Background: an optimization exercise with open tools, aiming at small area, a short achievable clock period and few clock cycles. Do not read the settings as production practice. At most, simulation tests tie the RTL to the original design; equivalence was not proved. Not every run is shown, and edits may drop behaviour that the tests do not exercise. Function not checked in runs 2 to 4: the RTL went through the layout flow alone.

==> design/flow/constraint.sdc <==
create_clock -name core_clock -period 5.0 [get_ports {CLK}]
set_input_delay 1.0000 -clock core_clock [delete_from_list [all_inputs] [get_ports {CLK}]]
set_output_delay 1.0000 -clock core_clock [all_outputs]
set_load 0.01 [all_outputs]
==> design/flow/design.v <==
module JAM (
input CLK,
input RST,
output [2:0] W,
output [2:0] J,
input [6:0] Cost,
output reg [3:0] MatchCount,
output reg [9:0] MinCost,
output reg Valid );
reg [7:0] cnt;
assign W = cnt[5:3];
assign J = cnt[2:0];
wire reading = (cnt[7:6] == 2'd0);
always @(posedge CLK or posedge RST)
  if (RST) cnt <= 8'd0;
  else if (cnt != 8'd255) cnt <= cnt + 8'd1;
reg [6:0] R0_0;
reg [6:0] R0_1;
reg [6:0] R0_2;
reg [6:0] R0_3;
reg [6:0] R0_4;
reg [6:0] R0_5;
reg [6:0] R0_6;
reg [6:0] R0_7;
reg [6:0] R1_0;
reg [6:0] R1_1;
reg [6:0] R1_2;
reg [6:0] R1_3;
reg [6:0] R1_4;
reg [6:0] R1_5;
reg [6:0] R1_6;
reg [6:0] R1_7;
reg [6:0] R2_0;
reg [6:0] R2_1;
reg [6:0] R2_2;
reg [6:0] R2_3;
reg [6:0] R2_4;
reg [6:0] R2_5;
reg [6:0] R2_6;
reg [6:0] R2_7;
reg [6:0] R3_0;
reg [6:0] R3_1;
reg [6:0] R3_2;
reg [6:0] R3_3;
reg [6:0] R3_4;
reg [6:0] R3_5;
reg [6:0] R3_6;
reg [6:0] R3_7;
reg [6:0] R4_0;
reg [6:0] R4_1;
reg [6:0] R4_2;
reg [6:0] R4_3;
reg [6:0] R4_4;
reg [6:0] R4_5;
reg [6:0] R4_6;
reg [6:0] R4_7;
reg [6:0] R5_0;
reg [6:0] R5_1;
reg [6:0] R5_2;
reg [6:0] R5_3;
reg [6:0] R5_4;
reg [6:0] R5_5;
reg [6:0] R5_6;
reg [6:0] R5_7;
reg [6:0] R6_0;
reg [6:0] R6_1;
reg [6:0] R6_2;
reg [6:0] R6_3;
reg [6:0] R6_4;
reg [6:0] R6_5;
reg [6:0] R6_6;
reg [6:0] R6_7;
reg [6:0] R7_0;
reg [6:0] R7_1;
reg [6:0] R7_2;
reg [6:0] R7_3;
reg [6:0] R7_4;
reg [6:0] R7_5;
reg [6:0] R7_6;
reg [6:0] R7_7;
always @(posedge CLK) begin
  R0_0 <= R0_1;
  R0_1 <= R0_2;
  R0_2 <= R0_3;
  R0_3 <= R0_4;
  R0_4 <= R0_5;
  R0_5 <= R0_6;
  R0_6 <= R0_7;
  R0_7 <= (reading && W == 3'd0) ? Cost : R0_0;
  R1_0 <= R1_1;
  R1_1 <= R1_2;
  R1_2 <= R1_3;
  R1_3 <= R1_4;
  R1_4 <= R1_5;
  R1_5 <= R1_6;
  R1_6 <= R1_7;
  R1_7 <= (reading && W == 3'd1) ? Cost : R1_0;
  R2_0 <= R2_1;
  R2_1 <= R2_2;
  R2_2 <= R2_3;
  R2_3 <= R2_4;
  R2_4 <= R2_5;
  R2_5 <= R2_6;
  R2_6 <= R2_7;
  R2_7 <= (reading && W == 3'd2) ? Cost : R2_0;
  R3_0 <= R3_1;
  R3_1 <= R3_2;
  R3_2 <= R3_3;
  R3_3 <= R3_4;
  R3_4 <= R3_5;
  R3_5 <= R3_6;
  R3_6 <= R3_7;
  R3_7 <= (reading && W == 3'd3) ? Cost : R3_0;
  R4_0 <= R4_1;
  R4_1 <= R4_2;
  R4_2 <= R4_3;
  R4_3 <= R4_4;
  R4_4 <= R4_5;
  R4_5 <= R4_6;
  R4_6 <= R4_7;
  R4_7 <= (reading && W == 3'd4) ? Cost : R4_0;
  R5_0 <= R5_1;
  R5_1 <= R5_2;
  R5_2 <= R5_3;
  R5_3 <= R5_4;
  R5_4 <= R5_5;
  R5_5 <= R5_6;
  R5_6 <= R5_7;
  R5_7 <= (reading && W == 3'd5) ? Cost : R5_0;
  R6_0 <= R6_1;
  R6_1 <= R6_2;
  R6_2 <= R6_3;
  R6_3 <= R6_4;
  R6_4 <= R6_5;
  R6_5 <= R6_6;
  R6_6 <= R6_7;
  R6_7 <= (reading && W == 3'd6) ? Cost : R6_0;
  R7_0 <= R7_1;
  R7_1 <= R7_2;
  R7_2 <= R7_3;
  R7_3 <= R7_4;
  R7_4 <= R7_5;
  R7_5 <= R7_6;
  R7_6 <= R7_7;
  R7_7 <= (reading && W == 3'd7) ? Cost : R7_0;
end
wire eval0 = (cnt >= 8'd64) && (cnt < 8'd134);
wire last0 = (cnt == 8'd133);
wire [6:0] t = cnt[6:0] - 7'd64;
reg [3:0] pat;
always @(*) begin
  case (t)
    7'd0: pat = 4'd0;
    7'd1: pat = 4'd0;
    7'd2: pat = 4'd0;
    7'd3: pat = 4'd0;
    7'd4: pat = 4'd0;
    7'd5: pat = 4'd0;
    7'd6: pat = 4'd0;
    7'd7: pat = 4'd0;
    7'd8: pat = 4'd1;
    7'd9: pat = 4'd1;
    7'd10: pat = 4'd1;
    7'd11: pat = 4'd1;
    7'd12: pat = 4'd1;
    7'd13: pat = 4'd1;
    7'd14: pat = 4'd1;
    7'd15: pat = 4'd1;
    7'd16: pat = 4'd2;
    7'd17: pat = 4'd2;
    7'd18: pat = 4'd2;
    7'd19: pat = 4'd2;
    7'd20: pat = 4'd2;
    7'd21: pat = 4'd2;
    7'd22: pat = 4'd2;
    7'd23: pat = 4'd2;
    7'd24: pat = 4'd3;
    7'd25: pat = 4'd3;
    7'd26: pat = 4'd3;
    7'd27: pat = 4'd3;
    7'd28: pat = 4'd3;
    7'd29: pat = 4'd3;
    7'd30: pat = 4'd3;
    7'd31: pat = 4'd3;
    7'd32: pat = 4'd4;
    7'd33: pat = 4'd4;
    7'd34: pat = 4'd4;
    7'd35: pat = 4'd4;
    7'd36: pat = 4'd4;
    7'd37: pat = 4'd4;
    7'd38: pat = 4'd4;
    7'd39: pat = 4'd4;
    7'd40: pat = 4'd5;
    7'd41: pat = 4'd5;
    7'd42: pat = 4'd5;
    7'd43: pat = 4'd5;
    7'd44: pat = 4'd5;
    7'd45: pat = 4'd5;
    7'd46: pat = 4'd5;
    7'd47: pat = 4'd5;
    7'd48: pat = 4'd6;
    7'd49: pat = 4'd6;
    7'd50: pat = 4'd6;
    7'd51: pat = 4'd6;
    7'd52: pat = 4'd6;
    7'd53: pat = 4'd6;
    7'd54: pat = 4'd6;
    7'd55: pat = 4'd6;
    7'd56: pat = 4'd7;
    7'd57: pat = 4'd7;
    7'd58: pat = 4'd7;
    7'd59: pat = 4'd7;
    7'd60: pat = 4'd7;
    7'd61: pat = 4'd7;
    7'd62: pat = 4'd7;
    7'd63: pat = 4'd7;
    7'd64: pat = 4'd8;
    7'd65: pat = 4'd8;
    7'd66: pat = 4'd8;
    7'd67: pat = 4'd8;
    7'd68: pat = 4'd9;
    7'd69: pat = 4'd9;
    default: pat = 4'd0;
  endcase
end
wire [2:0] post0 = 3'd0;
wire [6:0] x0_0 = R0_0;
wire [6:0] x1_0 = R1_0;
wire [6:0] x2_0 = R2_0;
wire [6:0] x3_0 = R3_0;
reg [2:0] post1;
always @(*) begin
  case (pat)
    4'd0: post1 = 3'd1;
    4'd1: post1 = 3'd5;
    4'd2: post1 = 3'd1;
    4'd3: post1 = 3'd1;
    4'd4: post1 = 3'd1;
    4'd5: post1 = 3'd5;
    4'd6: post1 = 3'd5;
    4'd7: post1 = 3'd1;
    4'd8: post1 = 3'd1;
    4'd9: post1 = 3'd2;
    default: post1 = 3'd1;
  endcase
end
reg [6:0] x0_1;
always @(*) begin
  case (post1)
    3'd1: x0_1 = R0_1;
    3'd2: x0_1 = R0_2;
    3'd5: x0_1 = R0_5;
    default: x0_1 = R0_1;
  endcase
end
reg [6:0] x1_1;
always @(*) begin
  case (post1)
    3'd1: x1_1 = R1_1;
    3'd2: x1_1 = R1_2;
    3'd5: x1_1 = R1_5;
    default: x1_1 = R1_1;
  endcase
end
reg [6:0] x2_1;
always @(*) begin
  case (post1)
    3'd1: x2_1 = R2_1;
    3'd2: x2_1 = R2_2;
    3'd5: x2_1 = R2_5;
    default: x2_1 = R2_1;
  endcase
end
reg [6:0] x3_1;
always @(*) begin
  case (post1)
    3'd1: x3_1 = R3_1;
    3'd2: x3_1 = R3_2;
    3'd5: x3_1 = R3_5;
    default: x3_1 = R3_1;
  endcase
end
reg [2:0] post2;
always @(*) begin
  case (pat)
    4'd0: post2 = 3'd2;
    4'd1: post2 = 3'd4;
    4'd2: post2 = 3'd2;
    4'd3: post2 = 3'd2;
    4'd4: post2 = 3'd4;
    4'd5: post2 = 3'd2;
    4'd6: post2 = 3'd2;
    4'd7: post2 = 3'd4;
    4'd8: post2 = 3'd4;
    4'd9: post2 = 3'd4;
    default: post2 = 3'd2;
  endcase
end
reg [6:0] x0_2;
always @(*) begin
  case (post2)
    3'd2: x0_2 = R0_2;
    3'd4: x0_2 = R0_4;
    default: x0_2 = R0_2;
  endcase
end
reg [6:0] x1_2;
always @(*) begin
  case (post2)
    3'd2: x1_2 = R1_2;
    3'd4: x1_2 = R1_4;
    default: x1_2 = R1_2;
  endcase
end
reg [6:0] x2_2;
always @(*) begin
  case (post2)
    3'd2: x2_2 = R2_2;
    3'd4: x2_2 = R2_4;
    default: x2_2 = R2_2;
  endcase
end
reg [6:0] x3_2;
always @(*) begin
  case (post2)
    3'd2: x3_2 = R3_2;
    3'd4: x3_2 = R3_4;
    default: x3_2 = R3_2;
  endcase
end
reg [2:0] post3;
always @(*) begin
  case (pat)
    4'd0: post3 = 3'd3;
    4'd1: post3 = 3'd6;
    4'd2: post3 = 3'd5;
    4'd3: post3 = 3'd6;
    4'd4: post3 = 3'd3;
    4'd5: post3 = 3'd6;
    4'd6: post3 = 3'd3;
    4'd7: post3 = 3'd6;
    4'd8: post3 = 3'd5;
    4'd9: post3 = 3'd6;
    default: post3 = 3'd3;
  endcase
end
reg [6:0] x0_3;
always @(*) begin
  case (post3)
    3'd3: x0_3 = R0_3;
    3'd5: x0_3 = R0_5;
    3'd6: x0_3 = R0_6;
    default: x0_3 = R0_3;
  endcase
end
reg [6:0] x1_3;
always @(*) begin
  case (post3)
    3'd3: x1_3 = R1_3;
    3'd5: x1_3 = R1_5;
    3'd6: x1_3 = R1_6;
    default: x1_3 = R1_3;
  endcase
end
reg [6:0] x2_3;
always @(*) begin
  case (post3)
    3'd3: x2_3 = R2_3;
    3'd5: x2_3 = R2_5;
    3'd6: x2_3 = R2_6;
    default: x2_3 = R2_3;
  endcase
end
reg [6:0] x3_3;
always @(*) begin
  case (post3)
    3'd3: x3_3 = R3_3;
    3'd5: x3_3 = R3_5;
    3'd6: x3_3 = R3_6;
    default: x3_3 = R3_3;
  endcase
end
reg [2:0] posb0;
always @(*) begin
  case (pat)
    4'd0: posb0 = 3'd4;
    4'd1: posb0 = 3'd2;
    4'd2: posb0 = 3'd4;
    4'd3: posb0 = 3'd4;
    4'd4: posb0 = 3'd2;
    4'd5: posb0 = 3'd4;
    4'd6: posb0 = 3'd4;
    4'd7: posb0 = 3'd2;
    4'd8: posb0 = 3'd2;
    4'd9: posb0 = 3'd5;
    default: posb0 = 3'd4;
  endcase
end
reg [6:0] y0_0;
always @(*) begin
  case (posb0)
    3'd2: y0_0 = R4_2;
    3'd4: y0_0 = R4_4;
    3'd5: y0_0 = R4_5;
    default: y0_0 = R4_2;
  endcase
end
reg [6:0] y1_0;
always @(*) begin
  case (posb0)
    3'd2: y1_0 = R5_2;
    3'd4: y1_0 = R5_4;
    3'd5: y1_0 = R5_5;
    default: y1_0 = R5_2;
  endcase
end
reg [6:0] y2_0;
always @(*) begin
  case (posb0)
    3'd2: y2_0 = R6_2;
    3'd4: y2_0 = R6_4;
    3'd5: y2_0 = R6_5;
    default: y2_0 = R6_2;
  endcase
end
reg [6:0] y3_0;
always @(*) begin
  case (posb0)
    3'd2: y3_0 = R7_2;
    3'd4: y3_0 = R7_4;
    3'd5: y3_0 = R7_5;
    default: y3_0 = R7_2;
  endcase
end
reg [2:0] posb1;
always @(*) begin
  case (pat)
    4'd0: posb1 = 3'd5;
    4'd1: posb1 = 3'd1;
    4'd2: posb1 = 3'd3;
    4'd3: posb1 = 3'd5;
    4'd4: posb1 = 3'd5;
    4'd5: posb1 = 3'd1;
    4'd6: posb1 = 3'd1;
    4'd7: posb1 = 3'd5;
    4'd8: posb1 = 3'd3;
    4'd9: posb1 = 3'd1;
    default: posb1 = 3'd5;
  endcase
end
reg [6:0] y0_1;
always @(*) begin
  case (posb1)
    3'd1: y0_1 = R4_1;
    3'd3: y0_1 = R4_3;
    3'd5: y0_1 = R4_5;
    default: y0_1 = R4_1;
  endcase
end
reg [6:0] y1_1;
always @(*) begin
  case (posb1)
    3'd1: y1_1 = R5_1;
    3'd3: y1_1 = R5_3;
    3'd5: y1_1 = R5_5;
    default: y1_1 = R5_1;
  endcase
end
reg [6:0] y2_1;
always @(*) begin
  case (posb1)
    3'd1: y2_1 = R6_1;
    3'd3: y2_1 = R6_3;
    3'd5: y2_1 = R6_5;
    default: y2_1 = R6_1;
  endcase
end
reg [6:0] y3_1;
always @(*) begin
  case (posb1)
    3'd1: y3_1 = R7_1;
    3'd3: y3_1 = R7_3;
    3'd5: y3_1 = R7_5;
    default: y3_1 = R7_1;
  endcase
end
wire [2:0] posb2 = 3'd7;
wire [6:0] y0_2 = R4_7;
wire [6:0] y1_2 = R5_7;
wire [6:0] y2_2 = R6_7;
wire [6:0] y3_2 = R7_7;
reg [2:0] posb3;
always @(*) begin
  case (pat)
    4'd0: posb3 = 3'd6;
    4'd1: posb3 = 3'd3;
    4'd2: posb3 = 3'd6;
    4'd3: posb3 = 3'd3;
    4'd4: posb3 = 3'd6;
    4'd5: posb3 = 3'd3;
    4'd6: posb3 = 3'd6;
    4'd7: posb3 = 3'd3;
    4'd8: posb3 = 3'd6;
    4'd9: posb3 = 3'd3;
    default: posb3 = 3'd6;
  endcase
end
reg [6:0] y0_3;
always @(*) begin
  case (posb3)
    3'd3: y0_3 = R4_3;
    3'd6: y0_3 = R4_6;
    default: y0_3 = R4_3;
  endcase
end
reg [6:0] y1_3;
always @(*) begin
  case (posb3)
    3'd3: y1_3 = R5_3;
    3'd6: y1_3 = R5_6;
    default: y1_3 = R5_3;
  endcase
end
reg [6:0] y2_3;
always @(*) begin
  case (posb3)
    3'd3: y2_3 = R6_3;
    3'd6: y2_3 = R6_6;
    default: y2_3 = R6_3;
  endcase
end
reg [6:0] y3_3;
always @(*) begin
  case (posb3)
    3'd3: y3_3 = R7_3;
    3'd6: y3_3 = R7_6;
    default: y3_3 = R7_3;
  endcase
end
wire [7:0] pt0_01_s1 = x0_0 + x1_1;
wire [7:0] pt0_01_s2 = x0_1 + x1_0;
reg [7:0] pt0_01_v; reg pt0_01_e;
wire [7:0] pt0_02_s1 = x0_0 + x1_2;
wire [7:0] pt0_02_s2 = x0_2 + x1_0;
reg [7:0] pt0_02_v; reg pt0_02_e;
wire [7:0] pt0_03_s1 = x0_0 + x1_3;
wire [7:0] pt0_03_s2 = x0_3 + x1_0;
reg [7:0] pt0_03_v; reg pt0_03_e;
wire [7:0] pt0_12_s1 = x0_1 + x1_2;
wire [7:0] pt0_12_s2 = x0_2 + x1_1;
reg [7:0] pt0_12_v; reg pt0_12_e;
wire [7:0] pt0_13_s1 = x0_1 + x1_3;
wire [7:0] pt0_13_s2 = x0_3 + x1_1;
reg [7:0] pt0_13_v; reg pt0_13_e;
wire [7:0] pt0_23_s1 = x0_2 + x1_3;
wire [7:0] pt0_23_s2 = x0_3 + x1_2;
reg [7:0] pt0_23_v; reg pt0_23_e;
wire [7:0] pt1_01_s1 = x2_0 + x3_1;
wire [7:0] pt1_01_s2 = x2_1 + x3_0;
reg [7:0] pt1_01_v; reg pt1_01_e;
wire [7:0] pt1_02_s1 = x2_0 + x3_2;
wire [7:0] pt1_02_s2 = x2_2 + x3_0;
reg [7:0] pt1_02_v; reg pt1_02_e;
wire [7:0] pt1_03_s1 = x2_0 + x3_3;
wire [7:0] pt1_03_s2 = x2_3 + x3_0;
reg [7:0] pt1_03_v; reg pt1_03_e;
wire [7:0] pt1_12_s1 = x2_1 + x3_2;
wire [7:0] pt1_12_s2 = x2_2 + x3_1;
reg [7:0] pt1_12_v; reg pt1_12_e;
wire [7:0] pt1_13_s1 = x2_1 + x3_3;
wire [7:0] pt1_13_s2 = x2_3 + x3_1;
reg [7:0] pt1_13_v; reg pt1_13_e;
wire [7:0] pt1_23_s1 = x2_2 + x3_3;
wire [7:0] pt1_23_s2 = x2_3 + x3_2;
reg [7:0] pt1_23_v; reg pt1_23_e;
wire [7:0] pb0_01_s1 = y0_0 + y1_1;
wire [7:0] pb0_01_s2 = y0_1 + y1_0;
reg [7:0] pb0_01_v; reg pb0_01_e;
wire [7:0] pb0_02_s1 = y0_0 + y1_2;
wire [7:0] pb0_02_s2 = y0_2 + y1_0;
reg [7:0] pb0_02_v; reg pb0_02_e;
wire [7:0] pb0_03_s1 = y0_0 + y1_3;
wire [7:0] pb0_03_s2 = y0_3 + y1_0;
reg [7:0] pb0_03_v; reg pb0_03_e;
wire [7:0] pb0_12_s1 = y0_1 + y1_2;
wire [7:0] pb0_12_s2 = y0_2 + y1_1;
reg [7:0] pb0_12_v; reg pb0_12_e;
wire [7:0] pb0_13_s1 = y0_1 + y1_3;
wire [7:0] pb0_13_s2 = y0_3 + y1_1;
reg [7:0] pb0_13_v; reg pb0_13_e;
wire [7:0] pb0_23_s1 = y0_2 + y1_3;
wire [7:0] pb0_23_s2 = y0_3 + y1_2;
reg [7:0] pb0_23_v; reg pb0_23_e;
wire [7:0] pb1_01_s1 = y2_0 + y3_1;
wire [7:0] pb1_01_s2 = y2_1 + y3_0;
reg [7:0] pb1_01_v; reg pb1_01_e;
wire [7:0] pb1_02_s1 = y2_0 + y3_2;
wire [7:0] pb1_02_s2 = y2_2 + y3_0;
reg [7:0] pb1_02_v; reg pb1_02_e;
wire [7:0] pb1_03_s1 = y2_0 + y3_3;
wire [7:0] pb1_03_s2 = y2_3 + y3_0;
reg [7:0] pb1_03_v; reg pb1_03_e;
wire [7:0] pb1_12_s1 = y2_1 + y3_2;
wire [7:0] pb1_12_s2 = y2_2 + y3_1;
reg [7:0] pb1_12_v; reg pb1_12_e;
wire [7:0] pb1_13_s1 = y2_1 + y3_3;
wire [7:0] pb1_13_s2 = y2_3 + y3_1;
reg [7:0] pb1_13_v; reg pb1_13_e;
wire [7:0] pb1_23_s1 = y2_2 + y3_3;
wire [7:0] pb1_23_s2 = y2_3 + y3_2;
reg [7:0] pb1_23_v; reg pb1_23_e;
reg v1, l1;
always @(posedge CLK) begin
  pt0_01_v <= (pt0_01_s1 < pt0_01_s2) ? pt0_01_s1 : pt0_01_s2;
  pt0_01_e <= (pt0_01_s1 == pt0_01_s2);
  pt0_02_v <= (pt0_02_s1 < pt0_02_s2) ? pt0_02_s1 : pt0_02_s2;
  pt0_02_e <= (pt0_02_s1 == pt0_02_s2);
  pt0_03_v <= (pt0_03_s1 < pt0_03_s2) ? pt0_03_s1 : pt0_03_s2;
  pt0_03_e <= (pt0_03_s1 == pt0_03_s2);
  pt0_12_v <= (pt0_12_s1 < pt0_12_s2) ? pt0_12_s1 : pt0_12_s2;
  pt0_12_e <= (pt0_12_s1 == pt0_12_s2);
  pt0_13_v <= (pt0_13_s1 < pt0_13_s2) ? pt0_13_s1 : pt0_13_s2;
  pt0_13_e <= (pt0_13_s1 == pt0_13_s2);
  pt0_23_v <= (pt0_23_s1 < pt0_23_s2) ? pt0_23_s1 : pt0_23_s2;
  pt0_23_e <= (pt0_23_s1 == pt0_23_s2);
  pt1_01_v <= (pt1_01_s1 < pt1_01_s2) ? pt1_01_s1 : pt1_01_s2;
  pt1_01_e <= (pt1_01_s1 == pt1_01_s2);
  pt1_02_v <= (pt1_02_s1 < pt1_02_s2) ? pt1_02_s1 : pt1_02_s2;
  pt1_02_e <= (pt1_02_s1 == pt1_02_s2);
  pt1_03_v <= (pt1_03_s1 < pt1_03_s2) ? pt1_03_s1 : pt1_03_s2;
  pt1_03_e <= (pt1_03_s1 == pt1_03_s2);
  pt1_12_v <= (pt1_12_s1 < pt1_12_s2) ? pt1_12_s1 : pt1_12_s2;
  pt1_12_e <= (pt1_12_s1 == pt1_12_s2);
  pt1_13_v <= (pt1_13_s1 < pt1_13_s2) ? pt1_13_s1 : pt1_13_s2;
  pt1_13_e <= (pt1_13_s1 == pt1_13_s2);
  pt1_23_v <= (pt1_23_s1 < pt1_23_s2) ? pt1_23_s1 : pt1_23_s2;
  pt1_23_e <= (pt1_23_s1 == pt1_23_s2);
  pb0_01_v <= (pb0_01_s1 < pb0_01_s2) ? pb0_01_s1 : pb0_01_s2;
  pb0_01_e <= (pb0_01_s1 == pb0_01_s2);
  pb0_02_v <= (pb0_02_s1 < pb0_02_s2) ? pb0_02_s1 : pb0_02_s2;
  pb0_02_e <= (pb0_02_s1 == pb0_02_s2);
  pb0_03_v <= (pb0_03_s1 < pb0_03_s2) ? pb0_03_s1 : pb0_03_s2;
  pb0_03_e <= (pb0_03_s1 == pb0_03_s2);
  pb0_12_v <= (pb0_12_s1 < pb0_12_s2) ? pb0_12_s1 : pb0_12_s2;
  pb0_12_e <= (pb0_12_s1 == pb0_12_s2);
  pb0_13_v <= (pb0_13_s1 < pb0_13_s2) ? pb0_13_s1 : pb0_13_s2;
  pb0_13_e <= (pb0_13_s1 == pb0_13_s2);
  pb0_23_v <= (pb0_23_s1 < pb0_23_s2) ? pb0_23_s1 : pb0_23_s2;
  pb0_23_e <= (pb0_23_s1 == pb0_23_s2);
  pb1_01_v <= (pb1_01_s1 < pb1_01_s2) ? pb1_01_s1 : pb1_01_s2;
  pb1_01_e <= (pb1_01_s1 == pb1_01_s2);
  pb1_02_v <= (pb1_02_s1 < pb1_02_s2) ? pb1_02_s1 : pb1_02_s2;
  pb1_02_e <= (pb1_02_s1 == pb1_02_s2);
  pb1_03_v <= (pb1_03_s1 < pb1_03_s2) ? pb1_03_s1 : pb1_03_s2;
  pb1_03_e <= (pb1_03_s1 == pb1_03_s2);
  pb1_12_v <= (pb1_12_s1 < pb1_12_s2) ? pb1_12_s1 : pb1_12_s2;
  pb1_12_e <= (pb1_12_s1 == pb1_12_s2);
  pb1_13_v <= (pb1_13_s1 < pb1_13_s2) ? pb1_13_s1 : pb1_13_s2;
  pb1_13_e <= (pb1_13_s1 == pb1_13_s2);
  pb1_23_v <= (pb1_23_s1 < pb1_23_s2) ? pb1_23_s1 : pb1_23_s2;
  pb1_23_e <= (pb1_23_s1 == pb1_23_s2);
end
always @(posedge CLK or posedge RST)
  if (RST) begin v1 <= 1'b0; l1 <= 1'b0; end
  else begin v1 <= eval0; l1 <= last0; end
wire [8:0] ct0_v = pt0_01_v + pt1_23_v;
wire [3:0] ct0_n = (pt0_01_e & pt1_23_e) ? 4'd4 : (pt0_01_e | pt1_23_e) ? 4'd2 : 4'd1;
wire [8:0] ct1_v = pt0_02_v + pt1_13_v;
wire [3:0] ct1_n = (pt0_02_e & pt1_13_e) ? 4'd4 : (pt0_02_e | pt1_13_e) ? 4'd2 : 4'd1;
wire [8:0] ct2_v = pt0_03_v + pt1_12_v;
wire [3:0] ct2_n = (pt0_03_e & pt1_12_e) ? 4'd4 : (pt0_03_e | pt1_12_e) ? 4'd2 : 4'd1;
wire [8:0] ct3_v = pt0_12_v + pt1_03_v;
wire [3:0] ct3_n = (pt0_12_e & pt1_03_e) ? 4'd4 : (pt0_12_e | pt1_03_e) ? 4'd2 : 4'd1;
wire [8:0] ct4_v = pt0_13_v + pt1_02_v;
wire [3:0] ct4_n = (pt0_13_e & pt1_02_e) ? 4'd4 : (pt0_13_e | pt1_02_e) ? 4'd2 : 4'd1;
wire [8:0] ct5_v = pt0_23_v + pt1_01_v;
wire [3:0] ct5_n = (pt0_23_e & pt1_01_e) ? 4'd4 : (pt0_23_e | pt1_01_e) ? 4'd2 : 4'd1;
wire [8:0] mt01_v = (ct1_v < ct0_v) ? ct1_v : ct0_v;
wire [3:0] mt01_n = (ct1_v < ct0_v) ? ct1_n : (ct0_v < ct1_v) ? ct0_n : ct0_n + ct1_n;
wire [8:0] mt23_v = (ct3_v < ct2_v) ? ct3_v : ct2_v;
wire [3:0] mt23_n = (ct3_v < ct2_v) ? ct3_n : (ct2_v < ct3_v) ? ct2_n : ct2_n + ct3_n;
wire [8:0] mt45_v = (ct5_v < ct4_v) ? ct5_v : ct4_v;
wire [3:0] mt45_n = (ct5_v < ct4_v) ? ct5_n : (ct4_v < ct5_v) ? ct4_n : ct4_n + ct5_n;
wire [8:0] mt03_v = (mt23_v < mt01_v) ? mt23_v : mt01_v;
wire [3:0] mt03_n = (mt23_v < mt01_v) ? mt23_n : (mt01_v < mt23_v) ? mt01_n : mt01_n + mt23_n;
wire [8:0] mt05_v = (mt45_v < mt03_v) ? mt45_v : mt03_v;
wire [3:0] mt05_n = (mt45_v < mt03_v) ? mt45_n : (mt03_v < mt45_v) ? mt03_n : mt03_n + mt45_n;
wire [8:0] cb0_v = pb0_01_v + pb1_23_v;
wire [3:0] cb0_n = (pb0_01_e & pb1_23_e) ? 4'd4 : (pb0_01_e | pb1_23_e) ? 4'd2 : 4'd1;
wire [8:0] cb1_v = pb0_02_v + pb1_13_v;
wire [3:0] cb1_n = (pb0_02_e & pb1_13_e) ? 4'd4 : (pb0_02_e | pb1_13_e) ? 4'd2 : 4'd1;
wire [8:0] cb2_v = pb0_03_v + pb1_12_v;
wire [3:0] cb2_n = (pb0_03_e & pb1_12_e) ? 4'd4 : (pb0_03_e | pb1_12_e) ? 4'd2 : 4'd1;
wire [8:0] cb3_v = pb0_12_v + pb1_03_v;
wire [3:0] cb3_n = (pb0_12_e & pb1_03_e) ? 4'd4 : (pb0_12_e | pb1_03_e) ? 4'd2 : 4'd1;
wire [8:0] cb4_v = pb0_13_v + pb1_02_v;
wire [3:0] cb4_n = (pb0_13_e & pb1_02_e) ? 4'd4 : (pb0_13_e | pb1_02_e) ? 4'd2 : 4'd1;
wire [8:0] cb5_v = pb0_23_v + pb1_01_v;
wire [3:0] cb5_n = (pb0_23_e & pb1_01_e) ? 4'd4 : (pb0_23_e | pb1_01_e) ? 4'd2 : 4'd1;
wire [8:0] mb01_v = (cb1_v < cb0_v) ? cb1_v : cb0_v;
wire [3:0] mb01_n = (cb1_v < cb0_v) ? cb1_n : (cb0_v < cb1_v) ? cb0_n : cb0_n + cb1_n;
wire [8:0] mb23_v = (cb3_v < cb2_v) ? cb3_v : cb2_v;
wire [3:0] mb23_n = (cb3_v < cb2_v) ? cb3_n : (cb2_v < cb3_v) ? cb2_n : cb2_n + cb3_n;
wire [8:0] mb45_v = (cb5_v < cb4_v) ? cb5_v : cb4_v;
wire [3:0] mb45_n = (cb5_v < cb4_v) ? cb5_n : (cb4_v < cb5_v) ? cb4_n : cb4_n + cb5_n;
wire [8:0] mb03_v = (mb23_v < mb01_v) ? mb23_v : mb01_v;
wire [3:0] mb03_n = (mb23_v < mb01_v) ? mb23_n : (mb01_v < mb23_v) ? mb01_n : mb01_n + mb23_n;
wire [8:0] mb05_v = (mb45_v < mb03_v) ? mb45_v : mb03_v;
wire [3:0] mb05_n = (mb45_v < mb03_v) ? mb45_n : (mb03_v < mb45_v) ? mb03_n : mb03_n + mb45_n;
reg [8:0] F, G; reg [3:0] Fn, Gn;
reg v2, l2;
always @(posedge CLK) begin
  F <= mt05_v; Fn <= mt05_n;
  G <= mb05_v; Gn <= mb05_n;
end
always @(posedge CLK or posedge RST)
  if (RST) begin v2 <= 1'b0; l2 <= 1'b0; end
  else begin v2 <= v1; l2 <= l1; end
wire [9:0] tot = F + G;
wire [3:0] totn = Fn * Gn;
always @(posedge CLK or posedge RST) begin
  if (RST) begin
    MinCost <= 10'd1023;
    MatchCount <= 4'd0;
    Valid <= 1'b0;
  end else begin
    if (v2) begin
      if (tot < MinCost) begin
        MinCost <= tot;
        MatchCount <= totn;
      end else if (tot == MinCost) begin
        MatchCount <= MatchCount + totn;
      end
    end
    if (l2) Valid <= 1'b1;
  end
end
endmodule
==> design/flow/run.sh <==
#!/bin/bash
# synth_recipe.tcl (not shown) runs the flow's synth.tcl, then flattens the netlist and writes it again
# the make line also repeats each setting of config.mk as NAME=value (left out here)
make -C /OpenROAD-flow-scripts/flow DESIGN_CONFIG=/design/flow/config.mk WORK_HOME=/design/flow/orfs CLKGATE_MAP_FILE= SYNTH_SCRIPT=/design/flow/synth_recipe.tcl finish
==> design/flow/config.mk <==
export PLATFORM = sky130hd
export DESIGN_NAME = JAM
export DESIGN_NICKNAME = JAM
export VERILOG_FILES = /design/flow/design.v
export SDC_FILE = /design/flow/constraint.sdc
export NUM_CORES = 4
export LEC_CHECK = 0
export CAP_MARGIN = 20
export CORE_MARGIN = 2
export CORE_UTILIZATION = 40
export SLEW_MARGIN = 20
**Run 1: signal routing as the flow saved it**

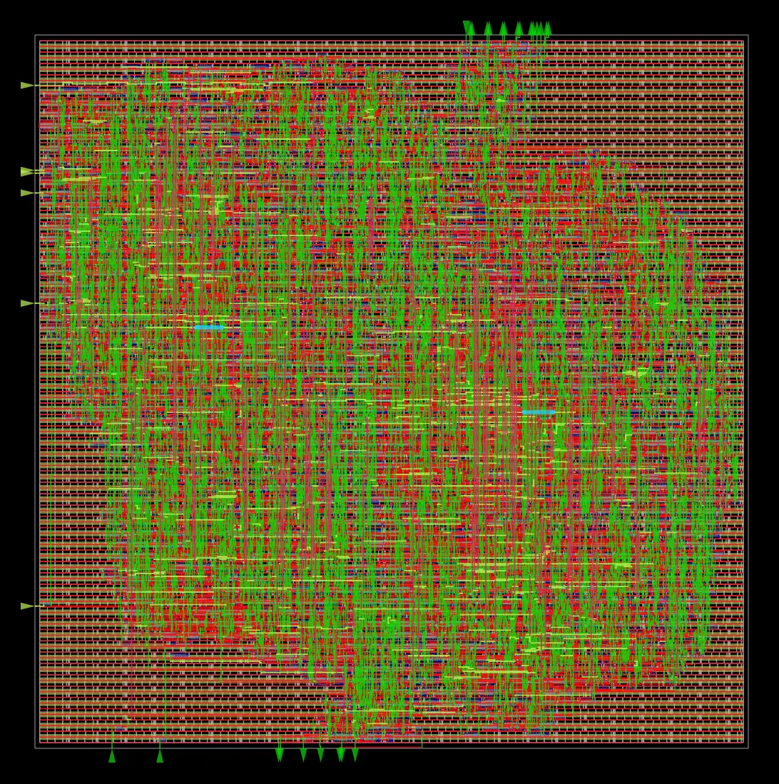
global routing usage summed across all routing layers: 25.1%
uppermost signal routing layer after detailed routing: met5
total length of routed met2 wires: 77200 um
total length of routed wires: 157000 um

**Run 1: metal 2**

Scale: 2 px per um.
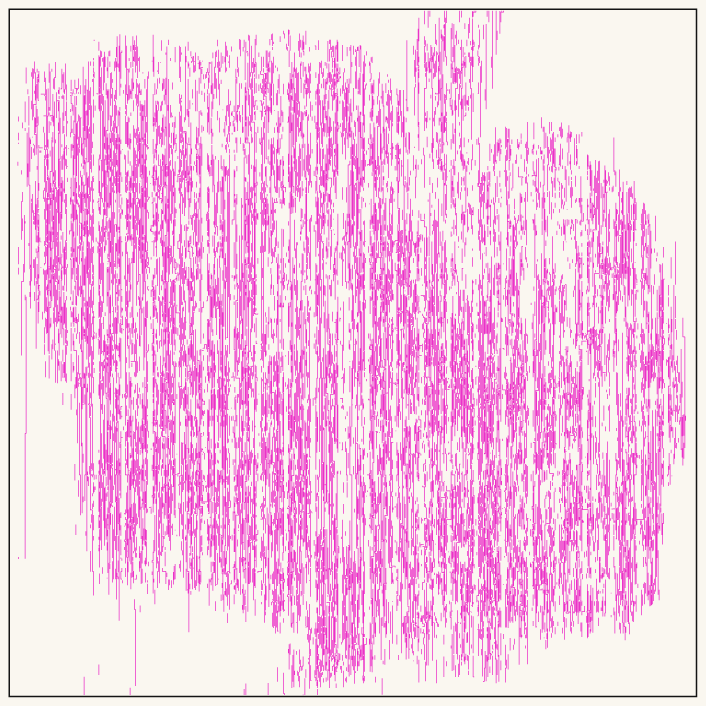
The layer carries 77.2 mm of wire. The wires run mostly vertical. The longest straight run is 115 um. The layer holds 49% of the routed length.

**Run 1: path with the least slack**

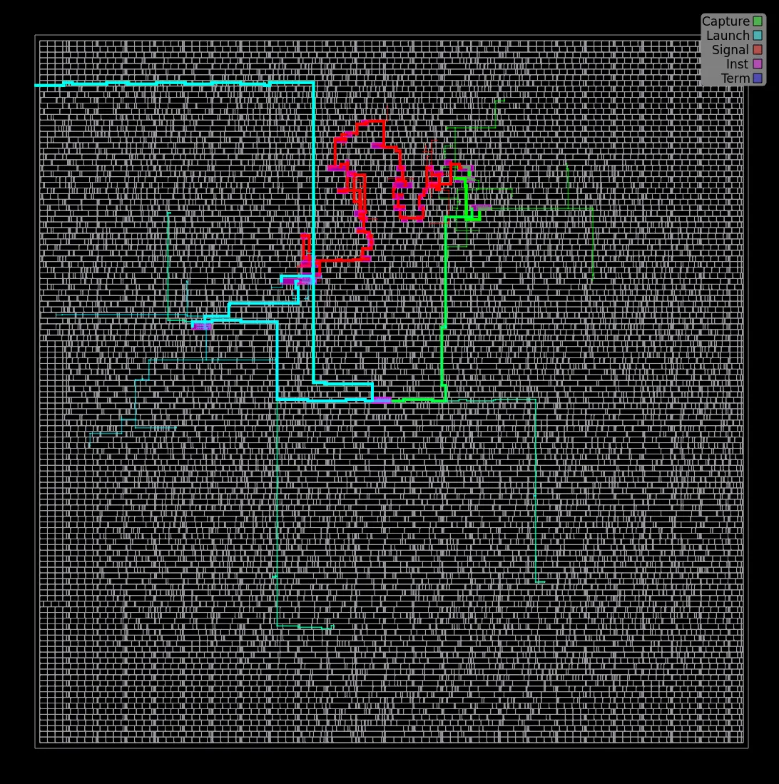
fin worst setup slack: -1.94 ns
Setup TNS: -86.55 ns

run 1: cell families (layout without fill, tap and decap cells):
kind of cell / count (synthesis) / after routing / share of synthesized area (%)
AOI/OAI and AO/OA: 1221 / 1221 / 16.9
adders and majority gates: 860 / 860 / 24.6
and+or+nand+nor: 816 / 818 / 8.45
DFF: 717 / 717 / 31.6
buffers and inverters: 606 / 2204 / 5.02
xor gates and xnor gates: 334 / 334 / 6.37
muxes: 306 / 306 / 7.13
other: 0 / 2 / 0
run 1: layout by cell type (no fill, tap or decap), types with 41 or more instances in the layout:
master,instances
sky130_fd_sc_hd__o21a_1,41
sky130_fd_sc_hd__a21oi_1,154
sky130_fd_sc_hd__clkbuf_16,77
sky130_fd_sc_hd__nor2_4,65
sky130_fd_sc_hd__xnor2_1,164
sky130_fd_sc_hd__o21ai_0,88
sky130_fd_sc_hd__xor2_1,93
sky130_fd_sc_hd__nand2b_1,52
sky130_fd_sc_hd__xnor2_2,65
sky130_fd_sc_hd__o21bai_1,166
sky130_fd_sc_hd__mux2_2,110
sky130_fd_sc_hd__a21o_1,180
sky130_fd_sc_hd__buf_4,1301
sky130_fd_sc_hd__dfxtp_1,685
sky130_fd_sc_hd__a21oi_2,258
sky130_fd_sc_hd__inv_2,57
sky130_fd_sc_hd__fa_2,47
sky130_fd_sc_hd__nor2_1,119
sky130_fd_sc_hd__buf_6,170
sky130_fd_sc_hd__ha_1,638
sky130_fd_sc_hd__nand4_1,66
sky130_fd_sc_hd__inv_1,447
sky130_fd_sc_hd__a22oi_1,83
sky130_fd_sc_hd__nor2b_1,44
sky130_fd_sc_hd__ha_4,134
sky130_fd_sc_hd__mux2i_1,93
sky130_fd_sc_hd__nand2_2,46
sky130_fd_sc_hd__nand2_1,223
sky130_fd_sc_hd__mux2_4,59
run 1: worst min path at each step:
stage	start	end	slack, ns	depth (start not counted)
6_report	R1_7[2]	R1_6[2]	0.32	0
5_1_grt	R1_7[5]	R1_6[5]	0.33	0
4_1_cts	R1_7[5]	R1_6[5]	0.33	0
3_5_place_dp	R0_7[6]	R0_6[6]	0.31	0
3_3_place_gp	R1_7[5]	R1_6[5]	0.31	0
2_1_floorplan	R0_7[0]	R0_6[0]	0.31	0
==> results.txt, run 1 <==
The run finished, with violations left. The violated checks flagged are negative setup slack. The minimum period implied by the final worst setup slack was 6.94 ns; the cell area after technology mapping was 45900 um^2.

The cell that appears most often on the critical path is sky130_fd_sc_hd__o21a_1. The number of standard cells in the final layout excluding fillers came out at 7974. Summed over all layers, the global routing overflow is 0. The worst path uses 139% of the clock period. The first global-routing pass estimated 228000 um of wire. Most common cell in the netlist: sky130_fd_sc_hd__ha_1.

The worst register-to-register path has a setup slack of -1.94 ns. Measured against its own limit, the worst slew margin works out to 36.0%. The height of the die is 343 um. In the synthesized netlist, the cells that appear most often are 785 x sky130_fd_sc_hd__ha_1, 690 x sky130_fd_sc_hd__dfxtp_1, 516 x sky130_fd_sc_hd__inv_1, 442 x sky130_fd_sc_hd__a21oi_1, 293 x sky130_fd_sc_hd__nand2_1.

The largest registers in the layout are MinCost: 10 flops, F: 9 flops, G: 9 flops. Counting the inverters off the clock network in the layout gives 516. The number of buffers created by CTS is 76.

The met1 wire length is 65300 um, and the number of post-CTS setup repair buffers is 216. The share of the core filled with cells came out at 60.9%. The kind of end point of the critical path was a flop. Average wire per standard cell: 19.7 um.

The clock tree skew after final layout is 0.0285 ns, and the global-route met1 utilization is 29.7%. On the final layout, the worst hold slack is 0.323 ns. On the worst path, the slowest cell contributes a delay of 0.55 ns. In the final layout, the share of cells above drive strength 1 is 44.1%. From left edge to right edge, the die measures 343 um. The CTS sink count was 717.

The path depth of the worst reg2reg path is 37. Type of the worst setup path: flop to flop. In the synthesized netlist the dominant register cell turns out to be sky130_fd_sc_hd__dfxtp_1. The pin count of the biggest net entering global routing was 28; the number of max-slew violations in the final report was 0.

The tools report the final setup violation count as 185. The total number of yosys warnings came out at 1. The layer with the highest usage after global routing is met2. The fraction of final cell area spent on non-clock buffers in this run is 18.5%. Counting every instance in the synthesized netlist gives 4860.

Data on the critical path arrives at its endpoint at 7.49 ns. Once detail routing completed, the nets flagged for antenna violations numbered 0. The worst register-to-register path ends at G[7]. The run gives 31.6% as the share of the yosys chip area belonging to registers. Routability-driven placement finished with a final weighted congestion of 0.946.

After the last flow step, the layout net total stands at 7263. The tools report the total count of hold-check failures in the final report as 0. The number of antenna violations at the first check in global routing was 7. The worst-case setup margin in the final layout was -1.94 ns. After layout, the buffer instance count without clock buffers stands at 1547. Data on the critical path is required at its endpoint by 5.55 ns. The run gives 717 as the sequential cell count. Met2 track demand over resource: 45.0%.

The transition time at the pin with the least slew margin came out at 0.958 ns. The via count of the first global-routing pass came out at 41.1k. Across the run, the number of max-cap violations was 0.
Testbench counts for the RTL of run 1, summed over its fixed seeds: cycles 5,472.
--- run 2 (changed files replaced; the others as in run 1) ---
==> design/flow/design.v <==
module JAM (
input CLK,
input RST,
output reg [2:0] W,
output reg [2:0] J,
input [6:0] Cost,
output reg [3:0] MatchCount,
output reg [9:0] MinCost,
output reg Valid );
reg [3:0] change_point_index;
reg [2:0] bigger_min_index;
reg [2:0] temp;
integer i,j,p,u,q;
reg [2:0] ar [7:0] ; 
reg [9:0] sum;
reg [2:0] temp1 ;
reg [2:0] WJ_cnt;
reg [3:0] change_max_time;
reg change_state;
reg [3:0] cnt;
reg [3:0] ns,cs; 
parameter INIT =4'd0; 
parameter FIND_C=4'd1;
parameter FIND_M=4'd2;
parameter CHANGE=4'd3;
parameter FLIP=4'd4;
parameter COST=4'd5;
parameter COMPARE=4'd6;
parameter FINISH=4'd7;
parameter WAIT2=4'd9;
parameter WAIT3=4'd10;
parameter WAIT4=4'd11;
always@(posedge CLK or posedge RST)
begin
    if(RST)
        cs <= INIT ;
    else
        cs <= ns ;
end
always@(*)
begin
    case(cs)
        INIT:
             ns = COST;            
        FIND_C:
            if(change_point_index==8)
                ns = FINISH;
            else if(change_point_index==6)
                ns = CHANGE;
            else
                ns = FIND_M;
        FIND_M:
            if(cnt==8)
                ns = CHANGE;
            else
                ns = FIND_M;
        CHANGE:
            if(change_point_index ==6)
                ns = COST;
            else
                ns = FLIP;
        FLIP:
            ns = COST;
        COST:
            if(WJ_cnt == 3'd7)
                ns = WAIT3;
            else
                ns = COST;
        WAIT3:
            ns = WAIT4;
        WAIT4:
            ns = COMPARE;
        COMPARE:
            ns = FIND_C;
        FINISH:
            ns = FINISH;
        default:
            ns=INIT ;
    endcase
end
always@(posedge RST or posedge CLK) begin
    if (RST)begin
        change_max_time <= 0;
    end
    else if(ns == FIND_M)begin    
        change_max_time <= (4'd7-change_point_index)>>1;
    end
end
always@(posedge RST or posedge CLK) begin
    if (RST)begin
        Valid <= 1'd0;
    end
    else if(ns == FINISH)begin
        Valid <= 1'd1;
    end
end
always@(posedge RST or posedge CLK) begin
    if (RST)begin
        bigger_min_index <= 3'd0;
    end
    else if(ns == COMPARE)begin
        bigger_min_index <= 8;
    end
    else if(ns == FIND_C)begin
        for(q=0;q<7;q=q+1)begin
            if(ar[q+1]>ar[q])begin
                bigger_min_index <= q+1;
            end
        end
    end
    else if(ns==FIND_M && (ar[bigger_min_index] > ar[cnt])  && (ar[cnt] > ar[change_point_index]))begin  
        bigger_min_index <=  cnt;
    end
end
always@(posedge CLK or posedge RST) begin
    if (RST)begin
        cnt <= 0;
    end
    else if(ns == COMPARE)begin
        cnt <= 8; 
    end
    else if(ns == FIND_C)begin
        for(u=0;u<7;u=u+1)begin
            if(ar[u+1]>ar[u])begin
                cnt <= u+2;
            end
        end
    end
    else if(ns == FIND_M)begin
        cnt <= cnt +1;
    end 
end
always@(posedge CLK or posedge RST) begin
    if (RST)begin
        change_point_index <= 0;
    end
    else if(ns == COMPARE)begin
        change_point_index <= 8; 
    end
    else if(ns == FIND_C)begin
        for(p=0;p<7;p=p+1)begin
            if(ar[p+1]>ar[p])begin
                change_point_index <= p;
            end
        end
    end 
end
always@(posedge RST or posedge CLK) begin
    if (RST)begin
        for(i=0;i<8;i=i+1)begin
            ar[i] <= i;
        end 
    end
    else if (ns == CHANGE)begin  
        ar[bigger_min_index] <= ar[change_point_index];
        ar[change_point_index] <= ar[bigger_min_index];
    end
    else if(ns == FLIP)begin
        for(i=0;i<8;i=i+1)begin
            if(i<change_max_time)begin
                ar[change_point_index+1+i] <= ar[7-i]; 
                ar[7-i] <= ar[change_point_index+1+i];
            end
        end
    end
end
always@(posedge RST or posedge CLK) begin
    if (RST)begin
        WJ_cnt <= 0;
    end
    else if(ns == COMPARE)begin
        WJ_cnt <= 0;
    end
    else if(ns == COST)
        WJ_cnt <= WJ_cnt + 1;
    else
        WJ_cnt <= WJ_cnt;    
end
always@(posedge RST or posedge CLK) begin
    if (RST)begin
        W <= 3'd0;
    end
    else if(ns == COST || cs ==COST)begin
        W <= WJ_cnt;
    end
end
always@(posedge RST or posedge CLK) begin
    if (RST)begin
        J <= 3'd0;
    end
    else if(ns == COST || cs == COST)begin
        J <= ar[WJ_cnt];
    end
end
always@(posedge RST or posedge CLK) begin
    if (RST)begin
        sum <= 10'd0;
    end
    else if(WJ_cnt == 0 && ns == COST)begin  
        sum <= 0;
    end
    else if(ns == COST||cs == COST||ns==WAIT4)begin                  
        sum <= sum + Cost;
    end
end
always@(posedge RST or posedge CLK) begin
    if (RST)begin
        MinCost <= 10'd1023;
    end
    else if(ns == COMPARE && MinCost > sum)begin
        MinCost <= sum;
    end
end
always@(posedge RST or posedge CLK) begin
    if (RST)begin
        MatchCount <= 4'd0;
    end
    else if(ns == COMPARE && MinCost > sum)begin
        MatchCount <= 4'd1;
    end
    else if(ns == COMPARE && MinCost == sum)begin
        MatchCount <= MatchCount + 4'd1;
    end
end
endmodule
==> run 2 against run 1 <==
The run now finishes clean. Clock skew shrank 0.014 ns. Synthesized cell count down 75%. Die area down 79%. Wire length shrank 75%. Final area fell by 85%.
==> results.txt, run 2 <==
The flow ran to the end and the layout has no timing, DRC or antenna violations. Type of the worst setup path: flop to flop. The synthesized netlist occupies a cell area of 9510 um^2. The most common cell in the netlist was sky130_fd_sc_hd__nand2_1.

The tools report the wire length of the first global-routing pass as 60400 um. During placement, the flow inserted port buffers numbering 29. The worst setup path is captured at a flop. After synthesis, the cell types taking the most area are sky130_fd_sc_hd__dfrtp_1 14%, sky130_fd_sc_hd__ha_1 9.3%, sky130_fd_sc_hd__dfstp_2 6.1%. The tools report the number of max-slew violations in the final report as 0. Leaving out fill and tap cells, the most frequent cells in the layout are 115 x sky130_fd_sc_hd__nand2_1, 83 x sky130_fd_sc_hd__nor2_1, 81 x sky130_fd_sc_hd__o21ai_0, 73 x sky130_fd_sc_hd__a21oi_1, 71 x sky130_fd_sc_hd__ha_1. The total number of yosys warnings is 2, and the transition time at the pin with the least slew margin is 1.08 ns.

After the last flow step, the layout net total stands at 1280. Height of the die: 158 um. The commonest cells after synthesis are 115 x sky130_fd_sc_hd__nand2_1, 83 x sky130_fd_sc_hd__nor2_1, 81 x sky130_fd_sc_hd__o21ai_0, 76 x sky130_fd_sc_hd__clkbuf_1, 73 x sky130_fd_sc_hd__a21oi_1.

In the final layout, the share of cells above drive strength 1 is 11.4%. The flip-flop and latch count after synthesis is 76. After layout, the worst path uses 75.2% of the clock period. In this run the tightest slew margin relative to its limit is 27.3%. The via count of the first global-routing pass is 9958, and the clock tree skew after final layout is 0.0149 ns. The largest registers in the layout are ar: 24 flops, MinCost: 10 flops, sum: 10 flops. The global placement routability congestion is 0.996, and the post-cts hold buffer count is 0.

Cell accounting for the most synthesized area: sky130_fd_sc_hd__dfrtp_1. The per-cell via count in the routed design was 6.96; the average footprint of a synthesized cell was 7.76 um^2. After detailed routing, the average wire length per cell comes to 26.1 um. The layout overhead on the synthesized area was 9.21%.

The share of the yosys chip area belonging to registers is 20.3%. The tools report the worst endpoint required time as 5.30 ns. The worst endpoint data arrival time was 4.06 ns. Dominant synthesized flop cell: sky130_fd_sc_hd__dfrtp_1. The library cell used most frequently in the layout, excluding fill and tap cells, is sky130_fd_sc_hd__nand2_1. The overflow left after global routing was 0. Clock tree synthesis inserted a total of 9 buffers. The number of antenna-violating nets in the routed design is 0.

The startpoint of the lowest-slack hold path is J[2]. After clock tree synthesis, the setup repair step added 0 buffers. The number of standard cells after synthesis was 1226; the detailed placer's ending HPWL was 26800 um. In this run the horizontal extent of the chip is 158 um. Max-cap violations in this run came to 0.

CTS sink count: 76. Wires add up to 39800 um. The number of antenna violations at the first check in global routing came out at 1.

The logs give 50 for the pin count of the biggest net entering global routing and 0.511 ns for the hold slack.
-- run 2: path summary, 6_finish.rpt --
| kind | to | slack (ns) | cells after the start |
|---|---|---|---|
| max | ar[1][0] | 1.24 | 11 |
| min | J[2] | 0.51 | 1 |
| max reg2reg | ar[1][0] | 1.24 | 11 |
| min reg2reg | J[2] | 0.51 | 1 |
| max in group asynchronous | MinCost[6] | 2.86 | 3 |
| min in group asynchronous | cs[1] | 1.15 | 2 |
-- run 2: area by class of cell --
cell class	instances	area [um^2]	area share (%)
Clock buffer	9	225	2.17
Clock inverter	7	105	1.01
Timing Repair Buffer	69	591	5.69
Inverter	65	245	2.36
Tap cell	319	399	3.84
Sequential cell	76	1930	18.6
Multi-Input combinational cell	978	6890	66.4
-- run 2: logic make-up after synthesis --
logic type / after synthesis / synth area share (%)
muxes: 83 / 9.83
adders and majority gates: 72 / 9.55
and+or+nand+nor: 358 / 17.8
buffers and inverters: 172 / 7.25
xor gates and xnor gates: 11 / 1.17
AOI/OAI and AO/OA: 454 / 34.1
DFF: 76 / 20.3
-- run 2: metal layers --
| metal | up-vias | global-route usage, % | part of all wire (%) |
|---|---|---|---|
| li1 | 4646 | - | - |
| met1 | 4917 | 41.5 | 37 |
| met4 | 2 | 19.8 | 6.7 |
| met2 | 815 | 46.8 | 42 |
| met3 | 226 | 9.20 | 14 |
| met5 | - | 0 | 0.033 |
-- run 2: critical path: stages, from the launching register on --
cell                       delay [ns]
sky130_fd_sc_hd__dfrtp_1         0.44
sky130_fd_sc_hd__ha_1            0.27
sky130_fd_sc_hd__ha_1            0.39
sky130_fd_sc_hd__buf_4           0.27
sky130_fd_sc_hd__ha_1            0.79
sky130_fd_sc_hd__nand4b_1        0.30
sky130_fd_sc_hd__o21ai_1         0.15
sky130_fd_sc_hd__a221oi_1        0.25
sky130_fd_sc_hd__o21ai_1         0.10
sky130_fd_sc_hd__a221oi_1        0.37
sky130_fd_sc_hd__a21oi_1         0.07
sky130_fd_sc_hd__mux2_2          0.27
**Run 2: path with the least slack**

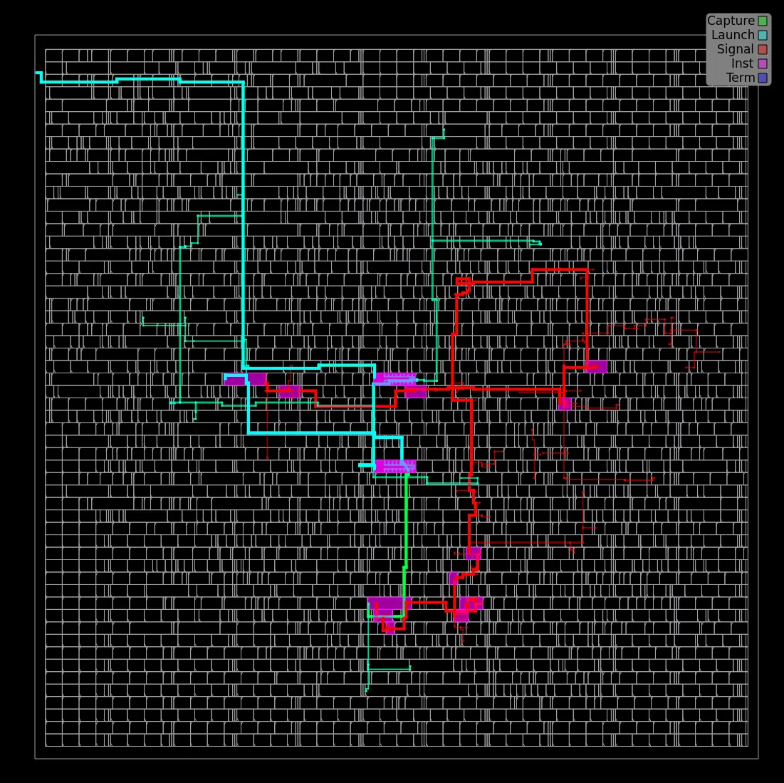
Cell Count, Final, Fillers Out: 1523
final critical delay including setup and external delays: 3.76 ns
final core utilization: 44.4%
Setup TNS: 0 ns
fin worst setup slack: 1.24 ns

**Run 2: signal routing as the flow saved it**

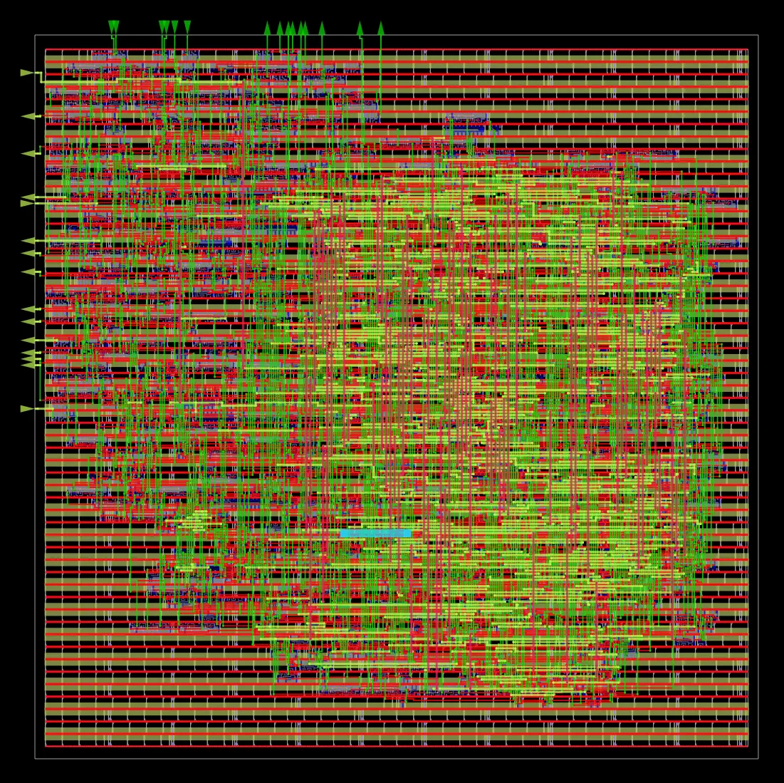
global routing usage summed across all routing layers: 32.0%
Routed met1 length: 14900 um

## Run 3: large edit since run 2, in outline
design/flow/design.v: 225 -> 1008 lines; modules unchanged: 0
  JAM: edited, 225 -> 1008 lines
==> run 3 against run 2 <==
Still clean. Clock-buffer cell count up 132. Maximum frequency down 14%. Global-route usage down 11 points. Synthesized area rose to 5.6 times the previous value. Via count rose to 3.7 times the previous value. Wire length rose to 3.7 times the previous value. Critical endpoint is now B4_V[8]. Highest routed layer unchanged.
==> results.txt, run 3 <==
For this design, the sink count on the clock tree is 972. The cell area after technology mapping came out at 52900 um^2.

Summed over all layers, the global routing overflow is 0. The run gives 0.0448 ns as the clock tree skew after final layout. The type of the worst setup path is flop to flop. The total count of hold-check failures in the final report is 0, and the layout overhead on the synthesized area is 11.3%.

The cell family contributing the most delay on the critical path was compound AO/OA/AOI/OAI gates. In this run the number of cells on the critical path is 18. The cell accounting for the most synthesized area is sky130_fd_sc_hd__dfxtp_1. The run finished with no timing, DRC or antenna violations. The first global-routing pass estimated 225000 um of wire. For the final-stage net count, the log shows 6407.

The final setup violation count was 0; the share of the core filled with cells was 44.8%. For the hold slack, the log shows 0.289 ns. The critical path goes through ha_1, fa_1, a211oi_1, nor2_1, a21oi_1, nor2_1, nor2_1, xor2_1, inv_1, ha_1, nand4_1, or4b_1, o221ai_1, o21ai_0, o21ai_0, a21o_1, inv_1, a221o_1. By area the synthesized netlist is led by sky130_fd_sc_hd__dfxtp_1 35%, sky130_fd_sc_hd__ha_1 20%, sky130_fd_sc_hd__xnor2_1 4.7%. For the number of max-slew violations in the final report, the log shows 0. The library cell used most frequently in the layout, excluding fill and tap cells, is sky130_fd_sc_hd__dfxtp_1. The average footprint of a synthesized cell is 9.82 um^2. The most used flip-flop cell after synthesis is sky130_fd_sc_hd__dfxtp_1.

For this run, the slowest stage of the critical path takes 0.54 ns. By count the netlist is led by 935 x sky130_fd_sc_hd__dfxtp_1, 836 x sky130_fd_sc_hd__ha_1, 479 x sky130_fd_sc_hd__inv_1, 409 x sky130_fd_sc_hd__nand2_1, 401 x sky130_fd_sc_hd__a21oi_1. The number of post-CTS setup repair buffers was 0; the number of standard cells in the final layout excluding fillers was 7314. The height of the die was 368 um; the post-cts hold buffer count was 0.

The tools report the met3 capacity usage during global routing as 2.48%. After global routing, the most crowded layer is met2. Global routing consumed, over all layers together, 21.5% of the routing resources.

The worst-case setup margin in the final layout came out at 0.607 ns. Pin count of the biggest net entering global routing: 38. TritonCTS created 99 clock buffers. The kind of end point of the critical path is a flop. In the final layout, the share of cells above drive strength 1 is 6.78%. The tools report the total wirelength of the detailed-routed design as 148000 um.

In this run the remaining antenna-violating nets after routing total 0. The per-cell via count in the routed design was 5.30. Measured along the x axis, the die boundary spans 368 um.

At the end of routability-driven placement, the weighted congestion stood at 0.914. Summed over all nets, the half-perimeter wirelength after detailed placement is 119000 um. Measured in cells, the most critical reg-to-reg path has a length of 18.

The average wire per standard cell was 20.2 um. At the worst endpoint, the required time is 5.54 ns.
run 3: metal layers:
metal / routed length (um) / vias to the layer above
li1: - / 19200
met1: 69600 / 18400
met2: 67000 / 997
met3: 7080 / 190
met4: 3840 / 2
met5: 7 / -
run 3: cell families (layout without fill, tap and decap cells):
family / after synthesis / in the layout / synth area share, %
other: 0 / 1 / 0
flip-flops: 972 / 972 / 37.2
adder cells (fa/ha/maj): 931 / 931 / 23.2
buffers and inverters: 561 / 730 / 3.99
AND/OR/NAND/NOR: 1102 / 1102 / 9.99
multiplexers: 156 / 156 / 3.23
AO/OA/AOI/OAI: 1302 / 1302 / 16.3
XOR/XNOR: 365 / 365 / 6.11
run 3: worst reg2reg max path: cells and delay by family, from the launching register on:
kind                       cells  cell delay (ns)
xor gates and xnor gates       1             0.23
and+or+nand+nor                5             0.94
DFF                            1             0.30
AOI/OAI and AO/OA              7             1.59
adders and majority gates      3             0.93
buffers and inverters          2             0.29
run 3: cell type report:
cell class	instances	area [um^2]	share of cell area, %
antenna	1	2.50	0.00425
clock buffer	141	2890	4.90
clock inverter	42	594	1.01
inverter	480	1800	3.06
multi-input combinational	3856	31200	52.9
sequential	972	19700	33.4
tap	1755	2200	3.73
timing repair buffer	67	576	0.978
run 3: final timing paths:
| kind | slack (ns) | end |
|---|---|---|
| max | 0.61 | B4_V[8] |
| min | 0.29 | R3_6[5] |
| max reg2reg | 0.61 | B4_V[8] |
| min reg2reg | 0.29 | R3_6[5] |
| max in group asynchronous | 3.50 | cnt[0] |
| min in group asynchronous | 0.85 | MatchCount[3] |
**Run 3: clock network drawn from the DEF**

Scale: 1 px per um.
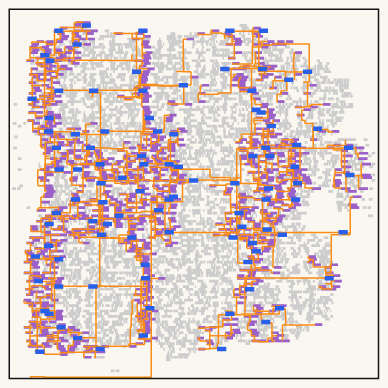
clock wires: shown in orange, length 11500 um. clock drivers: shown in blue, count 99. flip-flops: shown in purple, count 972.
Position of the flops: spread over the die.

**Run 3: metal 2**

Scale: 2 px per um.
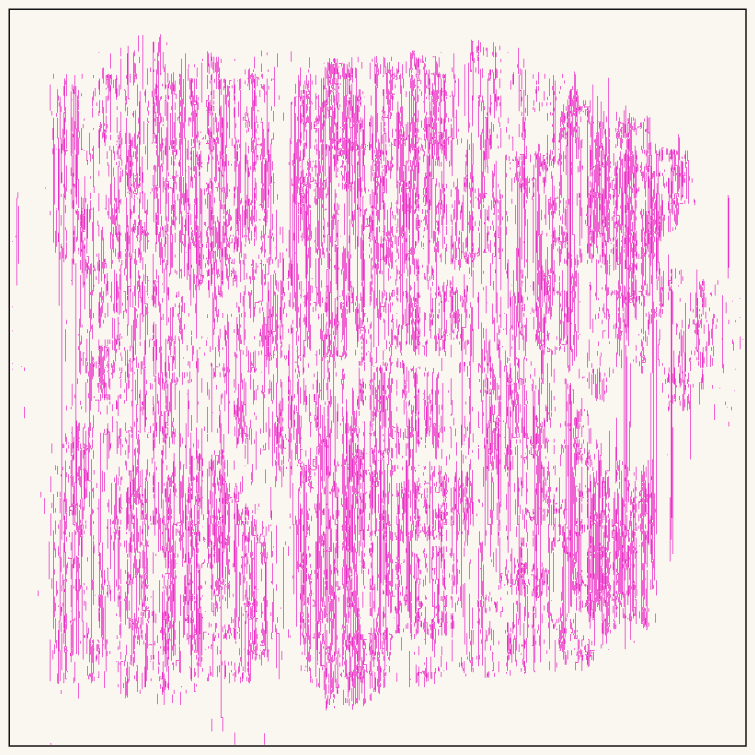
The wires run mostly vertical. The longest straight run is 147 um. 5366 nets have wire on it. The layer carries 67.0 mm of wire.

==> run 3 -> run 4 <==
--- a/design/flow/config.mk
+++ b/design/flow/config.mk
@@ -10,2 +10,4 @@
 export CORE_UTILIZATION = 40
+export SETUP_SLACK_MARGIN = 1.5
 export SLEW_MARGIN = 20
+export TNS_END_PERCENT = 100
**Run 4: path with the least slack**

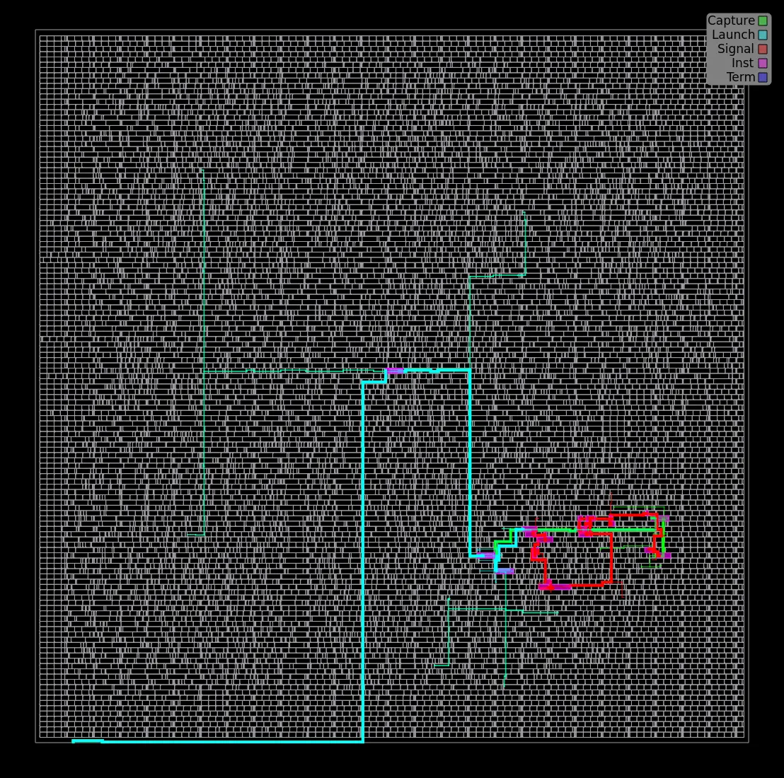
final critical delay including setup and external delays: 3.87 ns
final core utilization: 48.8%
fin worst setup slack: 1.13 ns
Cell Count, Final, Fillers Out: 7530

==> run 4 against run 3 <==
Critical path type unchanged. First-iteration DRC count decreased by 11%. Sequential share of layout area decreased by 2.5 points. Global-route usage increased by 0.63 points. Worst setup slack improved by 0.52 ns. Still clean on timing, DRC and antenna. Register-to-register slack improved by 0.52 ns. Non-clock buffer count increased by 204. Final cell count increased by 3.0%. Via count increased by 3.1%. Synthesized cell count unchanged. Clock skew increased by 0.0032 ns.
==> results.txt, run 4 <==
In this run the tightest slew margin relative to its limit is 28.5%. After detailed routing, no signal wire sits above met4. Number of antenna violations at the first check in global routing: 12. Cell accounting for the most synthesized area: sky130_fd_sc_hd__dfxtp_1. STA puts the critical path data arrival time at 4.42 ns. STA puts the critical path data required time at 5.55 ns. Global routing used 36.0% of the available met2 tracks. The region available for standard cell placement spans 131000 um^2. The floorplan step set the die height to 368 um. The library cell used most frequently in the layout, excluding fill and tap cells, is sky130_fd_sc_hd__dfxtp_1. The flow ran to the end and the layout has no timing, DRC or antenna violations. In this run, synthesis produced a sequential element count of 972.

Of the cells placed in the final design, the portion with a size suffix greater than 1 is 20.6%. The first global-routing pass estimated 231000 um of wire. Once detailed placement completed, the half-perimeter wirelength came to 120000 um. The layout overhead on the synthesized area was 21.1%; the number of max-slew violations in the final report was 0.

After global routing, the most crowded layer is met2. For the pin with the worst max-slew slack, the measured transition is 1.07 ns. For the number of standard cells after synthesis, the log shows 5389. Leaving out fill and tap cells, the most frequent cells in the layout are 862 x sky130_fd_sc_hd__dfxtp_1, 768 x sky130_fd_sc_hd__ha_1, 456 x sky130_fd_sc_hd__inv_1, 407 x sky130_fd_sc_hd__nand2_1, 278 x sky130_fd_sc_hd__a21oi_1. The dominant synthesized flop cell was sky130_fd_sc_hd__dfxtp_1.

The cell family contributing the most delay on the critical path was simple AND/OR/NAND/NOR gates. The clock arrives with 0.0480 ns of skew. Final hold analysis gives a worst-case slack of 0.319 ns. The number of buffers added on ports was 29. In the finished design, the share of the clock period the worst path needs comes to 77.4%. Clock tree synthesis found a total of 972 sinks.

Adding up every negative setup slack in the final design gives 0 ns. Together, buffers and inverters on the worst path number 3. The final-stage net count is 6618.

The tools report the kind of end point of the critical path as a flop. The overflow left after global routing came out at 0. The total count of hold-check failures in the final report came out at 0. The per-cell via count in the routed design was 5.31. The share of the Yosys chip area taken by registers is 37.2%. For the total global routing track utilization, the log shows 22.1%. The total number of yosys warnings came out at 1.

The commonest cells after synthesis are 935 x sky130_fd_sc_hd__dfxtp_1, 836 x sky130_fd_sc_hd__ha_1, 479 x sky130_fd_sc_hd__inv_1, 409 x sky130_fd_sc_hd__nand2_1, 401 x sky130_fd_sc_hd__a21oi_1. Traced cell by cell, the critical path runs through ha_2, inv_2, fa_2, nor2b_1, o2111ai_1, and2_4, nor2b_4, xnor2_4, inv_1, ha_1, nand4_1, or4b_4, o221ai_2, o21ai_1, o21ai_1, a21o_1, inv_2, a221o_1. Cell area after technology mapping: 52900 um^2. Global routing consumed, on the met1 layer, 30.3% of the routing resources. Summed over all nets, wire length on met2 after detailed routing comes to 70800 um.

The met3 capacity usage during global routing is 2.43%, and the maximum single-stage delay on the critical path is 0.50 ns. The type of the worst setup path was flop to flop. Setup violations remaining at the end of the flow were counted as 0.

The biggest fanout along the worst timing path was 6. The average footprint of a synthesized cell is 9.82 um^2. Cell with the largest stage delay on the worst path: sky130_fd_sc_hd__or4b_4.

Entering global routing, the biggest net connects 38 pins. Yosys attributes the largest share of cell area to sky130_fd_sc_hd__dfxtp_1 35%, sky130_fd_sc_hd__ha_1 20%, sky130_fd_sc_hd__xnor2_1 4.7%. The via count of the first global-routing pass was 39.3k; the number of buffers created by CTS was 100.

Among all cell types in the netlist, the one instantiated most often is sky130_fd_sc_hd__dfxtp_1. The horizontal die dimension is 368 um. The run gives 0 as the number of violations of the max-capacitance limit.
**Run 4: signal routing as the flow saved it**

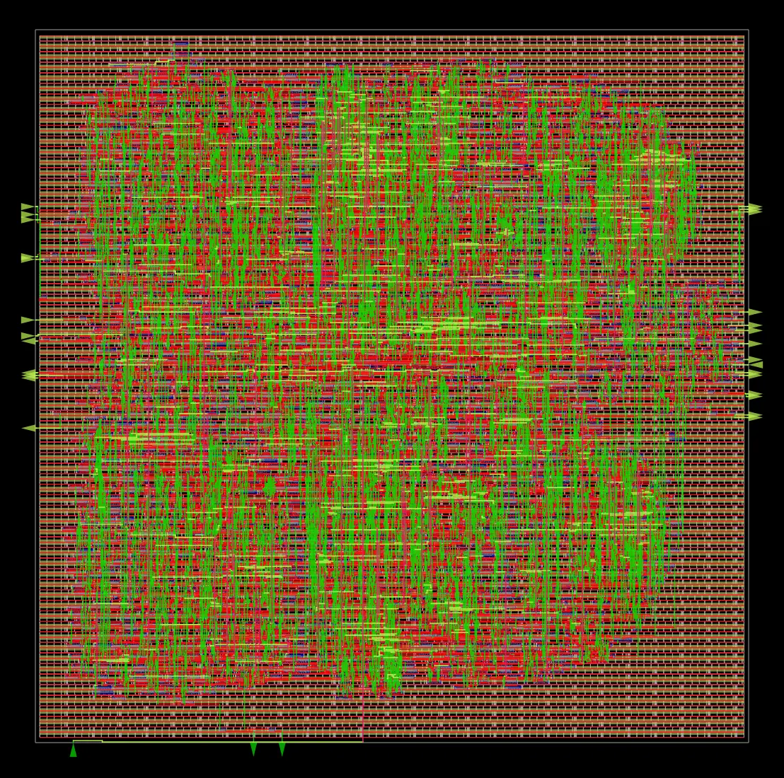
routed length on met3: 6950 um
count of vias placed by the detailed router: 40.0k
average routed wire per standard cell: 20.6 um
Routed met1 length: 71900 um
total length of routed wires: 155000 um

[run 4: changes by cell type in the layout (fill, tap and decap cells not counted), sizes merged]
cell | before | now
diode | 1 | 3
clkbuf | 141 | 130
inv | 485 | 486
nor2 | 225 | 226
a32o | 1 | 2
o21ba | 4 | 6
clkinv | 20 | 29
or2 | 19 | 20
clkinvlp | 6 | 10
bufinv | 11 | 12
o22a | 10 | 11
buf | 38 | 242
[run 4: repair_timing]
action / in CTS / in global routing
buffers inserted: 114 / 90
gates resized for setup: 373 / 426
endpoints found under the setup margin: 132 / 170
pin swaps: 129 / 231
cloned: 4 / 5
hold buffers: 0 / 0
[run 4: per-stage QoR]
stage / std cells / util (%) / area [um^2]
after detailed placement: 7127 / 42.2 / 55400
after CTS: 7432 / 46.8 / 61400
after global placement: 7127 / 42.2 / 55400
final: 7530 / 48.8 / 64100
after global routing: 7527 / 48.8 / 64000
after floorplan: 5389 / - / 52900
[run 4: logic make-up after synthesis]
kind of cell             Yosys count  synth area share [%]
AO/OA/AOI/OAI                   1302                  16.3
AND/OR/NAND/NOR                 1102                  9.99
flip-flops                       972                  37.2
adder cells (fa/ha/maj)          931                  23.2
buffers and inverters            561                  3.99
XOR/XNOR                         365                  6.11
multiplexers                     156                  3.23
[run 4: final cells by class]
class                           instances  area [um^2]  share of cell area, %
Tap cell                             1755         2200                   3.43
Clock buffer                          130         2840                   4.43
Clock inverter                         57          739                   1.15
Sequential cell                       972        19800                   30.9
Multi-Input combinational cell       3862        34400                   53.8
Inverter                              480         1810                   2.82
Antenna cell                            3         7.51                 0.0117
Timing Repair Buffer                  271         2230                   3.48
[run 4: path summary, 6_finish.rpt]
check                        start             to  slack, ns  cells after the start
min in group asynchronous      RST  MatchCount[3]       0.76                      2
hold / removal             R3_7[6]        R3_6[6]       0.32                      0
hold reg to reg            R3_7[6]        R3_6[6]       0.32                      0
setup reg to reg           X7_1[0]        B4_V[3]       1.13                     18
max in group asynchronous      RST         cnt[6]       3.69                      2
setup / recovery           X7_1[0]        B4_V[3]       1.13                     18
## Run 5: large edit since run 4, in outline
design/flow/design.v: 1008 -> 654 lines; modules unchanged: 0
  JAM: edited, 1008 -> 654 lines
--- a/design/flow/config.mk
+++ b/design/flow/config.mk
@@ -9,5 +9,3 @@
 export CORE_MARGIN = 2
 export CORE_UTILIZATION = 40
-export SETUP_SLACK_MARGIN = 1.5
 export SLEW_MARGIN = 20
-export TNS_END_PERCENT = 100
==> run 5 against run 4 <==
Register-to-register slack worse by 0.84 ns. Hold slack better by 0.0031 ns. Final area decreased by 14%. Global-route usage grew 0.25 points. Critical path type unchanged. Highest routed layer is now met5.
==> results.txt, run 5 <==
The biggest fanout along the worst timing path is 11. Global routing consumed, on the met1 layer, 31.3% of the routing resources. The die is 354 um tall. For the number of max-slew violations in the final report, the log shows 0. The dominant synthesized flop cell was sky130_fd_sc_hd__dfxtp_1.

Counting tap cells, the placed design contains a total of 6708 instances. Data arrives at the worst endpoint at 5.24 ns. The via count of the first global-routing pass came out at 36.4k. The per-cell via count in the routed design was 5.40. At the end of the flow, the number of nets in the layout was 6125. For the number of antenna-violating nets in the routed design, the log shows 0. For hold timing, the worst endpoint is R6_6[2]. In this run the critical register-to-register path is launched from selT3_6_1.

For the multi-input logic area, the log shows 30200 um^2. After detailed routing, the average wire length per cell comes to 20.8 um. For this design the top-level I/O count stands at 30. The tightest hold path in the finished design has a slack of 0.322 ns. The total area inside the core boundary comes to 122000 um^2. In the final layout, the share of cells above drive strength 1 is 8.30%. For the number of antenna violations at the first check in global routing, the log shows 10. Synthesis produced 5018 cells.

Max-cap violations in this run came to 0. The met3 capacity usage during global routing was 2.54%. The number of standard cells in the final layout excluding fillers came out at 6867.

The clock network takes up 5.35% of total cell area after layout. The share of the final layout cell area in multi-input gates was 55.0%. The worst pin sits at a relative slew slack of 31.8%. Yosys attributes the largest share of cell area to sky130_fd_sc_hd__dfxtp_1 31%, sky130_fd_sc_hd__ha_1 22%, sky130_fd_sc_hd__inv_1 4.9%.

The total number of yosys warnings came out at 1. The run gives 0.288 ns as the worst-case setup margin in the final layout. The startpoint of the lowest-slack hold path is R6_7[2].

The area share of the largest cell type after synthesis came out at 31.2%. The run finished with no timing, DRC or antenna violations. Endpoint of the lowest-slack register-to-register path: B3_023_V[5]. After synthesis the cells add up to 49000 um^2. The total via count in the routed design was 37.1k. The worst setup path is captured at a flop.

At the pin with the least slew margin, the transition time is 1.02 ns. The most common library cell in the layout ignoring fill and taps was sky130_fd_sc_hd__ha_1. Among all cell classes, the greatest summed area belongs to multi-input combinational cells. The wire length of the first global-routing pass is 216000 um.

The sequential cells in the finished layout cover a total of 16200 um^2. The run gives 0.949 as the global placement routability congestion. The sequential cell area share came out at 29.6%.

The path depth of the worst reg2reg path works out to 14. The number of multi-input logic gates is 3517. Leaving out the clock tree, the finished layout contains a buffer count of 134.

The flip-flop and latch count after synthesis was 801; the number of buffers created by CTS was 84. The average footprint of a synthesized cell was 9.77 um^2. The non-clock inverters instantiated in the layout total 636. Non-clock buffering takes up 1.96% of total cell area after layout. For the total wirelength of the detailed-routed design, the log shows 143000 um. For this design, the CTS-stage hold fixing added 0 buffers. For this run the aggregate overflow at the end of global routing stands at 0.

Clock tree synthesis found a total of 801 sinks. In the global route stage, overall resource usage came out at 22.4%. For the sequential cell count, the log shows 801.

In the synthesized netlist, the cells that appear most often are 856 x sky130_fd_sc_hd__ha_1, 764 x sky130_fd_sc_hd__dfxtp_1, 635 x sky130_fd_sc_hd__inv_1, 388 x sky130_fd_sc_hd__a21oi_1, 238 x sky130_fd_sc_hd__xnor2_1. The tools report the share of the yosys chip area belonging to registers as 33.1%.

The detailed placer's ending HPWL was 118000 um; the hold-critical path depth was 0. The final instance area is 54900 um^2, and the slack of the worst reg-to-reg path is 0.29 ns. The die is 354 um wide. The final worst-path cycle share was 94.2%; the number of buffers added on ports was 29. The worst setup path is of the flop to flop kind.
Testbench counts for the RTL of run 5, summed over its fixed seeds: cycles 5,472.
==> run 5: per-layer routing <==
layer	vias up	share of wire (%)	wire, um
met3	215	5.0	7190
met4	2	3.1	4480
met1	17600	47	67900
li1	18200	-	-
met2	1015	44	63500
met5	-	0.0091	13
==> run 5: worst max-delay path by stage <==
stage | from | end | slack (ns) | depth (start not counted)
2_1_floorplan | selT3_6_1 | T3_013_V[0] | 0.54 | 18
3_3_place_gp | selT1_2_2 | B4_V[3] | 0.05 | 20
3_5_place_dp | selT1_2_2 | B4_V[3] | 0.06 | 20
4_1_cts | selT1_2_2 | B4_V[3] | 0.05 | 20
5_1_grt | selB0_2_2 | B4_V[3] | -0.008 | 20
6_report | selT3_6_1 | B3_023_V[5] | 0.29 | 14
==> run 5: cells by family (layout without fill, tap and decap cells) <==
family          Yosys count  in the layout  synth area share [%]
mux                     171            171                  3.82
fa+ha+maj               946            946                  25.4
flops                   801            801                  33.1
xor+xnor                349            349                  6.23
compound gates         1285           1285                  18.1
buf+inv                 700            921                  5.38
other cells               0              3                     0
simple gates            766            766                  7.95
==> run 5: critical path, stage by stage (launching register included) <==
cell and delay, ns:
sky130_fd_sc_hd__dfxtp_1 0.76, sky130_fd_sc_hd__mux2_2 0.48, sky130_fd_sc_hd__ha_1 0.23, sky130_fd_sc_hd__fa_1 0.41, sky130_fd_sc_hd__a21o_1 0.18, sky130_fd_sc_hd__a21oi_1 0.22, sky130_fd_sc_hd__o21bai_1 0.09, sky130_fd_sc_hd__a21oi_1 0.22
sky130_fd_sc_hd__nor2b_1 0.07, sky130_fd_sc_hd__o21ai_0 0.40, sky130_fd_sc_hd__ha_1 0.35, sky130_fd_sc_hd__a21o_1 0.18, sky130_fd_sc_hd__o21bai_1 0.58, sky130_fd_sc_hd__nor2_1 0.12, sky130_fd_sc_hd__a221o_1 0.29
==> run 5: timing repair <==
item                                    in CTS  in global routing
buffers inserted                             0                  5
endpoints found under the setup margin       0                 48
resized for setup                            0                 16
**Run 5: path with the least slack**

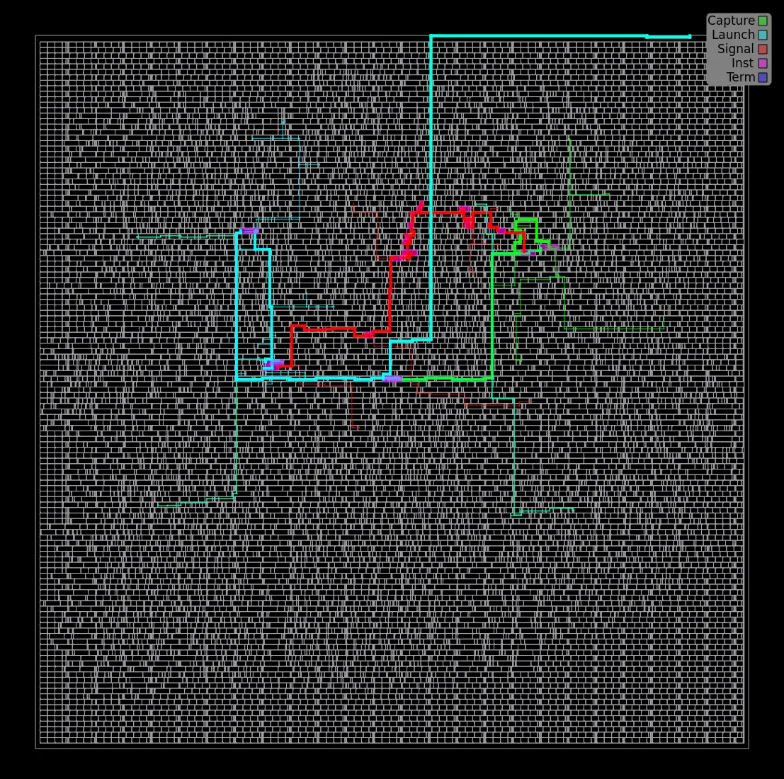
final core utilization: 45.1%
final critical delay including setup and external delays: 4.71 ns

**Run 5: cell classes on the final placement**

Scale: 1.5 px per um. Fill, decap, tap and diode cells in gray.
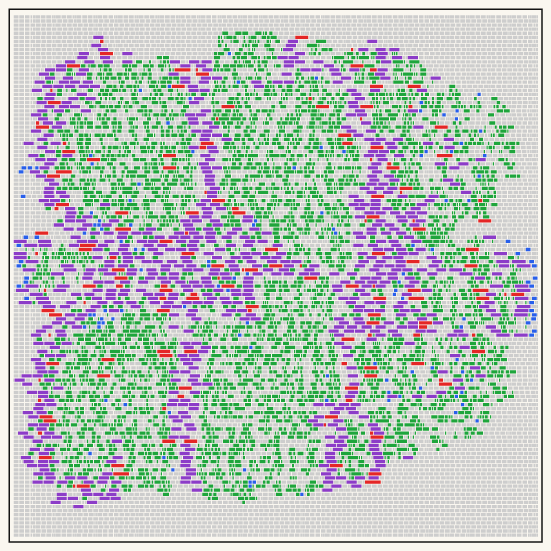
other buffers and delay cells: shown in blue, cells 134. clock drivers and dummy loads: shown in red, cells 151. flops: shown in purple, cells 801. combinational and other logic: shown in green, cells 4153.


## Gallery

Clock network drawn from the DEF.
Plate I
Scale: 1 px per um.
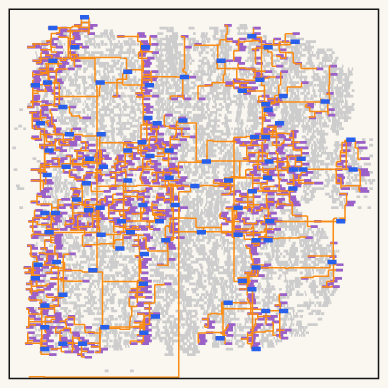
Plate II
Scale: 1.5 px per um.
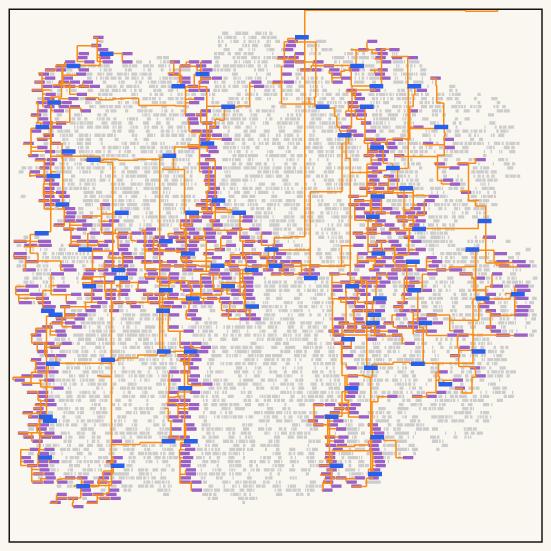
Plate III
Scale: 1.5 px per um.
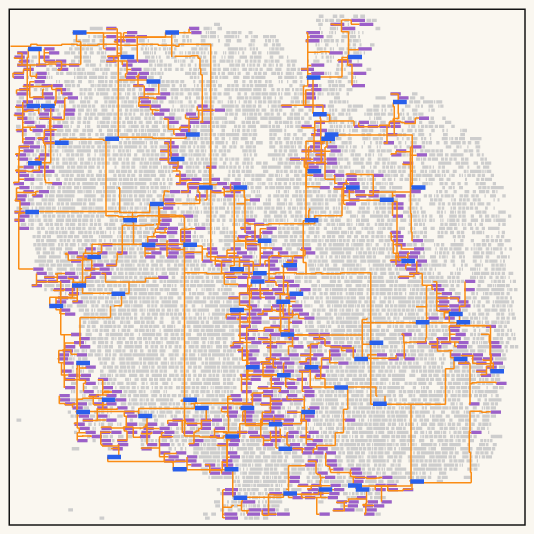
Plate IV
Scale: 3 px per um.
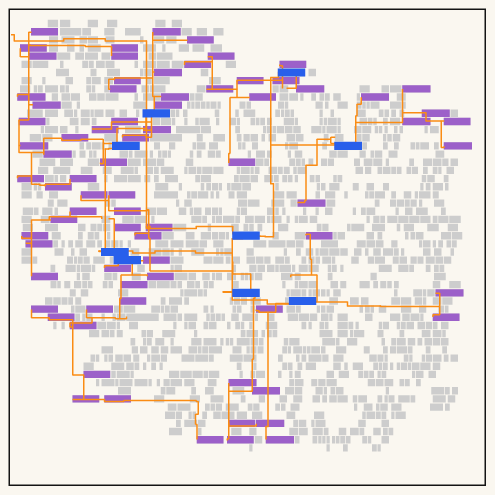
| picture | from |
|---|---|
| Plate IV | run 2 |
| Plate II | run 5 |
| Plate III | run 1 |
| Plate I | run 4 |
Of these, fewest sequential cells: Plate IV
Of these, smallest die: Plate IV


==> screenshots <==
Metal 2.
image #1
Scale: 4 px per um.
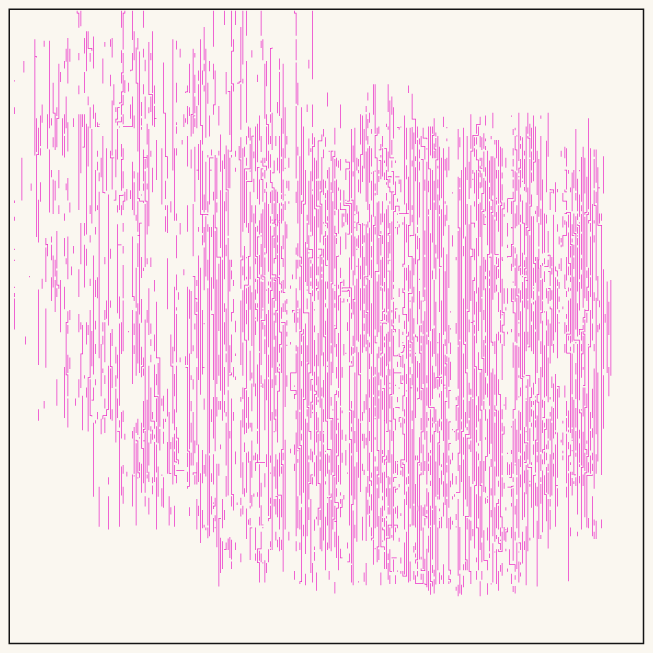
image #2
Scale: 2 px per um.
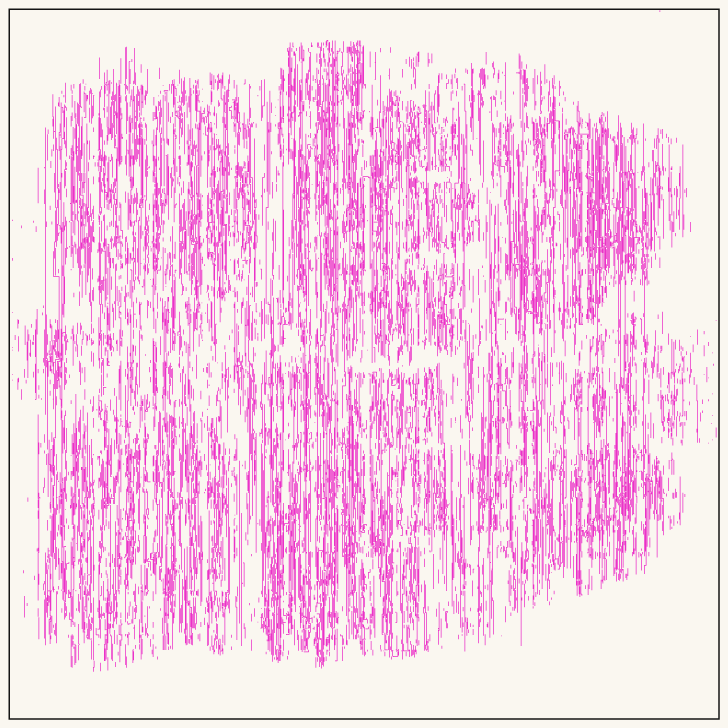
run 5 -> image #2
run 2 -> image #1
The one with the largest die is image #2.

Key to image #1:
The layer holds 42% of the routed length. The wires run mostly vertical. The layer carries 16700 um of wire.

-- what the ideal ports hide --
In the flow no input, the clock included, has a driving cell. The finished layouts below were timed again as built, in two steps. Step 1 assumes that a clkbuf_16 drives the clock port and a buf_2 every other input. Step 2 times the ports against the registers' clock, not the clock port: input delays grow and output delays shrink by t, the midpoint of the rising clock arrivals with the driver on. a / b / c = ideal ports / drivers / drivers and shift; a / b = the first two.
run	t (ns)	setup WS [ns]	hold slack, ns	worst register clock-pin slew, ns	cell pins on the clock port's net
run 1	0.741	-1.939 / -1.939 / -1.939	0.323 / 0.323 / 0.323	0.07 / 0.07	1
run 2	0.411	1.241 / 1.241 / 1.241	0.511 / 0.511 / 0.511	0.08 / 0.08	1
run 3	0.732	0.607 / 0.607 / 0.607	0.289 / 0.289 / 0.289	0.07 / 0.07	1
run 4	0.752	1.131 / 1.131 / 1.131	0.319 / 0.319 / 0.319	0.07 / 0.07	1
run 5	0.720	0.288 / 0.288 / 0.288	0.322 / 0.322 / 0.322	0.07 / 0.07	1
